Context: an optimization exercise on an open-source flow, tuned for small area and a short achievable clock period. The choices shown serve that exercise and are no tape-out recipe.
Where RTL was checked, it was by simulation tests only, not by an equivalence proof against the original.
Some runs may be left out. An edit can pass the tests and still lose a function that they never use.
Function not checked in run 2: the RTL went through the layout flow alone.

Fig. 1: run 1, routed metal per tile
Drawn at 1.5 px/µm. 26 x 26 tiles, from dark blue (low) to red (high), scaled to the fullest tile. Values are wire area over tile area, all layers added.
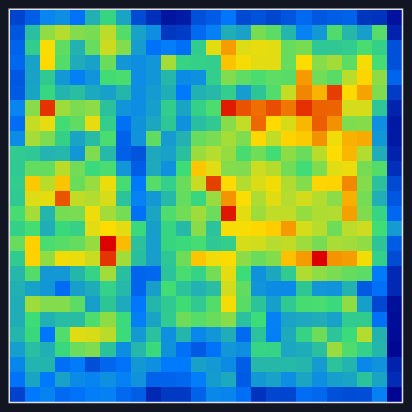
Fig. 2: run 1, track usage over the die
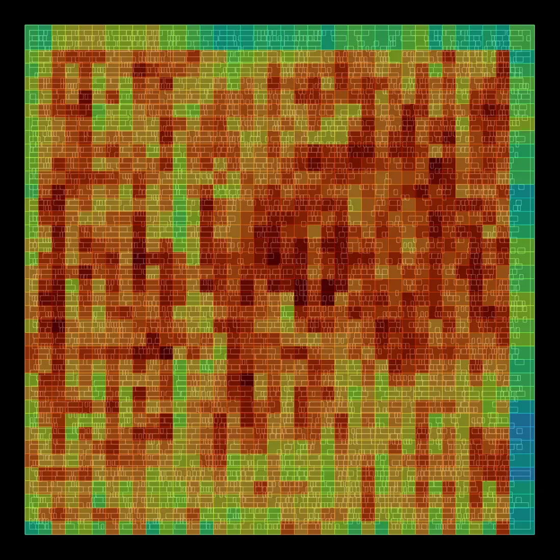
Fig. 3: run 1, cell outlines without signal wires
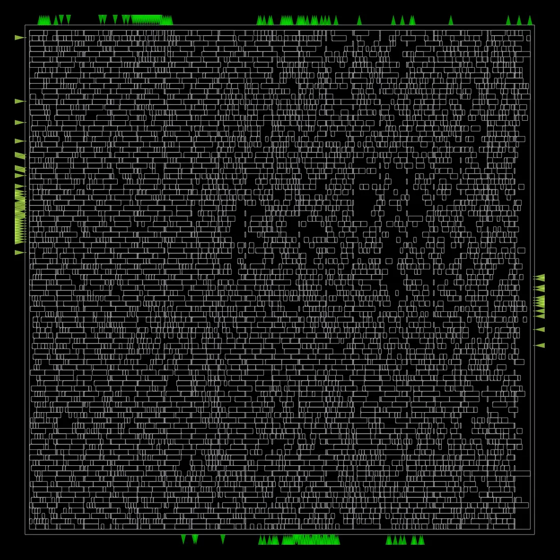
--- flow/design.v: outline only ---
// module mul_a: 36 lines
// module mul_b: 57 lines
// module mul24: 1547 lines
// module fa_cell: 4 lines
// module han_cell: 4 lines
// module add_pre: 37 lines
// module adder32: 90 lines
// module PE: 54 lines
module PE (input [31:0] x, input [31:0] w, input [31:0] acc, output reg [31:0] res, input clk, output reg [31:0] wout);
  // ...
==> flow/flow/run.sh <==
#!/bin/bash
# The standard layout, with two changes to how it is made:
# - repair_timing is asked to keep a setup margin (flow/margin.txt, in ns), so
#   that the timing repair also works on paths that already meet the clock;
# - the port buffers that buffer_ports inserts on every input and output are
#   sky130_fd_sc_hd__buf_2 cells instead of its default delay-buffer cell.
# make's full output goes to flow_make.log; each ORFS step keeps its own log
# under orfs/logs.
set -euo pipefail
MARGIN=$(cat flow/margin.txt)
bash standard.sh SETUP_SLACK_MARGIN=$MARGIN \
  "BUFFER_PORTS_ARGS=-buffer_cell sky130_fd_sc_hd__buf_2" finish > flow_make.log 2>&1
==> flow/flow/margin.txt <==
11
==> flow/standard.sh <==
#!/bin/bash
# synth_recipe.tcl (not shown) runs the flow's synth.tcl, then flattens the netlist and writes it again
# the make line also repeats each setting of config.mk as NAME=value (left out here)
make -C /OpenROAD-flow-scripts/flow DESIGN_CONFIG=/design/flow/config.mk WORK_HOME=/design/flow/orfs CLKGATE_MAP_FILE= SYNTH_SCRIPT=/design/flow/synth_recipe.tcl "${@:-finish}"
==> flow/config.mk <==
export PLATFORM = sky130hd
export DESIGN_NAME = PE
export DESIGN_NICKNAME = PE
export VERILOG_FILES = /design/flow/design.v
export SDC_FILE = /design/flow/constraint.sdc
export NUM_CORES = 4
export LEC_CHECK = 0
export CAP_MARGIN = 20
export CORE_MARGIN = 2
export CORE_UTILIZATION = 60
export SLEW_MARGIN = 20
export SYNTH_HIERARCHICAL = 1
export SYNTH_MINIMUM_KEEP_SIZE = 0
==> flow/constraint.sdc <==
create_clock -name core_clock -period 18.0 [get_ports {clk}]
set_input_delay 3.6000 -clock core_clock [delete_from_list [all_inputs] [get_ports {clk}]]
set_output_delay 3.6000 -clock core_clock [all_outputs]
set_load 0.01 [all_outputs]
==> notes.md, run 1 <==
Setup path:
- The count of buffering cells on the critical path with inverters included is 3.
- STA puts the critical path data arrival time at 7.50 ns.
- The critical path is of the in2reg type.
- The worst-path maximum fanout is 8.
- The slowest stage of the critical path belongs to the cell sky130_fd_sc_hd__a2111oi_4.
- For this run, the slowest stage of the critical path takes between 0.4 and 0.5 ns.
- The number of cells on the worst reg-to-reg path is 16.
- The critical path startpoint category is an input port.
- The worst setup path is captured at a flip-flop.
- The critical path runs through a total of 17 cells.
- Setup slack on the worst reg-to-reg path comes out at 11.10 ns.
- The cell family contributing the most delay on the critical path is compound AO/OA/AOI/OAI gates.
- Data on the critical path is required at its endpoint by between 15 and 20 ns.
- The signal on the critical path passes through buf_8 > ha_4 > fa_2 > nand2b_4 > a2111oi_4 > a211o_1 > nand3_2 > o311a_1 > nor4_4 > buf_6 > buf_12 > mux4_2 > mux2i_2 > mux2i_1 > nor2_1 > o221ai_2 > or3_1.

Route:
- The detailed-router iteration count before antenna repair is 8.
- The average vias per placed instance is 6.615.
- The detailed router finished its first iteration with roughly 4500 violations.
- The detailed-route DRC error count is 0.
- Summed over all nets, wire length on met2 after detailed routing comes to roughly 64 mm.
- The top routing layer in use is met5.
- The routed length on met1 is 55.06 mm.
- The detail route stage leaves a number of antenna-violating nets equal to 0.
- Summed over all nets, wire length on met3 after detailed routing comes to 15.47 mm.
- The final route contains about 36000 vias.
- For this block, the routed nets add up to between 100 and 150 mm of wire.

Timing:
- The total count of max-transition violations in the final report came to 0.
- The worst slew margin relative to its limit is 0.2012.
- The transition at the pin with the smallest max-transition slack is about 1.2 ns.
- The number of failing setup endpoints in the final timing report is 0.
- The worst hold margin is 0.5890 ns.
- After layout, the minimum clock period comes to 7.030 ns.
- Across the routed clock network, the largest skew measured is roughly 0.055 ns.
- Adding up every negative setup slack in the final design gives 0 ns.
- In the post-route analysis, the smallest setup slack over all paths is 10.97 ns.
- Derived from the worst setup path, the maximum achievable clock frequency is 142.3 MHz.
- The number of hold-slack violations in the final timing report is 0.
- Setup repair after global routing could not meet its margin everywhere.
- Of the available clock period, the critical path in the final layout requires 0.3905.

Clocking:
- The CTS tree is done.
- The clock sink count is 246.
- Clock-pin slew was measured on the worst setup and hold paths at 0.06 ns.
- The buffer type at the clock tree root is sky130_fd_sc_hd__clkbuf_16.
- The count of instances resized after the clock tree is built is 61.
- No sink is reached through more buffers than the 3 on the longest clock path.
- The worst-skew pair later-pin latency is 0.64 ns.
- After clock tree synthesis, the setup repair step added 13 buffers.
- The H-tree depth reported by CTS is 1.
- The number of hold buffers added after CTS was 0.
- The number of clock buffers added by TritonCTS is 30.

Final layout:
- Of all the cell area in the finished design, the clock network holds 0.02449.
- The count of multi-input combinational gates is 3629.
- The sequential fraction of total cell area is 0.1189.
- The data-path buffer share of cell area in the final layout is 0.03679.
- The sequential cell area in the final layout is just under 5000 µm².
- The number of nets in the final layout is between 5000 and 6000.
- By area, the class that comes first in the final layout consists of multi-input gates.
- The multi-input combinational cells in the finished layout cover a total of between 30000 and 40000 µm².
- Leaving out fill and tap cells, the most frequent cells in the layout are sky130_fd_sc_hd__nand2_1 (815), sky130_fd_sc_hd__fa_1 (468), sky130_fd_sc_hd__inv_1 (369).
- The area growth from synthesis to layout is 4.435%.
- The share of the final layout cell area in multi-input gates is 0.7583.
- After filler insertion, the fill cell instance count of the layout stands at 5775.
- Once layout is done, the placed cells without fillers occupy 41430 µm².
- Leaving out fill and tap cells, the most frequent cell in the layout is sky130_fd_sc_hd__nand2_1.
- The antenna diode instance count is 0.
- The number of non-clock buffers in the layout is about 220.
- The number of inverters outside the clock class in the layout is 389.
- The layout has 39 clock buffers.
- Of the cells placed in the final design, the portion with a size suffix greater than 1 is 0.1323.

Run status:
- The flow ran to the end and the layout has no timing, DRC or antenna violations.

Global routing:
- The global route total overflow is 0.
- The via count of the first global-routing pass is 35349.
- The all-layer global routing usage is 0.4193.
- The first-pass GRT wire length is 216.3 mm.
- For met3 alone, demand over resource in global routing was 0.08691.
- The pin count of the biggest net entering global routing is 57.
- The number of antenna violations at the first check in global routing is 2.

Flow run:
- The tool flagged a number of max-cap violations equal to 0.

Floorplanning:
- The region available for standard cell placement spans 65630 µm².
- The count of standard-cell rows is 94.
- The die is 261.1 µm tall.
- The horizontal die dimension is 261.1 µm.
- The effective utilization at floorplan is 0.6044.
- The area of the die is 68190 µm².
- Pin placement for this block handled roughly 160 I/O pins.

Placed design:
- Before CTS, the worst setup slack after placement is approximately 9.7 ns.
- The placer's final routability congestion estimate is 1.060.
- The count of buffers from port buffering is 160.
- Once detailed placement completed, the half-perimeter wirelength came to around 110 mm.
- The total placed cells including tap cells is ~5300.
- The instance area at placement is 39430 µm².

Min path:
- In this run the worst hold path is classified as reg2reg.
- The cell depth of the worst min-delay path is 1.

Yosys:
- The count of warnings emitted by yosys is 10.
- The average instance in the mapped netlist occupies 8.610 µm².
- The number of cells produced by synthesis is 4607.
- Summing every instance area after synthesis gives just under 40000 µm².
## Picture notes: Fig. 1
nearly empty tiles: 0.30%
fullest tile: 0.79
tiles over half the peak: 43%

## Picture notes: Fig. 2
met2 usage in global routing: 0.6509
met1 Track Usage GR: 0.5467
most used routing layer in global routing: met2
detail-routed net length per standard cell: 26.63 µm
utilization of the core after routing: 0.6312

## Picture notes: Fig. 3
number of standard cells in the final layout excluding fillers: 5408
Seq Cell Count: 246
TAP cells: 864

Fig. 4: run 1, wiring by layer
Drawn at 1.5 px/µm. Only two layers are drawn.
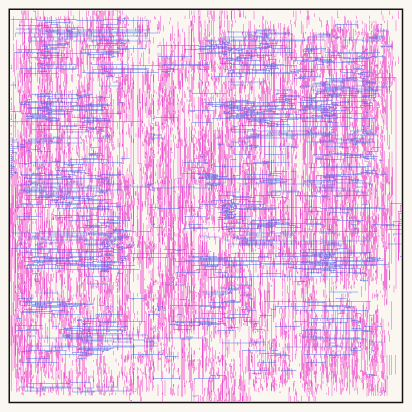

## Run 2: what changed since run 1
--- a/flow/design.v
+++ b/flow/design.v
@@ -1,6 +1,7 @@
 module mul_a (input [31:0] a, input [31:0] b,
-              output [47:0] sn,      
-              output [47:0] cn,
+              output [47:15] sn,     
+              output [47:15] cn,     
+              output        c15,     
               output [8:0]  e2,      
               output        s,       
               output        in_nan,  
@@ -15,7 +16,12 @@
   wire       b_max = &eb;
   wire       a_zero = ~|ea & ~fa_nz;
   wire       b_zero = ~|eb & ~fb_nz;
-  mul24 u_mul (.a({1'b1, a[22:0]}), .b({1'b1, b[22:0]}), .sn(sn), .cn(cn));
+  wire [47:0] sn_all, cn_all;
+  mul24 u_mul (.a({1'b1, a[22:0]}), .b({1'b1, b[22:0]}), .sn(sn_all), .cn(cn_all));
+  assign sn = sn_all[47:15];
+  assign cn = cn_all[47:15];
+  wire [15:0] low = {1'b0, ~sn_all[14:0]} + {1'b0, ~cn_all[14:0]};
+  assign c15 = low[15];
   assign s       = a[31] ^ b[31];
   assign e2      = {1'b0, ea} + {1'b0, eb};
   assign in_nan  = (a_max & fa_nz) | (b_max & fb_nz) | (a_max & b_zero) | (b_max & a_zero);
@@ -34,7 +40,7 @@
   wire [5:0]  tz = {1'b0, tza} + {1'b0, tzb};
   assign st = tz < 6'd22;
 endmodule
-module mul_b (input [47:0] sn, input [47:0] cn, input [8:0] e2, input s,
+module mul_b (input [47:15] sn, input [47:15] cn, input c15, input [8:0] e2, input s,
               input in_nan, input in_inf, input in_zero, input st,
               output        zs,      
               output [7:0]  ze,      
@@ -44,15 +50,15 @@
               output        znan,    
               output [9:0]  f0,      
               output [1:0]  k);
-  wire [47:0] ps = ~sn;
-  wire [47:0] pc = ~cn;
-  wire [47:0] p = ps + pc;
+  wire [47:15] ps = ~sn;
+  wire [47:15] pc = ~cn;
+  wire [47:15] p = ps + pc + {32'd0, c15};
   wire        hi = p[47];
   wire        g  = p[23];
   wire        r  = p[22];
-  wire [47:0] h = ps ^ pc;
-  wire [47:0] gg = ps & pc;
-  wire [47:0] q = h ^ {gg[46:0], 1'b0};
+  wire [47:15] h = ps ^ pc;
+  wire [47:15] gg = ps & pc;
+  wire [47:16] q = h[47:16] ^ gg[46:15];
   reg  [22:0] q_run;    
   integer j;
   always @* begin
@@ -1774,13 +1780,15 @@
   end
 endmodule
 module PE (input [31:0] x, input [31:0] w, input [31:0] acc, output reg [31:0] res, input clk, output reg [31:0] wout);
-  wire [47:0] sn, cn;
+  wire [47:15] sn, cn;
+  wire        c15;
   wire [8:0]  e2;
   wire        ms, mnan, minf, mzero, mst;
-  reg  [47:0] sn_q, cn_q;
+  reg  [47:15] sn_q, cn_q;
+  reg         c15_q;
   reg  [8:0]  e2_q;
   reg         ms_q, mnan_q, minf_q, mzero_q, mst_q;
-  mul_a ma (.a(x), .b(w), .sn(sn), .cn(cn), .e2(e2), .s(ms), .in_nan(mnan), .in_inf(minf),
+  mul_a ma (.a(x), .b(w), .sn(sn), .cn(cn), .c15(c15), .e2(e2), .s(ms), .in_nan(mnan), .in_inf(minf),
             .in_zero(mzero), .st(mst));
   wire        ps, pzero, pinf, pnan;
   wire [7:0]  pe;
@@ -1795,7 +1803,7 @@
   reg  [7:0]  ex_q, d_q;
   reg  [22:0] fx_q;
   reg  [26:0] sh_q;
-  mul_b mb (.sn(sn_q), .cn(cn_q), .e2(e2_q), .s(ms_q), .in_nan(mnan_q), .in_inf(minf_q),
+  mul_b mb (.sn(sn_q), .cn(cn_q), .c15(c15_q), .e2(e2_q), .s(ms_q), .in_nan(mnan_q), .in_inf(minf_q),
             .in_zero(mzero_q), .st(mst_q), .zs(ps), .ze(pe), .zf(pf), .zzero(pzero), .zinf(pinf),
             .znan(pnan), .f0(f0), .k(k));
   add_pre p1 (.as(ps), .ae(pe), .af(pf), .a_zero(pzero), .a_inf(pinf), .a_nan(pnan),
@@ -1808,6 +1816,7 @@
     wout    <= w;
     sn_q    <= sn;
     cn_q    <= cn;
+    c15_q   <= c15;
     e2_q    <= e2;
     ms_q    <= ms;
     mnan_q  <= mnan;
==> flow/flow/run.sh (replaced) <==
#!/bin/bash
# The standard layout, with repair_timing asked to keep a setup margin, so that
# the timing repair also works on paths that already meet the 18 ns clock.
set -euo pipefail
MARGIN=$(cat flow/margin.txt)
bash standard.sh SETUP_SLACK_MARGIN=$MARGIN finish > flow_make.log 2>&1
Fig. 5: run 2, wiring by layer
Drawn at 1.5 px/µm. Only two layers are drawn.
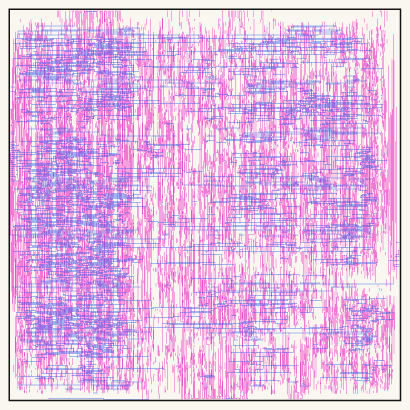
[met2] magenta | wire length: 68.5 mm
[met3] blue | wire length: 20.9 mm

Fig. 6: run 2, a small window of the routed layout
Region (182, 182) to (207, 207) µm. Cells in grey, sequential cells in the stronger grey; small squares are vias.
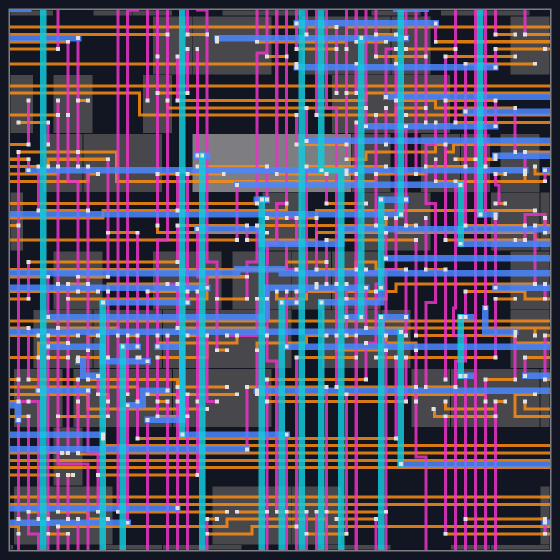
[met4] cyan
[met2] magenta
[met1] orange
[met3] blue
sequential cells in the window: 1
cells with their middle in the window: 41
most frequent: nor4_1 (4), nand3_1 (4)

Fig. 7: run 2, routed metal per tile
Drawn at 1.5 px/µm. 26 x 26 tiles, from dark blue (low) to red (high), scaled to the fullest tile. Values are wire area over tile area, all layers added.
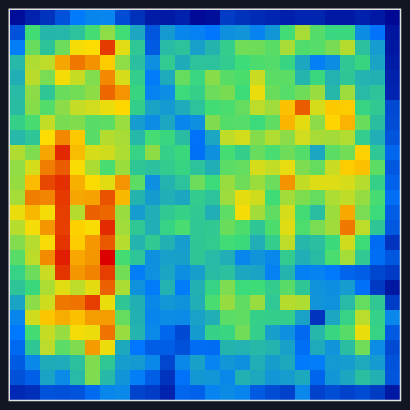
fullest tile: 0.94
nearly empty tiles: 0.10%
densest ninth of the die: west

==> notes.md, run 2 <==
Setup path:
- The endpoint arrival time on the critical path was 7.64 ns (was 7.50 ns).
- The delay of the slowest critical-path stage came to 0.61 ns (was 0.46 ns).
- The cell family contributing the most delay on the critical path is adder cells (was compound AO/OA/AOI/OAI gates).
- Counting stages on the worst path, the most repeated cell is sky130_fd_sc_hd__fa_1.
- The required arrival time at the worst endpoint is 18.46 ns (was 18.47 ns).
- The sort of element at the end of the critical path is a flip-flop (unchanged).
- Ordered cell list for the critical path: clkbuf_2 > buf_12 > buf_4 > nand2_1 > fa_2 > fa_1 > fa_1 > fa_1 > fa_2 > fa_1 > fa_2 (was buf_8 > ha_4 > fa_2 > nand2b_4 > a2111oi_4 > a211o_1 > nand3_2 > o311a_1 > nor4_4 > buf_6 > buf_12 > mux4_2 > mux2i_2 > mux2i_1 > nor2_1 > o221ai_2 > or3_1).
- The critical setup path kind is in2reg (unchanged).
- The critical path startpoint category is an input port (unchanged).
- The slowest library cell on the worst path is sky130_fd_sc_hd__fa_1 (was sky130_fd_sc_hd__a2111oi_4).
- The count of buffering cells on the critical path with inverters included is 3 (unchanged).
- The length in cells of the worst reg-to-reg path is 19 (was 16).
- The slack of the worst reg-to-reg path is 11.10 ns (about the same).
- The worst-path maximum fanout is 9 (was 8).
- The depth of the critical timing path with buffers and inverters included is 11 (was 17).

Timing:
- The worst slew margin relative to its limit is 0.1850 (was 0.2012).
- The worst clock skew was 0.03761 ns (was 0.05459 ns).
- The total count of max-transition violations in the final report is 0 (unchanged).
- The worst-case setup margin in the final layout is 10.83 ns (was 10.97 ns).
- The final setup TNS is 0 ns (unchanged).
- The transition at the pin with the smallest max-transition slack is 1.210 ns (was 1.186 ns).
- The number of failing setup endpoints in the final timing report is 0 (unchanged).
- The share of the clock period used by the worst path is 0.3985 (was 0.3905).
- The highest clock rate was 139.4 MHz (was 142.3 MHz).
- The final critical path time including I/O delays and setup came to 7.172 ns (was 7.030 ns).
- The number of hold-slack violations in the final timing report is 0 (unchanged).
- The worst hold margin is 0.5408 ns (was 0.5890 ns).
- RSZ-0062 raised after global routing: true (unchanged).

Global routing:
- The met2 demand-to-capacity share in global routing is 0.6992 (was 0.6509).
- The first-pass GRT wire length is 232.4 mm (was 216.3 mm).
- The most used routing layer in global routing is met2 (unchanged).
- The all-layer global routing usage is 0.4595 (was 0.4193).
- The fraction of met3 tracks used by global routing is 0.1276 (was 0.08691).
- The global route total overflow was 0 (unchanged).
- The number of antenna violations at the first check in global routing is 9 (was 2).
- The met1 routing resource usage after global routing is 0.5437 (was 0.5467).
- The pin count of the biggest net entering global routing is 56 (was 57).
- The via count of the first global-routing pass is 37184 (was 35349).

Floorplanning:
- The core region area is 64580 µm² (was 65630 µm²).
- The effective utilization at floorplan is 0.6081 (was 0.6044).
- The height of the die was 259.8 µm (was 261.1 µm).
- The boundary pin count is 161 (unchanged).
- The horizontal die dimension is 259.8 µm (was 261.1 µm).
- The inserted tap cell count came to 855 (was 864).
- The count of standard-cell rows was 93 (was 94).
- The area of the die is 67510 µm² (was 68190 µm²).

Placed design:
- The placer's final routability congestion estimate is 1.060 (unchanged).
- The placed wire-length estimate came to 105.5 mm (was 107.6 mm).
- The instance area at placement is 39990 µm² (was 39430 µm²).
- The setup slack at placement is 8.914 ns (was 9.691 ns).
- The count of buffers from port buffering is 160 (unchanged).
- The total placed cells including tap cells is 5350 (was 5313).

Final layout:
- The number of clock buffers in the layout is 38 (was 39).
- The sequential fraction of total cell area is 0.09729 (was 0.1189).
- The sequential cell area in the final layout is 4345 µm² (was 4925 µm²).
- Commonest cells after routing, fill and taps aside: sky130_fd_sc_hd__nand2_1 (807), sky130_fd_sc_hd__fa_1 (465), sky130_fd_sc_hd__inv_1 (381) (was sky130_fd_sc_hd__nand2_1 (815), sky130_fd_sc_hd__fa_1 (468), sky130_fd_sc_hd__inv_1 (369)).
- The number of sequential cells is 217 (was 246).
- The antenna diode instance count was 8 (was 0).
- The final core area utilization is 0.6916 (was 0.6312).
- The share of cells above drive strength 1 is 0.1401 (was 0.1323).
- The cell group occupying the most layout area is multi-input gates (unchanged).
- The count of multi-input combinational gates was 3657 (was 3629).
- The clock-cell share of area is 0.02143 (was 0.02449).
- The area growth from synthesis to layout was 13.74% (was 4.435%).
- The number of filler instances in the final layout is 5033 (was 5775).
- The most common library cell in the layout ignoring fill and taps is sky130_fd_sc_hd__nand2_1 (unchanged).
- The number of inverters outside the clock class in the layout came to 398 (was 389).
- The area taken by multi-input logic gates is 31580 µm² (was 31410 µm²).
- The area of all placed cells without fillers is 44660 µm² (was 41430 µm²).
- The share of the final layout cell area in multi-input gates was 0.7070 (was 0.7583).
- The final instance count without filler cells is 5597 (was 5408).
- The number of non-clock buffers in the layout is 413 (was 224).
- The data-path buffer share of cell area in the final layout is 0.1162 (was 0.03679).
- The number of nets in the final layout was 5520 (was 5324).

Route:
- The number of DRC violations after detailed-routing iteration 0 is 5053 (was 4479).
- The routed length on met3 is 20.86 mm (was 15.47 mm).
- The routed length on met1 was 55.17 mm (was 55.06 mm).
- The detailed-router iteration count before antenna repair is 8 (unchanged).
- The top routing layer in use is met5 (unchanged).
- The routed via count is 38152 (was 35774).
- The sum of routed wire length over all layers was 162.8 mm (was 144.0 mm).
- The mean routed wirelength per cell is 29.09 µm (was 26.63 µm).
- The count of nets left with antenna violations after detail routing was 0 (unchanged).
- The average vias per placed instance came to 6.817 (was 6.615).
- The detailed-route DRC error count came to 0 (unchanged).
- The met2 wirelength from detailed routing was 68.53 mm (was 63.51 mm).

Min path:
- The cell depth of the worst min-delay path came to 2 (was 1).
- The path class of the lowest-slack min-delay path is reg2reg (unchanged).

Clocking:
- The CTS buffer count is 29 (was 30).
- The number of post-CTS setup repair buffers is 36 (was 13).
- The H-tree depth reported by CTS is 1 (unchanged).
- The hold buffer count at cts is 0 (unchanged).
- The clock transition at the register clock pins on the worst setup and hold paths after CTS is 0.06 ns (about the same).
- The worst-skew pair later-pin latency is 0.62 ns (was 0.64 ns).
- The clock sink count is 217 (was 246).
- The count of instances resized after the clock tree is built is 269 (was 61).
- The buffer type at the clock tree root is sky130_fd_sc_hd__clkbuf_16 (unchanged).
- The maximum clock insertion buffer count came to 3 (unchanged).
- The CTS tree is done (unchanged).

Yosys:
- The count of warnings emitted by yosys is 10 (unchanged).
- The number of cells produced by synthesis was 4618 (was 4607).
- The mean area per synthesized cell is 8.504 µm² (was 8.610 µm²).
- The post-synthesis cell area came to 39270 µm² (was 39670 µm²).

Run status:
- Outcome: no timing/DRC/antenna violations (unchanged).

Flow run:
- The total of max-cap violations is 0 (unchanged).
Fig. 8: run 2, cell outlines without signal wires
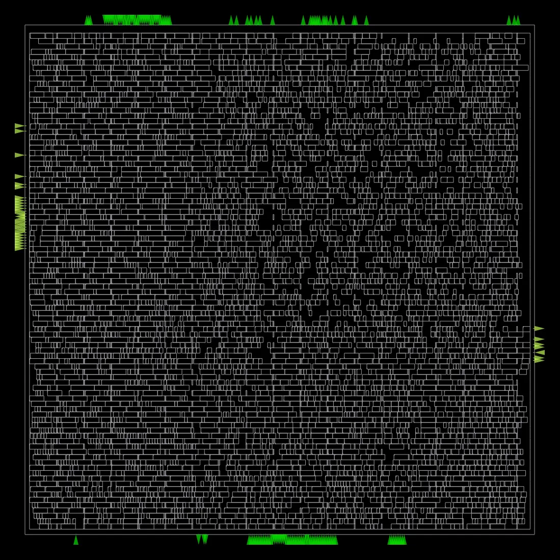

## Run 3: what changed since run 2
--- a/flow/design.v
+++ b/flow/design.v
@@ -1656,7 +1656,7 @@
                 input a_zero, input a_inf, input a_nan,
                 input [9:0] f0, input [1:0] k, input [31:0] b,
                 output sx, output sy, output [7:0] ex, output [22:0] fx,
-                output [26:0] sh, output [7:0] d,
+                output [26:0] sh, output d_0, output d_le1,
                 output r_nan, output r_inf, output r_zz, output r_pass);
   wire        sb = b[31];
   wire [7:0]  eb = b[30:23];
@@ -1674,7 +1674,9 @@
   wire [7:0] d1 = p1[9] ? n1[7:0] : p1[7:0];
   wire [7:0] d2 = p2[9] ? n2[7:0] : p2[7:0];
   wire       xa = (k == 2'd0) ? ~p0[9] : (k == 2'd1) ? ~p1[9] : ~p2[9];
-  assign d  = (k == 2'd0) ? d0 : (k == 2'd1) ? d1 : d2;
+  wire [7:0] d = (k == 2'd0) ? d0 : (k == 2'd1) ? d1 : d2;
+  assign d_0   = ~|d;
+  assign d_le1 = ~|d[7:1];
   assign r_nan  = a_nan | (b_max & fb_nz);
   assign r_inf  = ~r_nan & (a_inf | b_max);
   assign r_zz   = ~r_nan & ~r_inf & a_zero & b_zero;
@@ -1690,11 +1692,11 @@
   assign sh = {sh0[26:1], sh0[0] | sh0[1]};
 endmodule
 module adder32 (input sx, input sy, input [7:0] ex, input [22:0] fx,
-                input [26:0] sh, input [7:0] d,
+                input [26:0] sh, input d_0, input d_le1,
                 input r_nan, input r_inf, input r_zz, input r_pass,
                 output reg [31:0] z);
   wire        sub = sx ^ sy;
-  wire        a_eq = ~|d & (fx == sh[25:3]);
+  wire        a_eq = d_0 & (fx == sh[25:3]);
   wire [26:0] mx  = {1'b1, fx, 3'b000};
   wire [27:0] t   = sub ? ({1'b0, mx} - {1'b0, sh}) : ({1'b0, mx} + {1'b0, sh});
   wire        c   = t[27];
@@ -1750,7 +1752,7 @@
   end
   wire        ufn  = ~|(mn & topmask) & ((|mn) | (ex < 8'd25));
   wire        ofn  = 1'b0;
-  wire        near = sub & ~|d[7:1];
+  wire        near = sub & d_le1;
   wire [23:0] mi  = near ? mn : mf;
   wire        ii  = near ? tn[0] : incf;
   wire [23:0] mi1 = mi + {23'd0, ii};
@@ -1796,21 +1798,23 @@
   wire [9:0]  f0;
   wire [1:0]  k;
   wire        sx, sy, rnan, rinf, rzz, rpass;
-  wire [7:0]  ex, d;
+  wire [7:0]  ex;
+  wire        d_0, d_le1;
   wire [22:0] fx;
   wire [26:0] sh;
   reg         sx_q, sy_q, rnan_q, rinf_q, rzz_q, rpass_q;
-  reg  [7:0]  ex_q, d_q;
+  reg  [7:0]  ex_q;
+  reg         d0_q, dle1_q;
   reg  [22:0] fx_q;
   reg  [26:0] sh_q;
   mul_b mb (.sn(sn_q), .cn(cn_q), .c15(c15_q), .e2(e2_q), .s(ms_q), .in_nan(mnan_q), .in_inf(minf_q),
             .in_zero(mzero_q), .st(mst_q), .zs(ps), .ze(pe), .zf(pf), .zzero(pzero), .zinf(pinf),
             .znan(pnan), .f0(f0), .k(k));
   add_pre p1 (.as(ps), .ae(pe), .af(pf), .a_zero(pzero), .a_inf(pinf), .a_nan(pnan),
-              .f0(f0), .k(k), .b(acc), .sx(sx), .sy(sy), .ex(ex), .fx(fx), .sh(sh), .d(d),
+              .f0(f0), .k(k), .b(acc), .sx(sx), .sy(sy), .ex(ex), .fx(fx), .sh(sh), .d_0(d_0), .d_le1(d_le1),
               .r_nan(rnan), .r_inf(rinf), .r_zz(rzz), .r_pass(rpass));
   wire [31:0] sum;
-  adder32 a1 (.sx(sx_q), .sy(sy_q), .ex(ex_q), .fx(fx_q), .sh(sh_q), .d(d_q),
+  adder32 a1 (.sx(sx_q), .sy(sy_q), .ex(ex_q), .fx(fx_q), .sh(sh_q), .d_0(d0_q), .d_le1(dle1_q),
               .r_nan(rnan_q), .r_inf(rinf_q), .r_zz(rzz_q), .r_pass(rpass_q), .z(sum));
   always @(posedge clk) begin
     wout    <= w;
@@ -1828,7 +1832,8 @@
     ex_q    <= ex;
     fx_q    <= fx;
     sh_q    <= sh;
-    d_q     <= d;
+    d0_q    <= d_0;
+    dle1_q  <= d_le1;
     rnan_q  <= rnan;
     rinf_q  <= rinf;
     rzz_q   <= rzz;
==> flow/flow/run.sh (replaced) <==
#!/bin/bash
# The standard layout, with two changes to how it is made:
# - repair_timing is asked to keep a setup margin (flow/margin.txt, in ns), so
#   that the timing repair also works on paths that already meet the clock;
# - the port buffers that buffer_ports inserts on every input and output are
#   sky130_fd_sc_hd__buf_2 cells instead of its default delay-buffer cell.
# make's full output goes to flow_make.log; each ORFS step keeps its own log
# under orfs/logs.
set -euo pipefail
MARGIN=$(cat flow/margin.txt)
bash standard.sh SETUP_SLACK_MARGIN=$MARGIN \
  "BUFFER_PORTS_ARGS=-buffer_cell sky130_fd_sc_hd__buf_2" finish > flow_make.log 2>&1
Fig. 9: run 3, cell outlines without signal wires
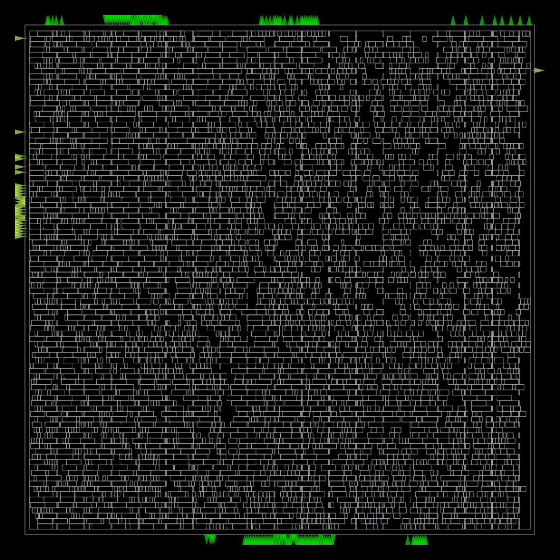
utilization of the core after routing: 0.6429
fillcell total: 5518
total core area: 64350 µm²

Fig. 10: run 3, routed metal per tile
Drawn at 1.5 px/µm. 26 x 26 tiles, from dark blue (low) to red (high), scaled to the fullest tile. Values are wire area over tile area, all layers added.
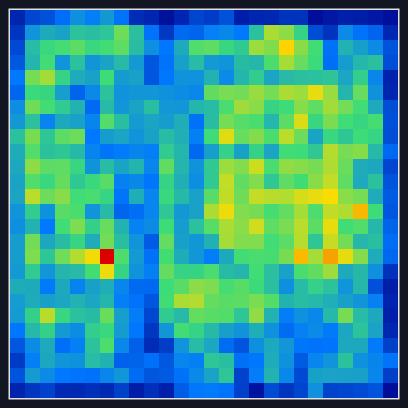
fullest tile: 0.98
mean over tiles: 0.38
densest ninth of the die: east
tiles over half the peak: 29%

Fig. 11: run 3, a small window of the routed layout
Region (182, 182) to (207, 207) µm. Cells in grey, sequential cells in the stronger grey; small squares are vias.
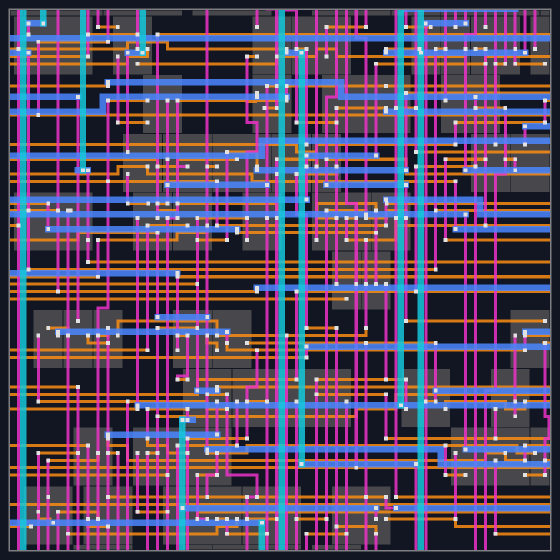
[met3] blue
[met4] cyan
[met2] magenta
[met1] orange
sequential cells in the window: 0
most frequent: a21oi_1 (9), nand2_1 (5)
cells with their middle in the window: 45

==> notes.md, run 3 <==
Timing:
- The worst clock skew is 0.02831 ns (was 0.03761 ns).
- The transition at the pin with the smallest max-transition slack was 1.205 ns (was 1.210 ns).
- The number of hold-slack violations in the final timing report is 0 (unchanged).
- The highest clock rate was 142.0 MHz (was 139.4 MHz).
- The final critical path time including I/O delays and setup came to 7.044 ns (was 7.172 ns).
- The worst-case setup margin in the final layout is 10.96 ns (was 10.83 ns).
- The worst hold margin came to 0.6061 ns (was 0.5408 ns).
- RSZ-0062 raised after global routing: true (unchanged).
- The total count of max-transition violations in the final report is 0 (unchanged).
- The worst slew margin relative to its limit came to 0.1879 (was 0.1850).
- The final setup TNS was 0 ns (unchanged).
- The number of failing setup endpoints in the final timing report is 0 (unchanged).
- The share of the clock period used by the worst path is 0.3913 (was 0.3985).

Setup path:
- The slack of the worst reg-to-reg path came to 11.12 ns (was 11.10 ns).
- The delay of the slowest critical-path stage is 0.61 ns (about the same).
- Ordered cell list for the critical path: buf_2 > inv_1 > ha_4 > nor2_1 > a21oi_1 > xnor2_2 > or4_4 > o311a_4 > a211oi_4 > buf_6 > buf_12 > mux4_2 > mux2i_4 > mux2i_2 > a22oi_1 > o21ai_1 (was clkbuf_2 > buf_12 > buf_4 > nand2_1 > fa_2 > fa_1 > fa_1 > fa_1 > fa_2 > fa_1 > fa_2).
- The sort of element at the end of the critical path was a flip-flop (unchanged).
- The required arrival time at the worst endpoint is 18.44 ns (was 18.46 ns).
- The depth of the critical timing path with buffers and inverters included is 16 (was 11).
- The critical path startpoint category is an input port (unchanged).
- The endpoint arrival time on the critical path is 7.49 ns (was 7.64 ns).
- The cell family contributing the most delay on the critical path is compound AO/OA/AOI/OAI gates (was adder cells).
- The count of buffering cells on the critical path with inverters included was 4 (was 3).
- The slowest library cell on the worst path is sky130_fd_sc_hd__or4_4 (was sky130_fd_sc_hd__fa_1).
- The length in cells of the worst reg-to-reg path is 23 (was 19).
- The critical setup path kind is in2reg (unchanged).
- The worst-path maximum fanout is 7 (was 9).

Final layout:
- The most common library cell in the layout ignoring fill and taps is sky130_fd_sc_hd__nand2_1 (unchanged).
- Commonest cells after routing, fill and taps aside: sky130_fd_sc_hd__nand2_1 (789), sky130_fd_sc_hd__fa_1 (462), sky130_fd_sc_hd__inv_1 (387) (was sky130_fd_sc_hd__nand2_1 (807), sky130_fd_sc_hd__fa_1 (465), sky130_fd_sc_hd__inv_1 (381)).
- The cell group occupying the most layout area was multi-input gates (unchanged).
- The count of multi-input combinational gates is 3685 (was 3657).
- The number of sequential cells is 211 (was 217).
- The final instance count without filler cells is 5448 (was 5597).
- The share of cells above drive strength 1 is 0.1309 (was 0.1401).
- The area taken by multi-input logic gates is 31430 µm² (was 31580 µm²).
- The area of all placed cells without fillers is 41370 µm² (was 44660 µm²).
- The number of nets in the final layout is 5377 (was 5520).
- The sequential cell area in the final layout is 4238 µm² (was 4345 µm²).
- The number of inverters outside the clock class in the layout came to 394 (was 398).
- The area growth from synthesis to layout is 6.271% (was 13.74%).
- The clock-cell share of area is 0.02311 (was 0.02143).
- The number of non-clock buffers in the layout is 255 (was 413).
- The antenna diode instance count is 0 (was 8).
- The share of the final layout cell area in multi-input gates was 0.7597 (was 0.7070).
- The sequential fraction of total cell area is 0.1024 (was 0.09729).
- The data-path buffer share of cell area in the final layout came to 0.05296 (was 0.1162).
- The number of clock buffers in the layout was 30 (was 38).

Placed design:
- The placed wire-length estimate came to 106.7 mm (was 105.5 mm).
- The total placed cells including tap cells is 5347 (was 5350).
- The instance area at placement was 38810 µm² (was 39990 µm²).
- The setup slack at placement is 9.362 ns (was 8.914 ns).
- The placer's final routability congestion estimate is 1.054 (was 1.060).
- The count of buffers from port buffering is 160 (unchanged).

Route:
- The mean routed wirelength per cell came to 26.65 µm (was 29.09 µm).
- The routed length on met3 is 15.55 mm (was 20.86 mm).
- The detailed-route DRC error count is 0 (unchanged).
- The number of DRC violations after detailed-routing iteration 0 is 4720 (was 5053).
- The average vias per placed instance is 6.698 (was 6.817).
- The detailed-router iteration count before antenna repair is 7 (was 8).
- The count of nets left with antenna violations after detail routing is 0 (unchanged).
- The routed length on met1 is 53.23 mm (was 55.17 mm).
- The routed via count was 36492 (was 38152).
- The met2 wirelength from detailed routing is 65.01 mm (was 68.53 mm).
- The top routing layer in use is met5 (unchanged).
- The sum of routed wire length over all layers is 145.2 mm (was 162.8 mm).

Floorplanning:
- The horizontal die dimension is 258.7 µm (was 259.8 µm).
- The count of standard-cell rows is 93 (unchanged).
- The boundary pin count was 161 (unchanged).
- The inserted tap cell count was 855 (unchanged).
- The area of the die is 66930 µm² (was 67510 µm²).
- The height of the die is 258.7 µm (was 259.8 µm).
- The effective utilization at floorplan is 0.6049 (was 0.6081).

Yosys:
- The post-synthesis cell area is 38930 µm² (was 39270 µm²).
- The mean area per synthesized cell was 8.382 µm² (was 8.504 µm²).
- The number of cells produced by synthesis was 4644 (was 4618).
- The count of warnings emitted by yosys is 10 (unchanged).

Min path:
- The cell depth of the worst min-delay path came to 2 (unchanged).
- The path class of the lowest-slack min-delay path is reg2reg (unchanged).

Clocking:
- The clock sink count came to 211 (was 217).
- The worst-skew pair later-pin latency was 0.59 ns (was 0.62 ns).
- The number of post-CTS setup repair buffers came to 9 (was 36).
- The CTS buffer count was 26 (was 29).
- The hold buffer count at cts was 0 (unchanged).
- The CTS tree is done (unchanged).
- The count of instances resized after the clock tree is built is 96 (was 269).
- The H-tree depth reported by CTS is 1 (unchanged).
- The maximum clock insertion buffer count is 3 (unchanged).
- The clock transition at the register clock pins on the worst setup and hold paths after CTS came to 0.06 ns (about the same).
- The buffer type at the clock tree root is sky130_fd_sc_hd__clkbuf_16 (unchanged).

Global routing:
- The most used routing layer in global routing is met2 (unchanged).
- The fraction of met3 tracks used by global routing is 0.08108 (was 0.1276).
- The all-layer global routing usage is 0.4238 (was 0.4595).
- The pin count of the biggest net entering global routing is 53 (was 56).
- The via count of the first global-routing pass is 36062 (was 37184).
- The first-pass GRT wire length is 216.9 mm (was 232.4 mm).
- The met1 routing resource usage after global routing is 0.5344 (was 0.5437).
- The met2 demand-to-capacity share in global routing is 0.6675 (was 0.6992).
- The global route total overflow is 0 (unchanged).
- The number of antenna violations at the first check in global routing is 1 (was 9).

Run status:
- Outcome: no timing/DRC/antenna violations (unchanged).

Flow run:
- The total of max-cap violations was 0 (unchanged).
Fig. 12: run 3, met4 routing
Drawn at 2 px/µm.
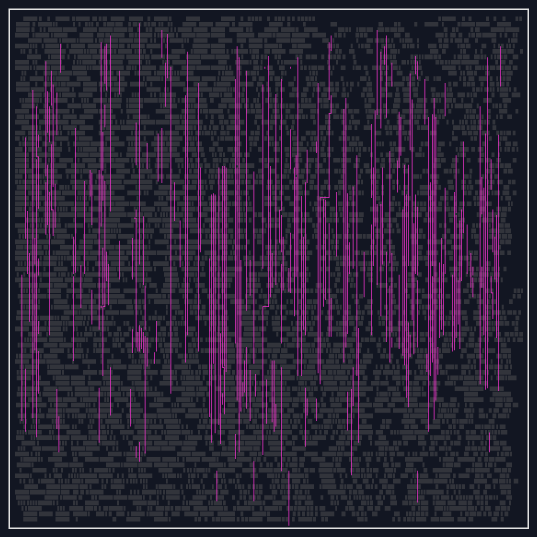

## Run 4: what changed since run 3
--- a/flow/design.v
+++ b/flow/design.v
@@ -1727,19 +1727,13 @@
   wire [24:0] tn  = neg ? t2[24:0] : t1[24:0];
   wire        sn  = neg ? sy : sx;
   wire [23:0] mn  = {tn[24:2], tn[0]};
-  wire [23:0] m1  = {t1[24:2], t1[0]};
-  wire [23:0] m2  = {t2[24:2], t2[0]};
-  reg  [4:0]  lz1, lz2;
+  reg  [4:0]  lz;
   integer i;
   always @* begin
-    lz1 = 5'd24;
-    lz2 = 5'd24;
-    for (i = 0; i < 24; i = i + 1) begin
-      if (m1[i]) lz1 = 5'd23 - i[4:0];
-      if (m2[i]) lz2 = 5'd23 - i[4:0];
-    end
+    lz = 5'd24;
+    for (i = 0; i < 24; i = i + 1)
+      if (mn[i]) lz = 5'd23 - i[4:0];
   end
-  wire [4:0]  lz   = neg ? lz2 : lz1;
   wire [23:0] mnn  = mn << lz;
   wire        lz0  = mn[23];
   wire [8:0]  exl  = {1'b0, ex} - {4'd0, lz};
Fig. 13: run 4, met4 routing
Drawn at 2 px/µm.
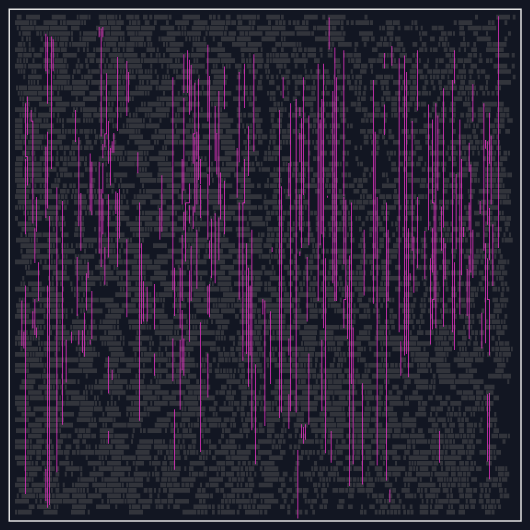
main direction: vertical
wire length on this layer: 9590 µm
DRT Wirelength: 133.8 mm
total via count in the routed design: 34203

Fig. 14: run 4, wiring by layer
Drawn at 1.5 px/µm. Only two layers are drawn.
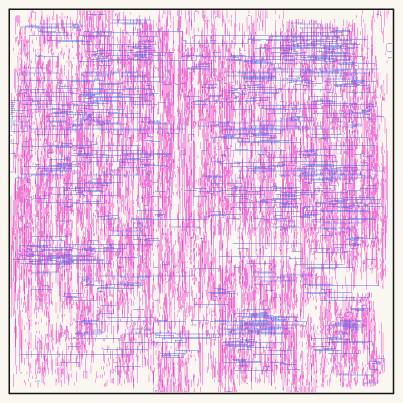
[met2] magenta | wire length: 60.7 mm
[met3] blue | wire length: 12900 µm
detail-routed net length per standard cell: 25.54 µm
aggregate global-route resource usage: 0.4097

Fig. 15: run 4, routed metal per tile
Drawn at 1.5 px/µm. 26 x 26 tiles, from dark blue (low) to red (high), scaled to the fullest tile. Values are wire area over tile area, all layers added.
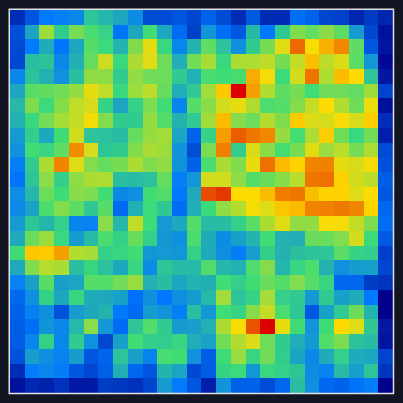
densest ninth of the die: east
mean over tiles: 0.36
emptiest ninth of the die: south-west
nearly empty tiles: 0.60%
tiles over half the peak: 43%

==> notes.md, run 4 <==
Run status:
- Outcome: no timing/DRC/antenna violations (unchanged).

Timing:
- The worst hold margin is 0.5698 ns (was 0.6061 ns).
- The transition at the pin with the smallest max-transition slack is 0.9776 ns (was 1.205 ns).
- The highest clock rate was 142.1 MHz (was 142.0 MHz).
- The total count of max-transition violations in the final report came to 0 (unchanged).
- The worst slew margin relative to its limit was 0.3423 (was 0.1879).
- The worst-case setup margin in the final layout is 10.97 ns (was 10.96 ns).
- The final critical path time including I/O delays and setup is 7.035 ns (was 7.044 ns).
- The final setup TNS came to 0 ns (unchanged).
- The number of failing setup endpoints in the final timing report is 0 (unchanged).
- RSZ-0062 raised after global routing: true (unchanged).
- The number of hold-slack violations in the final timing report is 0 (unchanged).
- The share of the clock period used by the worst path was 0.3908 (was 0.3913).
- The worst clock skew is 0.03072 ns (was 0.02831 ns).

Setup path:
- The endpoint arrival time on the critical path is 7.47 ns (was 7.49 ns).
- The count of buffering cells on the critical path with inverters included came to 6 (was 4).
- Ordered cell list for the critical path: buf_8 > ha_4 > inv_2 > fa_2 > a211oi_4 > o211ai_2 > or4_4 > o311a_4 > a211oi_4 > buf_12 > buf_12 > buf_12 > buf_12 > mux4_2 > mux2i_4 > o22ai_1 > a32oi_1 > o311ai_1 (was buf_2 > inv_1 > ha_4 > nor2_1 > a21oi_1 > xnor2_2 > or4_4 > o311a_4 > a211oi_4 > buf_6 > buf_12 > mux4_2 > mux2i_4 > mux2i_2 > a22oi_1 > o21ai_1).
- The depth of the critical timing path with buffers and inverters included is 18 (was 16).
- The critical path startpoint category is an input port (unchanged).
- The critical setup path kind is in2reg (unchanged).
- The slack of the worst reg-to-reg path is 11.07 ns (was 11.12 ns).
- The worst-path maximum fanout is 5 (was 7).
- The sort of element at the end of the critical path was a flip-flop (unchanged).
- The length in cells of the worst reg-to-reg path was 20 (was 23).
- The delay of the slowest critical-path stage was 0.58 ns (was 0.61 ns).
- The cell family contributing the most delay on the critical path is compound AO/OA/AOI/OAI gates (unchanged).
- The most frequent cell on the critical path is sky130_fd_sc_hd__buf_12.
- The slowest library cell on the worst path is sky130_fd_sc_hd__or4_4 (unchanged).
- The required arrival time at the worst endpoint came to 18.44 ns (about the same).

Global routing:
- The most used routing layer in global routing is met2 (unchanged).
- The pin count of the biggest net entering global routing is 45 (was 53).
- The first-pass GRT wire length is 201.6 mm (was 216.9 mm).
- The met1 routing resource usage after global routing is 0.5190 (was 0.5344).
- The via count of the first global-routing pass is 33520 (was 36062).
- The met2 demand-to-capacity share in global routing is 0.6540 (was 0.6675).
- The global route total overflow came to 0 (unchanged).
- The fraction of met3 tracks used by global routing is 0.07526 (was 0.08108).
- The number of antenna violations at the first check in global routing was 7 (was 1).

Floorplanning:
- The count of standard-cell rows came to 92 (was 93).
- The horizontal die dimension came to 255.2 µm (was 258.7 µm).
- The inserted tap cell count was 846 (was 855).
- The core region area is 62740 µm² (was 64350 µm²).
- The effective utilization at floorplan is 0.6034 (was 0.6049).
- The boundary pin count is 161 (unchanged).
- The area of the die came to 65110 µm² (was 66930 µm²).
- The height of the die is 255.2 µm (was 258.7 µm).

Final layout:
- The antenna diode instance count is 0 (unchanged).
- The area taken by multi-input logic gates was 30320 µm² (was 31430 µm²).
- The cell group occupying the most layout area is multi-input gates (unchanged).
- The number of non-clock buffers in the layout came to 237 (was 255).
- The number of nets in the final layout came to 5175 (was 5377).
- The data-path buffer share of cell area in the final layout is 0.04472 (was 0.05296).
- The number of sequential cells came to 211 (unchanged).
- The sequential fraction of total cell area is 0.1061 (was 0.1024).
- The area of all placed cells without fillers came to 39870 µm² (was 41370 µm²).
- The most common library cell in the layout ignoring fill and taps was sky130_fd_sc_hd__nand2_1 (unchanged).
- The final instance count without filler cells was 5237 (was 5448).
- The final core area utilization was 0.6356 (was 0.6429).
- The number of clock buffers in the layout came to 36 (was 30).
- The share of the final layout cell area in multi-input gates is 0.7603 (was 0.7597).
- The clock-cell share of area is 0.02410 (was 0.02311).
- Commonest cells after routing, fill and taps aside: sky130_fd_sc_hd__nand2_1 (781), sky130_fd_sc_hd__fa_1 (467), sky130_fd_sc_hd__inv_1 (390) (was sky130_fd_sc_hd__nand2_1 (789), sky130_fd_sc_hd__fa_1 (462), sky130_fd_sc_hd__inv_1 (387)).
- The area growth from synthesis to layout is 5.339% (was 6.271%).
- The sequential cell area in the final layout is 4229 µm² (was 4238 µm²).
- The share of cells above drive strength 1 is 0.1362 (was 0.1309).
- The number of inverters outside the clock class in the layout was 403 (was 394).
- The number of filler instances in the final layout is 5528 (was 5518).
- The count of multi-input combinational gates came to 3491 (was 3685).

Route:
- The routed length on met1 was 50.50 mm (was 53.23 mm).
- The routed length on met3 is 12.88 mm (was 15.55 mm).
- The detailed-router iteration count before antenna repair is 8 (was 7).
- The top routing layer in use is met5 (unchanged).
- The number of DRC violations after detailed-routing iteration 0 is 3920 (was 4720).
- The average vias per placed instance is 6.531 (was 6.698).
- The met2 wirelength from detailed routing was 60.74 mm (was 65.01 mm).
- The detailed-route DRC error count is 0 (unchanged).
- The count of nets left with antenna violations after detail routing was 0 (unchanged).

Clocking:
- The buffer type at the clock tree root is sky130_fd_sc_hd__clkbuf_16 (unchanged).
- The number of post-CTS setup repair buffers is 20 (was 9).
- The clock sink count is 211 (unchanged).
- The maximum clock insertion buffer count is 3 (unchanged).
- The hold buffer count at cts is 0 (unchanged).
- The clock transition at the register clock pins on the worst setup and hold paths after CTS was 0.06 ns (about the same).
- The count of instances resized after the clock tree is built is 79 (was 96).
- The CTS tree is done (unchanged).
- The H-tree depth reported by CTS came to 1 (unchanged).
- The worst-skew pair later-pin latency came to 0.60 ns (was 0.59 ns).
- The CTS buffer count came to 27 (was 26).

Min path:
- The path class of the lowest-slack min-delay path is reg2reg (unchanged).
- The cell depth of the worst min-delay path came to 1 (was 2).

Flow run:
- The total of max-cap violations is 0 (unchanged).

Yosys:
- The count of warnings emitted by yosys is 10 (unchanged).
- The number of cells produced by synthesis is 4436 (was 4644).
- The post-synthesis cell area is 37850 µm² (was 38930 µm²).
- The mean area per synthesized cell is 8.533 µm² (was 8.382 µm²).

Placed design:
- The placer's final routability congestion estimate is 1.026 (was 1.054).
- The placed wire-length estimate is 99.18 mm (was 106.7 mm).
- The total placed cells including tap cells is 5142 (was 5347).
- The instance area at placement is 37660 µm² (was 38810 µm²).
- The setup slack at placement is 9.763 ns (was 9.362 ns).
- The count of buffers from port buffering is 160 (unchanged).
Fig. 16: run 4, cell outlines without signal wires
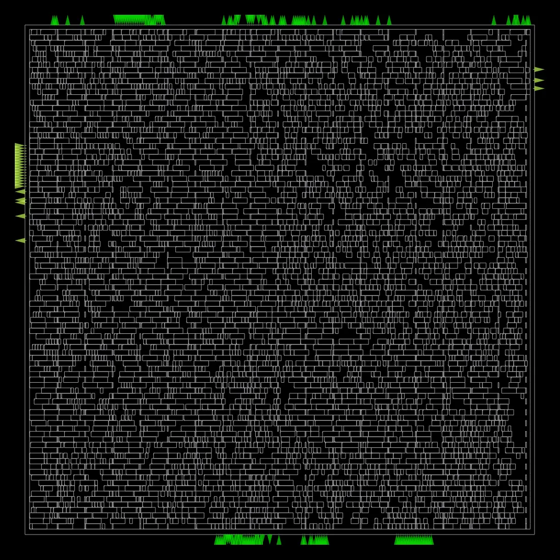

## Run 5: what changed since run 4
--- a/flow/design.v
+++ b/flow/design.v
@@ -52,7 +52,9 @@
               output [1:0]  k);
   wire [47:15] ps = ~sn;
   wire [47:15] pc = ~cn;
-  wire [47:15] p = ps + pc + {32'd0, c15};
+  wire [47:15] p;
+  wire        p_co;
+  skl_add #(33) u_cpa (.a(ps), .b(pc), .ci(c15), .s(p), .co(p_co));
   wire        hi = p[47];
   wire        g  = p[23];
   wire        r  = p[22];
@@ -97,6 +99,33 @@
   assign ze = (k == 2'd0) ? ec0 : (k == 2'd1) ? ec1 : ec2;
   assign zf = hi ? f_hi : f_lo;
 endmodule
+module skl_add #(parameter W = 8) (input [W-1:0] a, input [W-1:0] b, input ci,
+                                  output [W-1:0] s, output co);
+  localparam L = (W >= 64) ? 7 : (W >= 32) ? 6 : (W >= 16) ? 5 : (W >= 8) ? 4 : (W >= 4) ? 3 : (W >= 2) ? 2 : 1;
+  wire [W:0] g0 = {a & b, ci};
+  wire [W:0] p0 = {a ^ b, 1'b0};
+  wire [W:0] g [0:L];
+  wire [W:0] p [0:L];
+  assign g[0] = g0;
+  assign p[0] = p0;
+  genvar l, i;
+  generate
+    for (l = 0; l < L; l = l + 1) begin : lvl
+      for (i = 0; i <= W; i = i + 1) begin : node
+        if ((i >> l) & 1) begin : comb
+          localparam integer J = ((i >> l) << l) - 1;
+          assign g[l + 1][i] = g[l][i] | (p[l][i] & g[l][J]);
+          assign p[l + 1][i] = p[l][i] & p[l][J];
+        end else begin : pass
+          assign g[l + 1][i] = g[l][i];
+          assign p[l + 1][i] = p[l][i];
+        end
+      end
+    end
+  endgenerate
+  assign s  = p0[W:1] ^ g[L][W-1:0];
+  assign co = g[L][W];
+endmodule
 module mul24 (input [23:0] a, input [23:0] b, output [47:0] sn, output [47:0] cn);
   wire [23:0] an = ~a;
   wire [23:0] bn = ~b;
@@ -1698,7 +1727,9 @@
   wire        sub = sx ^ sy;
   wire        a_eq = d_0 & (fx == sh[25:3]);
   wire [26:0] mx  = {1'b1, fx, 3'b000};
-  wire [27:0] t   = sub ? ({1'b0, mx} - {1'b0, sh}) : ({1'b0, mx} + {1'b0, sh});
+  wire [27:0] t;
+  wire        t_co;
+  skl_add #(28) u_far (.a({1'b0, mx}), .b({1'b0, sh} ^ {28{sub}}), .ci(sub), .s(t), .co(t_co));
   wire        c   = t[27];
   wire        n1  = ~t[27] & ~t[26];
   wire [23:0] mf  = c ? t[27:4] : (n1 ? {t[25:4], t[2], 1'b0} : {t[26:4], t[2]});
@@ -1721,8 +1752,10 @@
   wire        off = ecf ? of1 : of0;
   wire [24:0] xn  = {1'b1, fx, 1'b0};
   wire [24:0] yn  = sh[26:2];
-  wire [25:0] t1  = {1'b0, xn} - {1'b0, yn};
-  wire [25:0] t2  = {1'b0, yn} - {1'b0, xn};
+  wire [25:0] t1, t2;
+  wire        t1_co, t2_co;
+  skl_add #(26) u_n1 (.a({1'b0, xn}), .b(~{1'b0, yn}), .ci(1'b1), .s(t1), .co(t1_co));
+  skl_add #(26) u_n2 (.a({1'b0, yn}), .b(~{1'b0, xn}), .ci(1'b1), .s(t2), .co(t2_co));
   wire        neg = t1[25];
   wire [24:0] tn  = neg ? t2[24:0] : t1[24:0];
   wire        sn  = neg ? sy : sx;
Fig. 17: run 5, cell outlines without signal wires
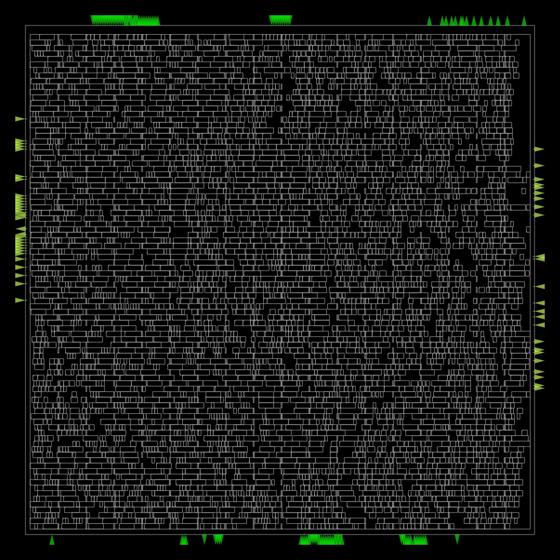
number of standard cells in the final layout excluding fillers: 5018
fraction of standard cell area that is sequential: 0.1067
count of standard-cell rows: 90
utilization of the core after routing: 0.6535

Fig. 18: run 5, wiring by layer
Drawn at 1.5 px/µm. Only two layers are drawn.
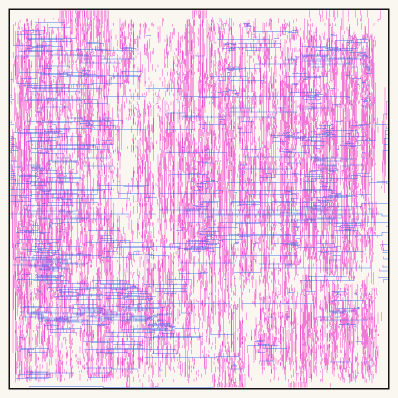
[met2] magenta | wire length: 56.0 mm
[met3] blue | wire length: 10200 µm
total via count in the routed design: 31167
aggregate global-route resource usage: 0.3683

Fig. 19: run 5, routed metal per tile
Drawn at 1.5 px/µm. 25 x 25 tiles, from dark blue (low) to red (high), scaled to the fullest tile. Values are wire area over tile area, all layers added.
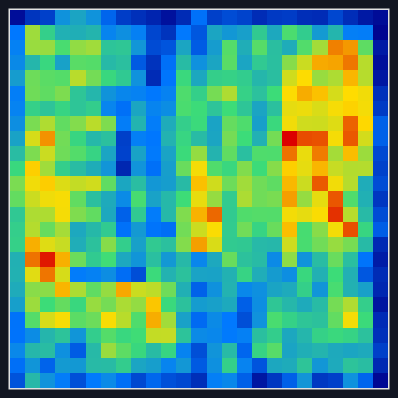
mean over tiles: 0.31
fullest tile: 0.70
densest ninth of the die: east
nearly empty tiles: 0.30%
DRT Wirelength: 118.1 mm
detail-routed net length per standard cell: 23.54 µm

==> notes.md, run 5 <==
Timing:
- The final setup TNS is 0 ns (unchanged).
- The highest clock rate is 141.4 MHz (was 142.1 MHz).
- The worst hold margin is 0.5985 ns (was 0.5698 ns).
- RSZ-0062 raised after global routing: true (unchanged).
- The total count of max-transition violations in the final report came to 0 (unchanged).
- The transition at the pin with the smallest max-transition slack is 1.034 ns (was 0.9776 ns).
- The number of failing setup endpoints in the final timing report is 0 (unchanged).
- The final critical path time including I/O delays and setup is 7.072 ns (was 7.035 ns).
- The worst clock skew was 0.05872 ns (was 0.03072 ns).
- The worst-case setup margin in the final layout was 10.93 ns (was 10.97 ns).
- The worst slew margin relative to its limit is 0.3109 (was 0.3423).
- The share of the clock period used by the worst path was 0.3929 (was 0.3908).

Placed design:
- The placed wire-length estimate is 85.95 mm (was 99.18 mm).
- The placer's final routability congestion estimate is 1.030 (was 1.026).
- The setup slack at placement is 9.688 ns (was 9.763 ns).
- The count of buffers from port buffering is 160 (unchanged).
- The instance area at placement is 36820 µm² (was 37660 µm²).

Final layout:
- The most common library cell in the layout ignoring fill and taps is sky130_fd_sc_hd__nand2_1 (unchanged).
- The antenna diode instance count is 3 (was 0).
- The area taken by multi-input logic gates is 29610 µm² (was 30320 µm²).
- The number of inverters outside the clock class in the layout came to 396 (was 403).
- The area growth from synthesis to layout is 7.334% (was 5.339%).
- The cell group occupying the most layout area is multi-input gates (unchanged).
- The share of cells above drive strength 1 is 0.1384 (was 0.1362).
- The number of filler instances in the final layout is 5200 (was 5528).
- The clock-cell share of area was 0.02424 (was 0.02410).
- The number of sequential cells came to 211 (unchanged).
- The count of multi-input combinational gates is 3312 (was 3491).
- The number of clock buffers in the layout came to 37 (was 36).
- The number of nets in the final layout came to 5032 (was 5175).
- The data-path buffer share of cell area in the final layout came to 0.05831 (was 0.04472).
- The area of all placed cells without fillers is 39590 µm² (was 39870 µm²).
- The share of the final layout cell area in multi-input gates is 0.7480 (was 0.7603).

Yosys:
- The count of warnings emitted by yosys was 13 (was 10).
- The mean area per synthesized cell is 8.771 µm² (was 8.533 µm²).

Route:
- The routed length on met3 is 10.18 mm (was 12.88 mm).
- The detailed-router iteration count before antenna repair was 8 (unchanged).
- The routed length on met1 is 46.15 mm (was 50.50 mm).
- The count of nets left with antenna violations after detail routing is 0 (unchanged).
- The number of DRC violations after detailed-routing iteration 0 was 2581 (was 3920).
- The average vias per placed instance is 6.211 (was 6.531).
- The met2 wirelength from detailed routing is 55.98 mm (was 60.74 mm).
- The top routing layer in use is met5 (unchanged).

Setup path:
- The cell family contributing the most delay on the critical path was compound AO/OA/AOI/OAI gates (unchanged).
- The required arrival time at the worst endpoint is 18.53 ns (was 18.44 ns).
- Ordered cell list for the critical path: buf_8 > ha_4 > inv_2 > fa_2 > a211o_1 > a2111oi_2 > nand3b_4 > and4_4 > nand4_4 > xnor2_4 > mux2i_4 > a221o_2 > buf_6 > buf_8 > buf_16 > mux2i_2 > mux2_4 > mux2_2 > nor2_2 (was buf_8 > ha_4 > inv_2 > fa_2 > a211oi_4 > o211ai_2 > or4_4 > o311a_4 > a211oi_4 > buf_12 > buf_12 > buf_12 > buf_12 > mux4_2 > mux2i_4 > o22ai_1 > a32oi_1 > o311ai_1).
- The sort of element at the end of the critical path is a flip-flop (unchanged).
- The critical path startpoint category is an input port (unchanged).
- The most frequent cell on the critical path is sky130_fd_sc_hd__buf_8 (was sky130_fd_sc_hd__buf_12).
- The delay of the slowest critical-path stage is 0.44 ns (was 0.58 ns).
- The slowest library cell on the worst path was sky130_fd_sc_hd__a221o_2 (was sky130_fd_sc_hd__or4_4).
- The worst-path maximum fanout is 7 (was 5).
- The slack of the worst reg-to-reg path is 11.16 ns (was 11.07 ns).

Clocking:
- The clock transition at the register clock pins on the worst setup and hold paths after CTS came to 0.06 ns (about the same).
- The worst-skew pair later-pin latency came to 0.61 ns (was 0.60 ns).
- The hold buffer count at cts is 0 (unchanged).
- The number of post-CTS setup repair buffers is 13 (was 20).
- The maximum clock insertion buffer count is 3 (unchanged).
- The clock sink count is 211 (unchanged).
- The H-tree depth reported by CTS was 1 (unchanged).
- The CTS tree was done (unchanged).

Global routing:
- The global route total overflow is 0 (unchanged).
- The met1 routing resource usage after global routing is 0.4785 (was 0.5190).
- The number of antenna violations at the first check in global routing is 10 (was 7).
- The pin count of the biggest net entering global routing is 47 (was 45).
- The first-pass GRT wire length is 180.6 mm (was 201.6 mm).
- The met2 demand-to-capacity share in global routing is 0.6144 (was 0.6540).
- The via count of the first global-routing pass is 30980 (was 33520).

Min path:
- The path class of the lowest-slack min-delay path is reg2reg (unchanged).

Floorplanning:
- The inserted tap cell count was 782 (was 846).
- The height of the die is 251.9 µm (was 255.2 µm).
- The core region area is 60580 µm² (was 62740 µm²).
- The boundary pin count is 161 (unchanged).
- The horizontal die dimension came to 251.9 µm (was 255.2 µm).
- The area of the die is 63470 µm² (was 65110 µm²).

Flow run:
- The total of max-cap violations is 0 (unchanged).

Run status:
- Outcome: no timing/DRC/antenna violations (unchanged).
Fig. 20: run 5, met4 routing
Drawn at 2 px/µm.
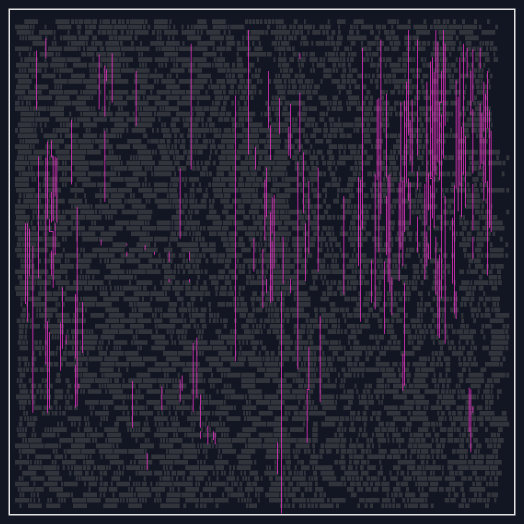

## Run 6: what changed since run 5
--- a/flow/design.v
+++ b/flow/design.v
@@ -1717,8 +1717,7 @@
   assign fx = xs ? af : bf;
   wire [22:0] fy = xs ? bf : af;
   wire [26:0] my  = {1'b1, fy, 3'b000};
-  wire [26:0] sh0 = ((|d[7:5]) | (d[4:0] > 5'd26)) ? 27'd0 : (my >> d[4:0]);
-  assign sh = {sh0[26:1], sh0[0] | sh0[1]};
+  assign sh = (|d[7:5]) ? 27'd0 : (my >> d[4:0]);
 endmodule
 module adder32 (input sx, input sy, input [7:0] ex, input [22:0] fx,
                 input [26:0] sh, input d_0, input d_le1,
@@ -1726,10 +1725,11 @@
                 output reg [31:0] z);
   wire        sub = sx ^ sy;
   wire        a_eq = d_0 & (fx == sh[25:3]);
+  wire [26:0] sha = {sh[26:1], sh[0] | sh[1]};
   wire [26:0] mx  = {1'b1, fx, 3'b000};
   wire [27:0] t;
   wire        t_co;
-  skl_add #(28) u_far (.a({1'b0, mx}), .b({1'b0, sh} ^ {28{sub}}), .ci(sub), .s(t), .co(t_co));
+  skl_add #(28) u_far (.a({1'b0, mx}), .b({1'b0, sha} ^ {28{sub}}), .ci(sub), .s(t), .co(t_co));
   wire        c   = t[27];
   wire        n1  = ~t[27] & ~t[26];
   wire [23:0] mf  = c ? t[27:4] : (n1 ? {t[25:4], t[2], 1'b0} : {t[26:4], t[2]});
Fig. 21: run 6, met4 routing
Drawn at 2 px/µm.
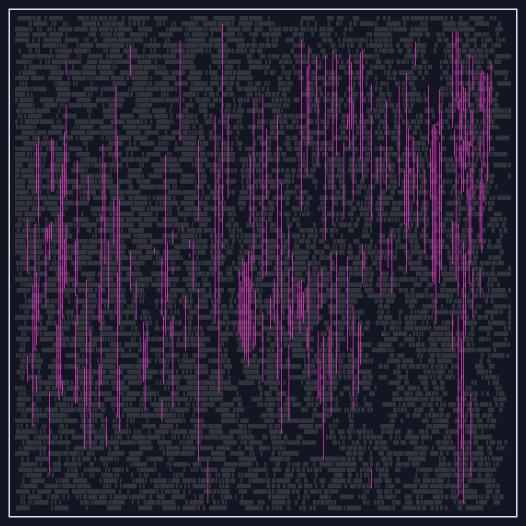
wire length on this layer: 7790 µm
main direction: vertical
longest straight run: 132 µm
nets with wire on the layer: 151
share of all routed wire: 6.2%
total via count in the routed design: 32166
DRT Wirelength: 125.4 mm

Fig. 22: run 6, wiring by layer
Drawn at 1.5 px/µm. Only two layers are drawn.
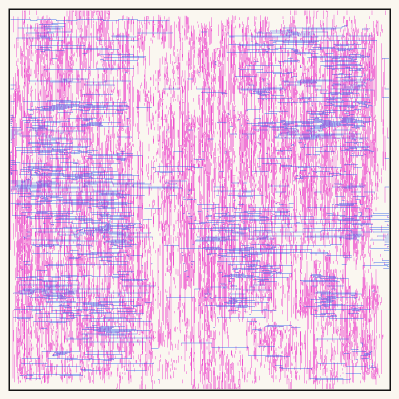
[met2] magenta | wire length: 56.8 mm
[met3] blue | wire length: 13300 µm
aggregate global-route resource usage: 0.3835
detail-routed net length per standard cell: 24.70 µm

==> notes.md, run 6 <==
Setup path:
- The delay of the slowest critical-path stage came to 0.54 ns (was 0.44 ns).
- The slowest library cell on the worst path is sky130_fd_sc_hd__or4_4 (was sky130_fd_sc_hd__a221o_2).
- The critical path startpoint category is an input port (unchanged).
- The sort of element at the end of the critical path is a flip-flop (unchanged).
- The cell family contributing the most delay on the critical path is compound AO/OA/AOI/OAI gates (unchanged).
- The depth of the critical timing path with buffers and inverters included is 16 (was 19).
- The critical setup path kind is in2reg (unchanged).
- The slack of the worst reg-to-reg path was 11.19 ns (was 11.16 ns).

Run status:
- The layout checks failed on slew limit.
- Outcome: failed layout checks (was no timing/DRC/antenna violations).

Floorplanning:
- The horizontal die dimension is 253.0 µm (was 251.9 µm).
- The core region area is 61480 µm² (was 60580 µm²).
- The height of the die is 253.0 µm (was 251.9 µm).
- The effective utilization at floorplan came to 0.6050 (was 0.6088).
- The count of standard-cell rows is 91 (was 90).
- The area of the die came to 64000 µm² (was 63470 µm²).
- The boundary pin count is 161 (unchanged).

Route:
- The routed length on met3 came to 13.33 mm (was 10.18 mm).
- The top routing layer in use was met5 (unchanged).
- The detailed-route DRC error count is 0 (unchanged).
- The detailed-router iteration count before antenna repair is 6 (was 8).
- The met2 wirelength from detailed routing is 56.84 mm (was 55.98 mm).

Final layout:
- The area taken by multi-input logic gates came to 30040 µm² (was 29610 µm²).
- The sequential fraction of total cell area is 0.1040 (was 0.1067).
- The share of cells above drive strength 1 came to 0.1652 (was 0.1384).
- The cell group occupying the most layout area is multi-input gates (unchanged).
- The number of clock buffers in the layout is 32 (was 37).
- The number of non-clock buffers in the layout is 319 (was 262).
- The number of sequential cells is 211 (unchanged).
- The final core area utilization is 0.6617 (was 0.6535).
- The antenna diode instance count is 1 (was 3).
- The data-path buffer share of cell area in the final layout is 0.07077 (was 0.05831).
- The clock-cell share of area is 0.02540 (was 0.02424).
- The share of the final layout cell area in multi-input gates is 0.7383 (was 0.7480).
- The area growth from synthesis to layout is 9.375% (was 7.334%).
- The most common library cell in the layout ignoring fill and taps is sky130_fd_sc_hd__nand2_1 (unchanged).
- The final instance count without filler cells is 5078 (was 5018).
- The count of multi-input combinational gates is 3308 (was 3312).

Global routing:
- The fraction of met3 tracks used by global routing is 0.07514 (was 0.05313).
- The via count of the first global-routing pass came to 31628 (was 30980).
- The most used routing layer in global routing is met2 (unchanged).
- The pin count of the biggest net entering global routing is 67 (was 47).
- The global route total overflow is 0 (unchanged).
- The met2 demand-to-capacity share in global routing is 0.6272 (was 0.6144).
- The number of antenna violations at the first check in global routing is 9 (was 10).

Timing:
- The worst slew margin relative to its limit came to -0.3643 (was 0.3109).
- The worst-case setup margin in the final layout is 10.80 ns (was 10.93 ns).
- The transition at the pin with the smallest max-transition slack was 1.990 ns (was 1.034 ns).
- The number of hold-slack violations in the final timing report was 0 (unchanged).
- The highest clock rate is 139.0 MHz (was 141.4 MHz).
- The final setup TNS is 0 ns (unchanged).
- RSZ-0062 raised after global routing: true (unchanged).
- The worst clock skew is 0.03118 ns (was 0.05872 ns).
- The total count of max-transition violations in the final report was 13 (was 0).
- The worst hold margin was 0.5701 ns (was 0.5985 ns).
- The number of failing setup endpoints in the final timing report came to 0 (unchanged).

Clocking:
- The number of post-CTS setup repair buffers came to 19 (was 13).
- The count of instances resized after the clock tree is built is 145 (was 87).
- The hold buffer count at cts is 0 (unchanged).
- The clock sink count is 211 (unchanged).

Placed design:
- The setup slack at placement is 9.060 ns (was 9.688 ns).
- The placed wire-length estimate was 88.87 mm (was 85.95 mm).
- The instance area at placement is 37200 µm² (was 36820 µm²).
- The count of buffers from port buffering came to 160 (unchanged).

Yosys:
- The count of warnings emitted by yosys came to 13 (unchanged).
- The number of cells produced by synthesis was 4207 (was 4205).

Min path:
- The path class of the lowest-slack min-delay path is reg2reg (unchanged).
- The cell depth of the worst min-delay path is 2 (was 1).

Flow run:
- The total of max-cap violations came to 0 (unchanged).
Fig. 23: run 6, routed metal per tile
Drawn at 1.5 px/µm. 25 x 25 tiles, from dark blue (low) to red (high), scaled to the fullest tile. Values are wire area over tile area, all layers added.
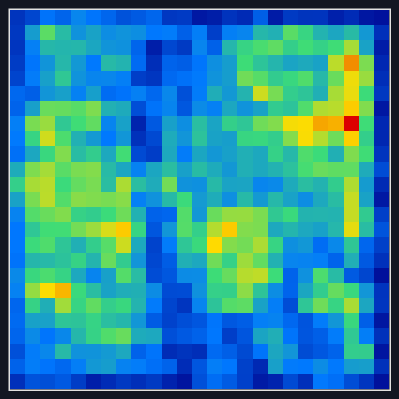
mean over tiles: 0.34
fullest tile: 0.95
tiles over half the peak: 21%

Fig. 24: run 6, cell outlines without signal wires
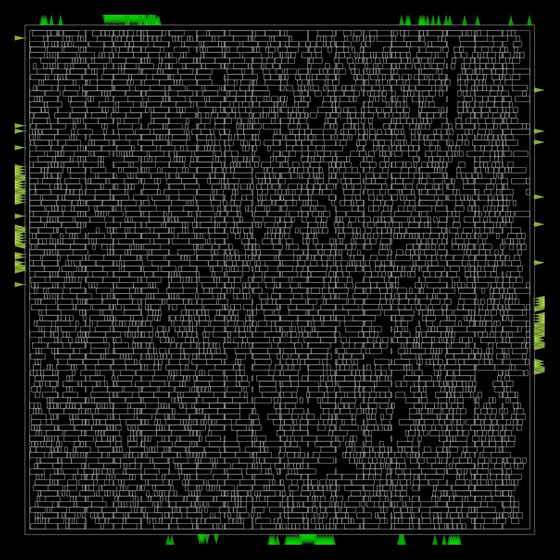

## Run 7: what changed since run 6
--- a/flow/design.v
+++ b/flow/design.v
@@ -1685,7 +1685,8 @@
                 input a_zero, input a_inf, input a_nan,
                 input [9:0] f0, input [1:0] k, input [31:0] b,
                 output sx, output sy, output [7:0] ex, output [22:0] fx,
-                output [26:0] sh, output d_0, output d_le1,
+                output [22:0] fy, output [4:0] dsh, output dz,
+                output d_0, output d_le1,
                 output r_nan, output r_inf, output r_zz, output r_pass);
   wire        sb = b[31];
   wire [7:0]  eb = b[30:23];
@@ -1715,21 +1716,23 @@
   assign sy = xs ? sb : as;
   assign ex = xs ? ae : eb;
   assign fx = xs ? af : bf;
-  wire [22:0] fy = xs ? bf : af;
-  wire [26:0] my  = {1'b1, fy, 3'b000};
-  assign sh = (|d[7:5]) ? 27'd0 : (my >> d[4:0]);
+  assign fy = xs ? bf : af;
+  assign dsh = d[4:0];
+  assign dz  = |d[7:5];
 endmodule
 module adder32 (input sx, input sy, input [7:0] ex, input [22:0] fx,
-                input [26:0] sh, input d_0, input d_le1,
+                input [22:0] fy, input [4:0] dsh, input dz, input d_0, input d_le1,
                 input r_nan, input r_inf, input r_zz, input r_pass,
-                output reg [31:0] z);
+                output reg [31:0] z, output zinc, output [4:0] zlz);
   wire        sub = sx ^ sy;
-  wire        a_eq = d_0 & (fx == sh[25:3]);
-  wire [26:0] sha = {sh[26:1], sh[0] | sh[1]};
+  wire        a_eq = d_0 & (fx == fy);
+  wire [26:0] my  = {1'b1, fy, 3'b000};
+  wire [26:0] sh0 = dz ? 27'd0 : (my >> dsh);
+  wire [26:0] sh  = {sh0[26:1], sh0[0] | sh0[1]};
   wire [26:0] mx  = {1'b1, fx, 3'b000};
   wire [27:0] t;
   wire        t_co;
-  skl_add #(28) u_far (.a({1'b0, mx}), .b({1'b0, sha} ^ {28{sub}}), .ci(sub), .s(t), .co(t_co));
+  skl_add #(28) u_far (.a({1'b0, mx}), .b({1'b0, sh} ^ {28{sub}}), .ci(sub), .s(t), .co(t_co));
   wire        c   = t[27];
   wire        n1  = ~t[27] & ~t[26];
   wire [23:0] mf  = c ? t[27:4] : (n1 ? {t[25:4], t[2], 1'b0} : {t[26:4], t[2]});
@@ -1751,7 +1754,7 @@
   wire        uff = ecf ? uf1 : uf0;
   wire        off = ecf ? of1 : of0;
   wire [24:0] xn  = {1'b1, fx, 1'b0};
-  wire [24:0] yn  = sh[26:2];
+  wire [24:0] yn  = dsh[0] ? {2'b01, fy} : {1'b1, fy, 1'b0};
   wire [25:0] t1, t2;
   wire        t1_co, t2_co;
   skl_add #(26) u_n1 (.a({1'b0, xn}), .b(~{1'b0, yn}), .ci(1'b1), .s(t1), .co(t1_co));
@@ -1767,10 +1770,8 @@
     for (i = 0; i < 24; i = i + 1)
       if (mn[i]) lz = 5'd23 - i[4:0];
   end
-  wire [23:0] mnn  = mn << lz;
   wire        lz0  = mn[23];
-  wire [8:0]  exl  = {1'b0, ex} - {4'd0, lz};
-  wire [7:0]  en   = lz0 ? ex : exl[7:0];
+  wire [7:0]  en   = ex;
   reg  [23:0] topmask;
   integer n;
   always @* begin
@@ -1782,13 +1783,16 @@
   wire        near = sub & d_le1;
   wire [23:0] mi  = near ? mn : mf;
   wire        ii  = near ? tn[0] : incf;
-  wire [23:0] mi1 = mi + {23'd0, ii};
   assign ecf = incf & (mf == 24'hfffffe);
   wire        sr = near ? sn : sx;
-  wire [23:0] mr = (near & ~lz0) ? mnn : mi1;
+  wire [23:0] mr = mi;
+  wire        mr_inc = ~(near & ~lz0) & ii;
   wire [7:0]  er = near ? en : ef;
   wire        uf = near ? ufn : uff;
   wire        of = near ? ofn : off;
+  wire normal = ~r_nan & ~r_inf & ~r_zz & ~r_pass & ~(a_eq & sub) & ~uf & ~of;
+  assign zinc = normal & mr_inc;
+  assign zlz  = (normal & near & ~lz0) ? lz : 5'd0;
   always @* begin
     if (r_nan)
       z = 32'hffc00000;
@@ -1808,7 +1812,7 @@
       z = {sr, er, mr[22:0]};
   end
 endmodule
-module PE (input [31:0] x, input [31:0] w, input [31:0] acc, output reg [31:0] res, input clk, output reg [31:0] wout);
+module PE (input [31:0] x, input [31:0] w, input [31:0] acc, output [31:0] res, input clk, output reg [31:0] wout);
   wire [47:15] sn, cn;
   wire        c15;
   wire [8:0]  e2;
@@ -1828,21 +1832,33 @@
   wire [7:0]  ex;
   wire        d_0, d_le1;
   wire [22:0] fx;
-  wire [26:0] sh;
+  wire [22:0] fy;
+  wire [4:0]  dsh;
+  wire        dz;
   reg         sx_q, sy_q, rnan_q, rinf_q, rzz_q, rpass_q;
   reg  [7:0]  ex_q;
   reg         d0_q, dle1_q;
   reg  [22:0] fx_q;
-  reg  [26:0] sh_q;
+  reg  [22:0] fy_q;
+  reg  [4:0]  dsh_q;
+  reg         dz_q;
   mul_b mb (.sn(sn_q), .cn(cn_q), .c15(c15_q), .e2(e2_q), .s(ms_q), .in_nan(mnan_q), .in_inf(minf_q),
             .in_zero(mzero_q), .st(mst_q), .zs(ps), .ze(pe), .zf(pf), .zzero(pzero), .zinf(pinf),
             .znan(pnan), .f0(f0), .k(k));
   add_pre p1 (.as(ps), .ae(pe), .af(pf), .a_zero(pzero), .a_inf(pinf), .a_nan(pnan),
-              .f0(f0), .k(k), .b(acc), .sx(sx), .sy(sy), .ex(ex), .fx(fx), .sh(sh), .d_0(d_0), .d_le1(d_le1),
+              .f0(f0), .k(k), .b(acc), .sx(sx), .sy(sy), .ex(ex), .fx(fx), .fy(fy), .dsh(dsh), .dz(dz), .d_0(d_0), .d_le1(d_le1),
               .r_nan(rnan), .r_inf(rinf), .r_zz(rzz), .r_pass(rpass));
   wire [31:0] sum;
-  adder32 a1 (.sx(sx_q), .sy(sy_q), .ex(ex_q), .fx(fx_q), .sh(sh_q), .d_0(d0_q), .d_le1(dle1_q),
-              .r_nan(rnan_q), .r_inf(rinf_q), .r_zz(rzz_q), .r_pass(rpass_q), .z(sum));
+  wire        suminc;
+  wire [4:0]  sumlz;
+  reg  [31:0] res_q;
+  reg         resinc_q;
+  reg  [4:0]  reslz_q;
+  wire [22:0] res_f = res_q[22:0] << reslz_q;
+  assign res = {res_q[31], res_q[30:23] - {3'd0, reslz_q}, res_f + {22'd0, resinc_q}};
+  adder32 a1 (.sx(sx_q), .sy(sy_q), .ex(ex_q), .fx(fx_q), .fy(fy_q), .dsh(dsh_q), .dz(dz_q), .d_0(d0_q), .d_le1(dle1_q),
+              .r_nan(rnan_q), .r_inf(rinf_q), .r_zz(rzz_q), .r_pass(rpass_q), .z(sum),
+              .zinc(suminc), .zlz(sumlz));
   always @(posedge clk) begin
     wout    <= w;
     sn_q    <= sn;
@@ -1858,13 +1874,17 @@
     sy_q    <= sy;
     ex_q    <= ex;
     fx_q    <= fx;
-    sh_q    <= sh;
+    fy_q    <= fy;
+    dsh_q   <= dsh;
+    dz_q    <= dz;
     d0_q    <= d_0;
     dle1_q  <= d_le1;
     rnan_q  <= rnan;
     rinf_q  <= rinf;
     rzz_q   <= rzz;
     rpass_q <= rpass;
-    res     <= sum;
+    res_q    <= sum;
+    resinc_q <= suminc;
+    reslz_q  <= sumlz;
   end
 endmodule
Fig. 25: run 7, cell outlines without signal wires
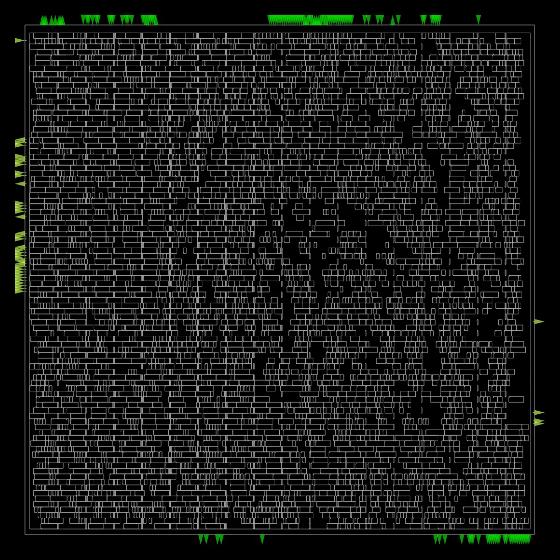
number of standard cells in the final layout excluding fillers: 4876
utilization of the core after routing: 0.6421
fillcell total: 5023

Fig. 26: run 7, a small window of the routed layout
Region (176, 176) to (201, 201) µm. Cells in grey, sequential cells in the stronger grey; small squares are vias.
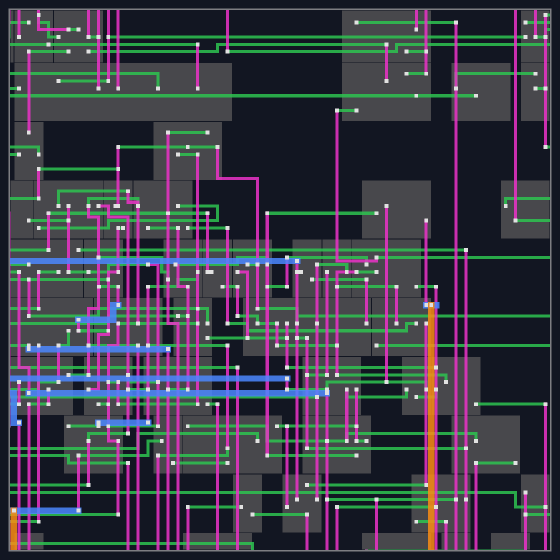
[met4] orange
[met3] blue
[met1] green
[met2] magenta
sequential cells in the window: 0
most frequent: inv_1 (5), xnor2_1 (5), ha_1 (4)
cells with their middle in the window: 41

Fig. 27: run 7, routed metal per tile
Drawn at 1.5 px/µm. 25 x 25 tiles, from dark blue (low) to red (high), scaled to the fullest tile. Values are wire area over tile area, all layers added.
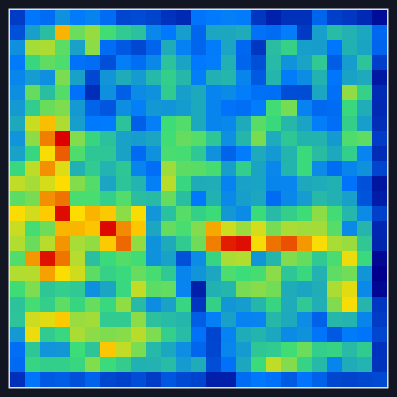
nearly empty tiles: 0.50%
densest ninth of the die: west
tiles over half the peak: 29%
mean over tiles: 0.33
fullest tile: 0.79

==> notes.md, run 7 <==
Run status:
- Outcome: no timing/DRC/antenna violations (was failed layout checks).

Placed design:
- The count of buffers from port buffering came to 160 (unchanged).
- The setup slack at placement is 8.263 ns (was 9.060 ns).
- The placer's final routability congestion estimate is 0.9871 (was 1.016).
- The placed wire-length estimate came to 87.90 mm (was 88.87 mm).
- The instance area at placement is 36470 µm² (was 37200 µm²).

Timing:
- The worst clock skew is 0.04841 ns (was 0.03118 ns).
- The total count of max-transition violations in the final report is 0 (was 13).
- The highest clock rate is 143.3 MHz (was 139.0 MHz).
- The worst-case setup margin in the final layout is 11.02 ns (was 10.80 ns).
- The number of failing setup endpoints in the final timing report is 0 (unchanged).
- The worst hold margin came to 0.5900 ns (was 0.5701 ns).
- The number of hold-slack violations in the final timing report is 0 (unchanged).
- The final critical path time including I/O delays and setup is 6.977 ns (was 7.195 ns).
- The final setup TNS is 0 ns (unchanged).
- The share of the clock period used by the worst path was 0.3876 (was 0.3997).
- RSZ-0062 raised after global routing: true (unchanged).
- The worst slew margin relative to its limit is 0.1929 (was -0.3643).

Floorplanning:
- The inserted tap cell count is 782 (was 790).
- The height of the die is 251.4 µm (was 253.0 µm).
- The area of the die is 63210 µm² (was 64000 µm²).
- The boundary pin count is 161 (unchanged).
- The core region area is 60470 µm² (was 61480 µm²).
- The count of standard-cell rows came to 90 (was 91).

Setup path:
- The critical setup path kind is in2reg (unchanged).
- The count of buffering cells on the critical path with inverters included is 1 (was 4).
- The slowest library cell on the worst path is sky130_fd_sc_hd__fa_1 (was sky130_fd_sc_hd__or4_4).
- The slack of the worst reg-to-reg path came to 11.22 ns (was 11.19 ns).
- The depth of the critical timing path with buffers and inverters included was 9 (was 16).
- The delay of the slowest critical-path stage is 0.62 ns (was 0.54 ns).
- Counting stages on the worst path, the most repeated cell is sky130_fd_sc_hd__fa_2.
- The critical path startpoint category is an input port (unchanged).
- The endpoint arrival time on the critical path is 7.50 ns (was 7.67 ns).
- The length in cells of the worst reg-to-reg path is 28 (was 26).
- The cell family contributing the most delay on the critical path is adder cells (was compound AO/OA/AOI/OAI gates).
- The required arrival time at the worst endpoint came to 18.53 ns (was 18.48 ns).
- Ordered cell list for the critical path: buf_4 > nand2_1 > fa_2 > fa_1 > fa_1 > fa_2 > fa_2 > fa_1 > fa_2 (was buf_8 > ha_4 > inv_2 > fa_2 > a21o_1 > a221oi_4 > xnor2_2 > or3b_4 > or4_4 > a31oi_4 > buf_12 > buf_8 > mux4_2 > mux4_2 > a32oi_1 > o211ai_1).
- The sort of element at the end of the critical path was a flip-flop (unchanged).

Final layout:
- Commonest cells after routing, fill and taps aside: sky130_fd_sc_hd__nand2_1 (706), sky130_fd_sc_hd__fa_1 (462), sky130_fd_sc_hd__inv_1 (393) (was sky130_fd_sc_hd__nand2_1 (712), sky130_fd_sc_hd__fa_1 (456), sky130_fd_sc_hd__inv_1 (386)).
- The area taken by multi-input logic gates is 28970 µm² (was 30040 µm²).
- The count of multi-input combinational gates is 3191 (was 3308).
- The number of sequential cells is 219 (was 211).
- The area growth from synthesis to layout is 5.713% (was 9.375%).
- The most common library cell in the layout ignoring fill and taps is sky130_fd_sc_hd__nand2_1 (unchanged).
- The share of the final layout cell area in multi-input gates was 0.7462 (was 0.7383).
- The antenna diode instance count is 0 (was 1).
- The number of inverters outside the clock class in the layout is 402 (was 397).
- The data-path buffer share of cell area in the final layout is 0.04802 (was 0.07077).
- The number of nets in the final layout is 4892 (was 5085).
- The number of clock buffers in the layout is 40 (was 32).
- The share of cells above drive strength 1 is 0.1395 (was 0.1652).
- The area of all placed cells without fillers came to 38830 µm² (was 40680 µm²).
- The sequential fraction of total cell area came to 0.1131 (was 0.1040).
- The clock-cell share of area is 0.02816 (was 0.02540).
- The sequential cell area in the final layout is 4392 µm² (was 4230 µm²).

Flow run:
- The total of max-cap violations is 0 (unchanged).

Route:
- The average vias per placed instance is 6.327 (was 6.334).
- The detailed-router iteration count before antenna repair came to 6 (unchanged).
- The routed length on met1 was 44.51 mm (was 47.35 mm).
- The sum of routed wire length over all layers is 120.4 mm (was 125.4 mm).
- The top routing layer in use was met4 (was met5).
- The routed via count is 30851 (was 32166).
- The met2 wirelength from detailed routing is 57.75 mm (was 56.84 mm).
- The mean routed wirelength per cell came to 24.69 µm (was 24.70 µm).
- The count of nets left with antenna violations after detail routing is 0 (unchanged).
- The detailed-route DRC error count is 0 (unchanged).

Yosys:
- The number of cells produced by synthesis is 4095 (was 4207).
- The post-synthesis cell area is 36730 µm² (was 37200 µm²).
- The mean area per synthesized cell is 8.969 µm² (was 8.841 µm²).
- The count of warnings emitted by yosys was 13 (unchanged).

Min path:
- The path class of the lowest-slack min-delay path is reg2reg (unchanged).
- The cell depth of the worst min-delay path is 2 (unchanged).

Clocking:
- The H-tree depth reported by CTS came to 1 (unchanged).
- The maximum clock insertion buffer count is 3 (unchanged).
- The CTS tree is done (unchanged).
- The CTS buffer count was 30 (was 28).
- The hold buffer count at cts is 0 (unchanged).
- The buffer type at the clock tree root is sky130_fd_sc_hd__clkbuf_16 (unchanged).
- The number of post-CTS setup repair buffers is 22 (was 19).
- The count of instances resized after the clock tree is built was 109 (was 145).

Global routing:
- The first-pass GRT wire length came to 183.9 mm (was 187.0 mm).
- The pin count of the biggest net entering global routing came to 62 (was 67).
- The via count of the first global-routing pass was 32024 (was 31628).
- The global route total overflow is 0 (unchanged).
- The fraction of met3 tracks used by global routing was 0.07665 (was 0.07514).
- The met1 routing resource usage after global routing is 0.4610 (was 0.4889).
- The met2 demand-to-capacity share in global routing is 0.6378 (was 0.6272).
- The most used routing layer in global routing is met2 (unchanged).
- The all-layer global routing usage is 0.3776 (was 0.3835).
Fig. 28: run 7, wiring by layer
Drawn at 1.5 px/µm. Only two layers are drawn.
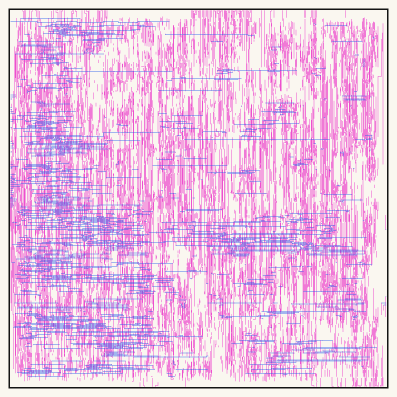

## Run 8: what changed since run 7
--- a/flow/design.v
+++ b/flow/design.v
@@ -1685,7 +1685,7 @@
                 input a_zero, input a_inf, input a_nan,
                 input [9:0] f0, input [1:0] k, input [31:0] b,
                 output sx, output sy, output [7:0] ex, output [22:0] fx,
-                output [22:0] fy, output [4:0] dsh, output dz,
+                output [26:0] shc, output [2:0] dsh,
                 output d_0, output d_le1,
                 output r_nan, output r_inf, output r_zz, output r_pass);
   wire        sb = b[31];
@@ -1716,18 +1716,18 @@
   assign sy = xs ? sb : as;
   assign ex = xs ? ae : eb;
   assign fx = xs ? af : bf;
-  assign fy = xs ? bf : af;
-  assign dsh = d[4:0];
-  assign dz  = |d[7:5];
+  wire [22:0] fy = xs ? bf : af;
+  wire [26:0] my = {1'b1, fy, 3'b000};
+  assign shc = (|d[7:5]) ? 27'd0 : (my >> {d[4:3], 3'b000});
+  assign dsh = d[2:0];
 endmodule
 module adder32 (input sx, input sy, input [7:0] ex, input [22:0] fx,
-                input [22:0] fy, input [4:0] dsh, input dz, input d_0, input d_le1,
+                input [26:0] shc, input [2:0] dsh, input d_0, input d_le1,
                 input r_nan, input r_inf, input r_zz, input r_pass,
                 output reg [31:0] z, output zinc, output [4:0] zlz);
   wire        sub = sx ^ sy;
-  wire        a_eq = d_0 & (fx == fy);
-  wire [26:0] my  = {1'b1, fy, 3'b000};
-  wire [26:0] sh0 = dz ? 27'd0 : (my >> dsh);
+  wire        a_eq = d_0 & (fx == shc[25:3]);
+  wire [26:0] sh0 = shc >> dsh;
   wire [26:0] sh  = {sh0[26:1], sh0[0] | sh0[1]};
   wire [26:0] mx  = {1'b1, fx, 3'b000};
   wire [27:0] t;
@@ -1754,7 +1754,7 @@
   wire        uff = ecf ? uf1 : uf0;
   wire        off = ecf ? of1 : of0;
   wire [24:0] xn  = {1'b1, fx, 1'b0};
-  wire [24:0] yn  = dsh[0] ? {2'b01, fy} : {1'b1, fy, 1'b0};
+  wire [24:0] yn  = dsh[0] ? {1'b0, shc[26:3]} : shc[26:2];
   wire [25:0] t1, t2;
   wire        t1_co, t2_co;
   skl_add #(26) u_n1 (.a({1'b0, xn}), .b(~{1'b0, yn}), .ci(1'b1), .s(t1), .co(t1_co));
@@ -1783,7 +1783,10 @@
   wire        near = sub & d_le1;
   wire [23:0] mi  = near ? mn : mf;
   wire        ii  = near ? tn[0] : incf;
-  assign ecf = incf & (mf == 24'hfffffe);
+  wire        fe_c  = (&t[27:5]) & ~t[4];
+  wire        fe_n1 = (&t[25:4]) & t[2];
+  wire        fe_0  = (&t[26:4]) & ~t[2];
+  assign ecf = incf & (c ? fe_c : (n1 ? fe_n1 : fe_0));
   wire        sr = near ? sn : sx;
   wire [23:0] mr = mi;
   wire        mr_inc = ~(near & ~lz0) & ii;
@@ -1832,21 +1835,19 @@
   wire [7:0]  ex;
   wire        d_0, d_le1;
   wire [22:0] fx;
-  wire [22:0] fy;
-  wire [4:0]  dsh;
-  wire        dz;
+  wire [26:0] shc;
+  wire [2:0]  dsh;
   reg         sx_q, sy_q, rnan_q, rinf_q, rzz_q, rpass_q;
   reg  [7:0]  ex_q;
   reg         d0_q, dle1_q;
   reg  [22:0] fx_q;
-  reg  [22:0] fy_q;
-  reg  [4:0]  dsh_q;
-  reg         dz_q;
+  reg  [26:0] shc_q;
+  reg  [2:0]  dsh_q;
   mul_b mb (.sn(sn_q), .cn(cn_q), .c15(c15_q), .e2(e2_q), .s(ms_q), .in_nan(mnan_q), .in_inf(minf_q),
             .in_zero(mzero_q), .st(mst_q), .zs(ps), .ze(pe), .zf(pf), .zzero(pzero), .zinf(pinf),
             .znan(pnan), .f0(f0), .k(k));
   add_pre p1 (.as(ps), .ae(pe), .af(pf), .a_zero(pzero), .a_inf(pinf), .a_nan(pnan),
-              .f0(f0), .k(k), .b(acc), .sx(sx), .sy(sy), .ex(ex), .fx(fx), .fy(fy), .dsh(dsh), .dz(dz), .d_0(d_0), .d_le1(d_le1),
+              .f0(f0), .k(k), .b(acc), .sx(sx), .sy(sy), .ex(ex), .fx(fx), .shc(shc), .dsh(dsh), .d_0(d_0), .d_le1(d_le1),
               .r_nan(rnan), .r_inf(rinf), .r_zz(rzz), .r_pass(rpass));
   wire [31:0] sum;
   wire        suminc;
@@ -1856,7 +1857,7 @@
   reg  [4:0]  reslz_q;
   wire [22:0] res_f = res_q[22:0] << reslz_q;
   assign res = {res_q[31], res_q[30:23] - {3'd0, reslz_q}, res_f + {22'd0, resinc_q}};
-  adder32 a1 (.sx(sx_q), .sy(sy_q), .ex(ex_q), .fx(fx_q), .fy(fy_q), .dsh(dsh_q), .dz(dz_q), .d_0(d0_q), .d_le1(dle1_q),
+  adder32 a1 (.sx(sx_q), .sy(sy_q), .ex(ex_q), .fx(fx_q), .shc(shc_q), .dsh(dsh_q), .d_0(d0_q), .d_le1(dle1_q),
               .r_nan(rnan_q), .r_inf(rinf_q), .r_zz(rzz_q), .r_pass(rpass_q), .z(sum),
               .zinc(suminc), .zlz(sumlz));
   always @(posedge clk) begin
@@ -1874,9 +1875,8 @@
     sy_q    <= sy;
     ex_q    <= ex;
     fx_q    <= fx;
-    fy_q    <= fy;
+    shc_q   <= shc;
     dsh_q   <= dsh;
-    dz_q    <= dz;
     d0_q    <= d_0;
     dle1_q  <= d_le1;
     rnan_q  <= rnan;
Fig. 29: run 8, wiring by layer
Drawn at 1.5 px/µm. Only two layers are drawn.
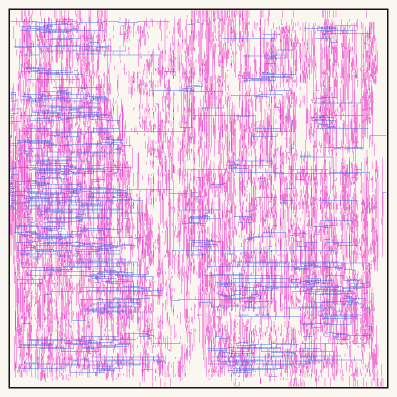
[met2] magenta | wire length: 53.8 mm
[met3] blue | wire length: 10300 µm
aggregate global-route resource usage: 0.3553
detail-routed net length per standard cell: 23.24 µm
DRT Wirelength: 113.2 mm
total via count in the routed design: 30678

Fig. 30: run 8, routed metal per tile
Drawn at 1.5 px/µm. 25 x 25 tiles, from dark blue (low) to red (high), scaled to the fullest tile. Values are wire area over tile area, all layers added.
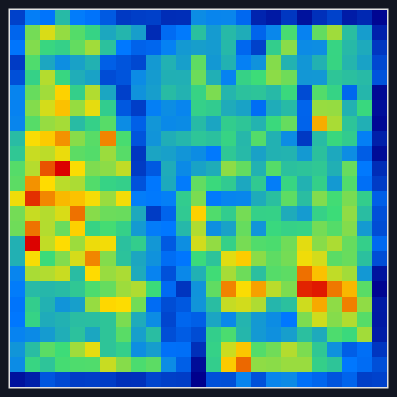
tiles over half the peak: 35%
nearly empty tiles: 0.80%
mean over tiles: 0.30
densest ninth of the die: west
fullest tile: 0.71

==> notes.md, run 8 <==
Setup path:
- The endpoint arrival time on the critical path was 3.42 ns (was 7.50 ns).
- The count of buffering cells on the critical path with inverters included is 3 (was 1).
- The slowest library cell on the worst path is sky130_fd_sc_hd__mux4_1 (was sky130_fd_sc_hd__fa_1).
- The sort of element at the end of the critical path was an output port (was flip-flop).
- The worst-path maximum fanout is 7 (was 26).
- The delay of the slowest critical-path stage is 0.58 ns (was 0.62 ns).
- Ordered cell list for the critical path: buf_12 > buf_8 > mux4_1 > a22oi_1 > or2_4 > nor3b_4 > o211a_4 > and4b_1 > xor2_1 > buf_2 (was buf_4 > nand2_1 > fa_2 > fa_1 > fa_1 > fa_2 > fa_2 > fa_1 > fa_2).
- The required arrival time at the worst endpoint is 14.40 ns (was 18.53 ns).
- The slack of the worst reg-to-reg path came to 11.44 ns (was 11.22 ns).
- The cell family contributing the most delay on the critical path is compound AO/OA/AOI/OAI gates (was adder cells).
- The depth of the critical timing path with buffers and inverters included is 10 (was 9).
- The critical setup path kind is reg2out (was in2reg).
- The length in cells of the worst reg-to-reg path came to 25 (was 28).
- The critical path startpoint category is a flip-flop (was input port).

Placed design:
- The placed wire-length estimate came to 84.17 mm (was 87.90 mm).
- The total placed cells including tap cells came to 4786 (was 4773).
- The instance area at placement came to 36510 µm² (was 36470 µm²).
- The count of buffers from port buffering is 160 (unchanged).
- The placer's final routability congestion estimate is 1.002 (was 0.9871).
- The setup slack at placement is 9.985 ns (was 8.263 ns).

Final layout:
- The sequential cell area in the final layout was 4410 µm² (was 4392 µm²).
- The antenna diode instance count came to 3 (was 0).
- The share of the final layout cell area in multi-input gates is 0.7527 (was 0.7462).
- Commonest cells after routing, fill and taps aside: sky130_fd_sc_hd__nand2_1 (723), sky130_fd_sc_hd__fa_1 (465), sky130_fd_sc_hd__inv_1 (400) (was sky130_fd_sc_hd__nand2_1 (706), sky130_fd_sc_hd__fa_1 (462), sky130_fd_sc_hd__inv_1 (393)).
- The area of all placed cells without fillers is 38380 µm² (was 38830 µm²).
- The area taken by multi-input logic gates is 28890 µm² (was 28970 µm²).
- The final core area utilization came to 0.6347 (was 0.6421).
- The cell group occupying the most layout area is multi-input gates (unchanged).
- The number of sequential cells is 220 (was 219).
- The most common library cell in the layout ignoring fill and taps is sky130_fd_sc_hd__nand2_1 (unchanged).
- The number of nets in the final layout is 4888 (was 4892).
- The data-path buffer share of cell area in the final layout is 0.04095 (was 0.04802).
- The area growth from synthesis to layout was 4.550% (was 5.713%).
- The count of multi-input combinational gates is 3200 (was 3191).
- The number of inverters outside the clock class in the layout is 406 (was 402).
- The number of non-clock buffers in the layout is 210 (was 226).
- The final instance count without filler cells is 4872 (was 4876).
- The number of clock buffers in the layout is 37 (was 40).
- The share of cells above drive strength 1 is 0.1214 (was 0.1395).
- The clock-cell share of area was 0.02572 (was 0.02816).

Global routing:
- The fraction of met3 tracks used by global routing is 0.06264 (was 0.07665).
- The met2 demand-to-capacity share in global routing came to 0.5928 (was 0.6378).
- The number of antenna violations at the first check in global routing is 2 (was 0).
- The pin count of the biggest net entering global routing came to 57 (was 62).
- The first-pass GRT wire length is 176.0 mm (was 183.9 mm).
- The most used routing layer in global routing is met2 (unchanged).
- The via count of the first global-routing pass is 31647 (was 32024).
- The met1 routing resource usage after global routing is 0.4573 (was 0.4610).
- The global route total overflow came to 0 (unchanged).

Timing:
- The total count of max-transition violations in the final report is 0 (unchanged).
- The worst-case setup margin in the final layout is 10.98 ns (was 11.02 ns).
- The number of hold-slack violations in the final timing report came to 0 (unchanged).
- The worst hold margin is 0.5890 ns (was 0.5900 ns).
- The worst clock skew came to 0.01176 ns (was 0.04841 ns).
- The final critical path time including I/O delays and setup is 7.022 ns (was 6.977 ns).
- The highest clock rate is 142.4 MHz (was 143.3 MHz).
- The share of the clock period used by the worst path is 0.3901 (was 0.3876).
- The worst slew margin relative to its limit is 0.3204 (was 0.1929).
- RSZ-0062 raised after global routing: true (unchanged).
- The final setup TNS is 0 ns (unchanged).
- The number of failing setup endpoints in the final timing report is 0 (unchanged).
- The transition at the pin with the smallest max-transition slack is 1.019 ns (was 1.211 ns).

Route:
- The met2 wirelength from detailed routing is 53.77 mm (was 57.75 mm).
- The count of nets left with antenna violations after detail routing is 0 (unchanged).
- The routed length on met3 is 10.26 mm (was 11.41 mm).
- The average vias per placed instance is 6.297 (was 6.327).
- The number of DRC violations after detailed-routing iteration 0 is 2702 (was 2896).
- The routed length on met1 came to 44.23 mm (was 44.51 mm).
- The detailed-route DRC error count came to 0 (unchanged).
- The detailed-router iteration count before antenna repair is 6 (unchanged).
- The top routing layer in use is met4 (unchanged).

Clocking:
- The clock transition at the register clock pins on the worst setup and hold paths after CTS is 0.07 ns (about the same).
- The count of instances resized after the clock tree is built is 72 (was 109).
- The number of post-CTS setup repair buffers is 6 (was 22).
- The clock sink count is 220 (was 219).
- The H-tree depth reported by CTS is 1 (unchanged).
- The maximum clock insertion buffer count came to 3 (unchanged).
- The worst-skew pair later-pin latency is 0.59 ns (was 0.62 ns).
- The hold buffer count at cts is 0 (unchanged).
- The CTS buffer count is 28 (was 30).
- The CTS tree was done (unchanged).
- The buffer type at the clock tree root is sky130_fd_sc_hd__clkbuf_16 (unchanged).

Floorplanning:
- The effective utilization at floorplan is 0.6071 (was 0.6074).
- The horizontal die dimension was 251.4 µm (about the same).
- The inserted tap cell count is 782 (unchanged).
- The height of the die is 251.4 µm (about the same).
- The count of standard-cell rows is 90 (unchanged).
- The boundary pin count is 161 (unchanged).
- The area of the die came to 63180 µm² (was 63210 µm²).

Flow run:
- The total of max-cap violations is 0 (unchanged).

Yosys:
- The mean area per synthesized cell is 8.925 µm² (was 8.969 µm²).
- The count of warnings emitted by yosys came to 13 (unchanged).
- The post-synthesis cell area came to 36710 µm² (was 36730 µm²).
- The number of cells produced by synthesis was 4113 (was 4095).

Run status:
- Outcome: no timing/DRC/antenna violations (unchanged).

Min path:
- The path class of the lowest-slack min-delay path is reg2reg (unchanged).
- The cell depth of the worst min-delay path is 2 (unchanged).
Fig. 31: run 8, cell outlines without signal wires
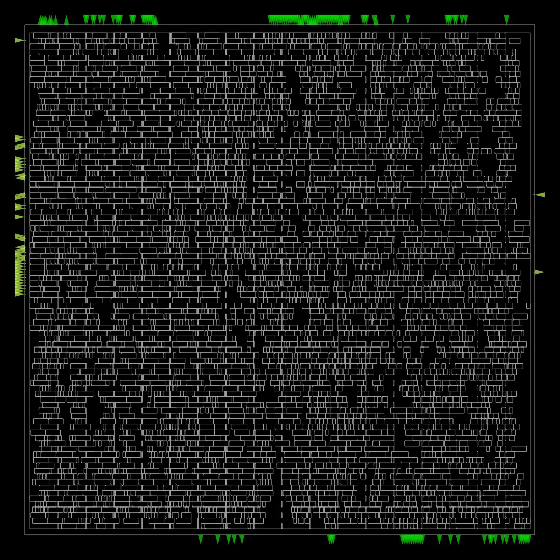
fillcell total: 5136
total core area: 60470 µm²
fraction of standard cell area that is sequential: 0.1149

==> separate check: timing with driven ports <==
How much do the figures lean on ideal ports? The routed layouts below were timed once more, with nothing changed but the port constraints. Step 1 (the two cells are an assumption about what drives the block):
set clk [get_ports {clk}]
set_driving_cell -lib_cell sky130_fd_sc_hd__clkbuf_16 $clk
set_driving_cell -lib_cell sky130_fd_sc_hd__buf_2 [delete_from_list [all_inputs] $clk]
Step 2 also shifts input and output timing later by t, the mid clock arrival at the registers, as if the neighbouring blocks saw the same clock. Slacks: ideal / step 1 / step 2; pairs: ideal / step 1.
run	shift t [ns]	setup WS [ns]	worst setup path at the end
run 1	0.682	10.970 / 11.002 / 10.320	input to register
run 2	0.655	10.828 / 10.845 / 10.190	input to register
run 3	0.639	10.956 / 10.978 / 10.339	input to register
run 4	0.659	10.965 / 10.983 / 10.325	input to register
run 5	0.636	10.928 / 10.929 / 10.293	input to register
run 6	0.657	10.804 / 10.820 / 10.163	input to register
run 7	0.659	11.023 / 11.012 / 10.396	input to register
run 8	0.651	10.978 / 10.916 / 10.425	input to register
For run 1, which loses most, drivers alone change the setup slack by +0.032 ns; drivers and shift together by -0.650 ns.
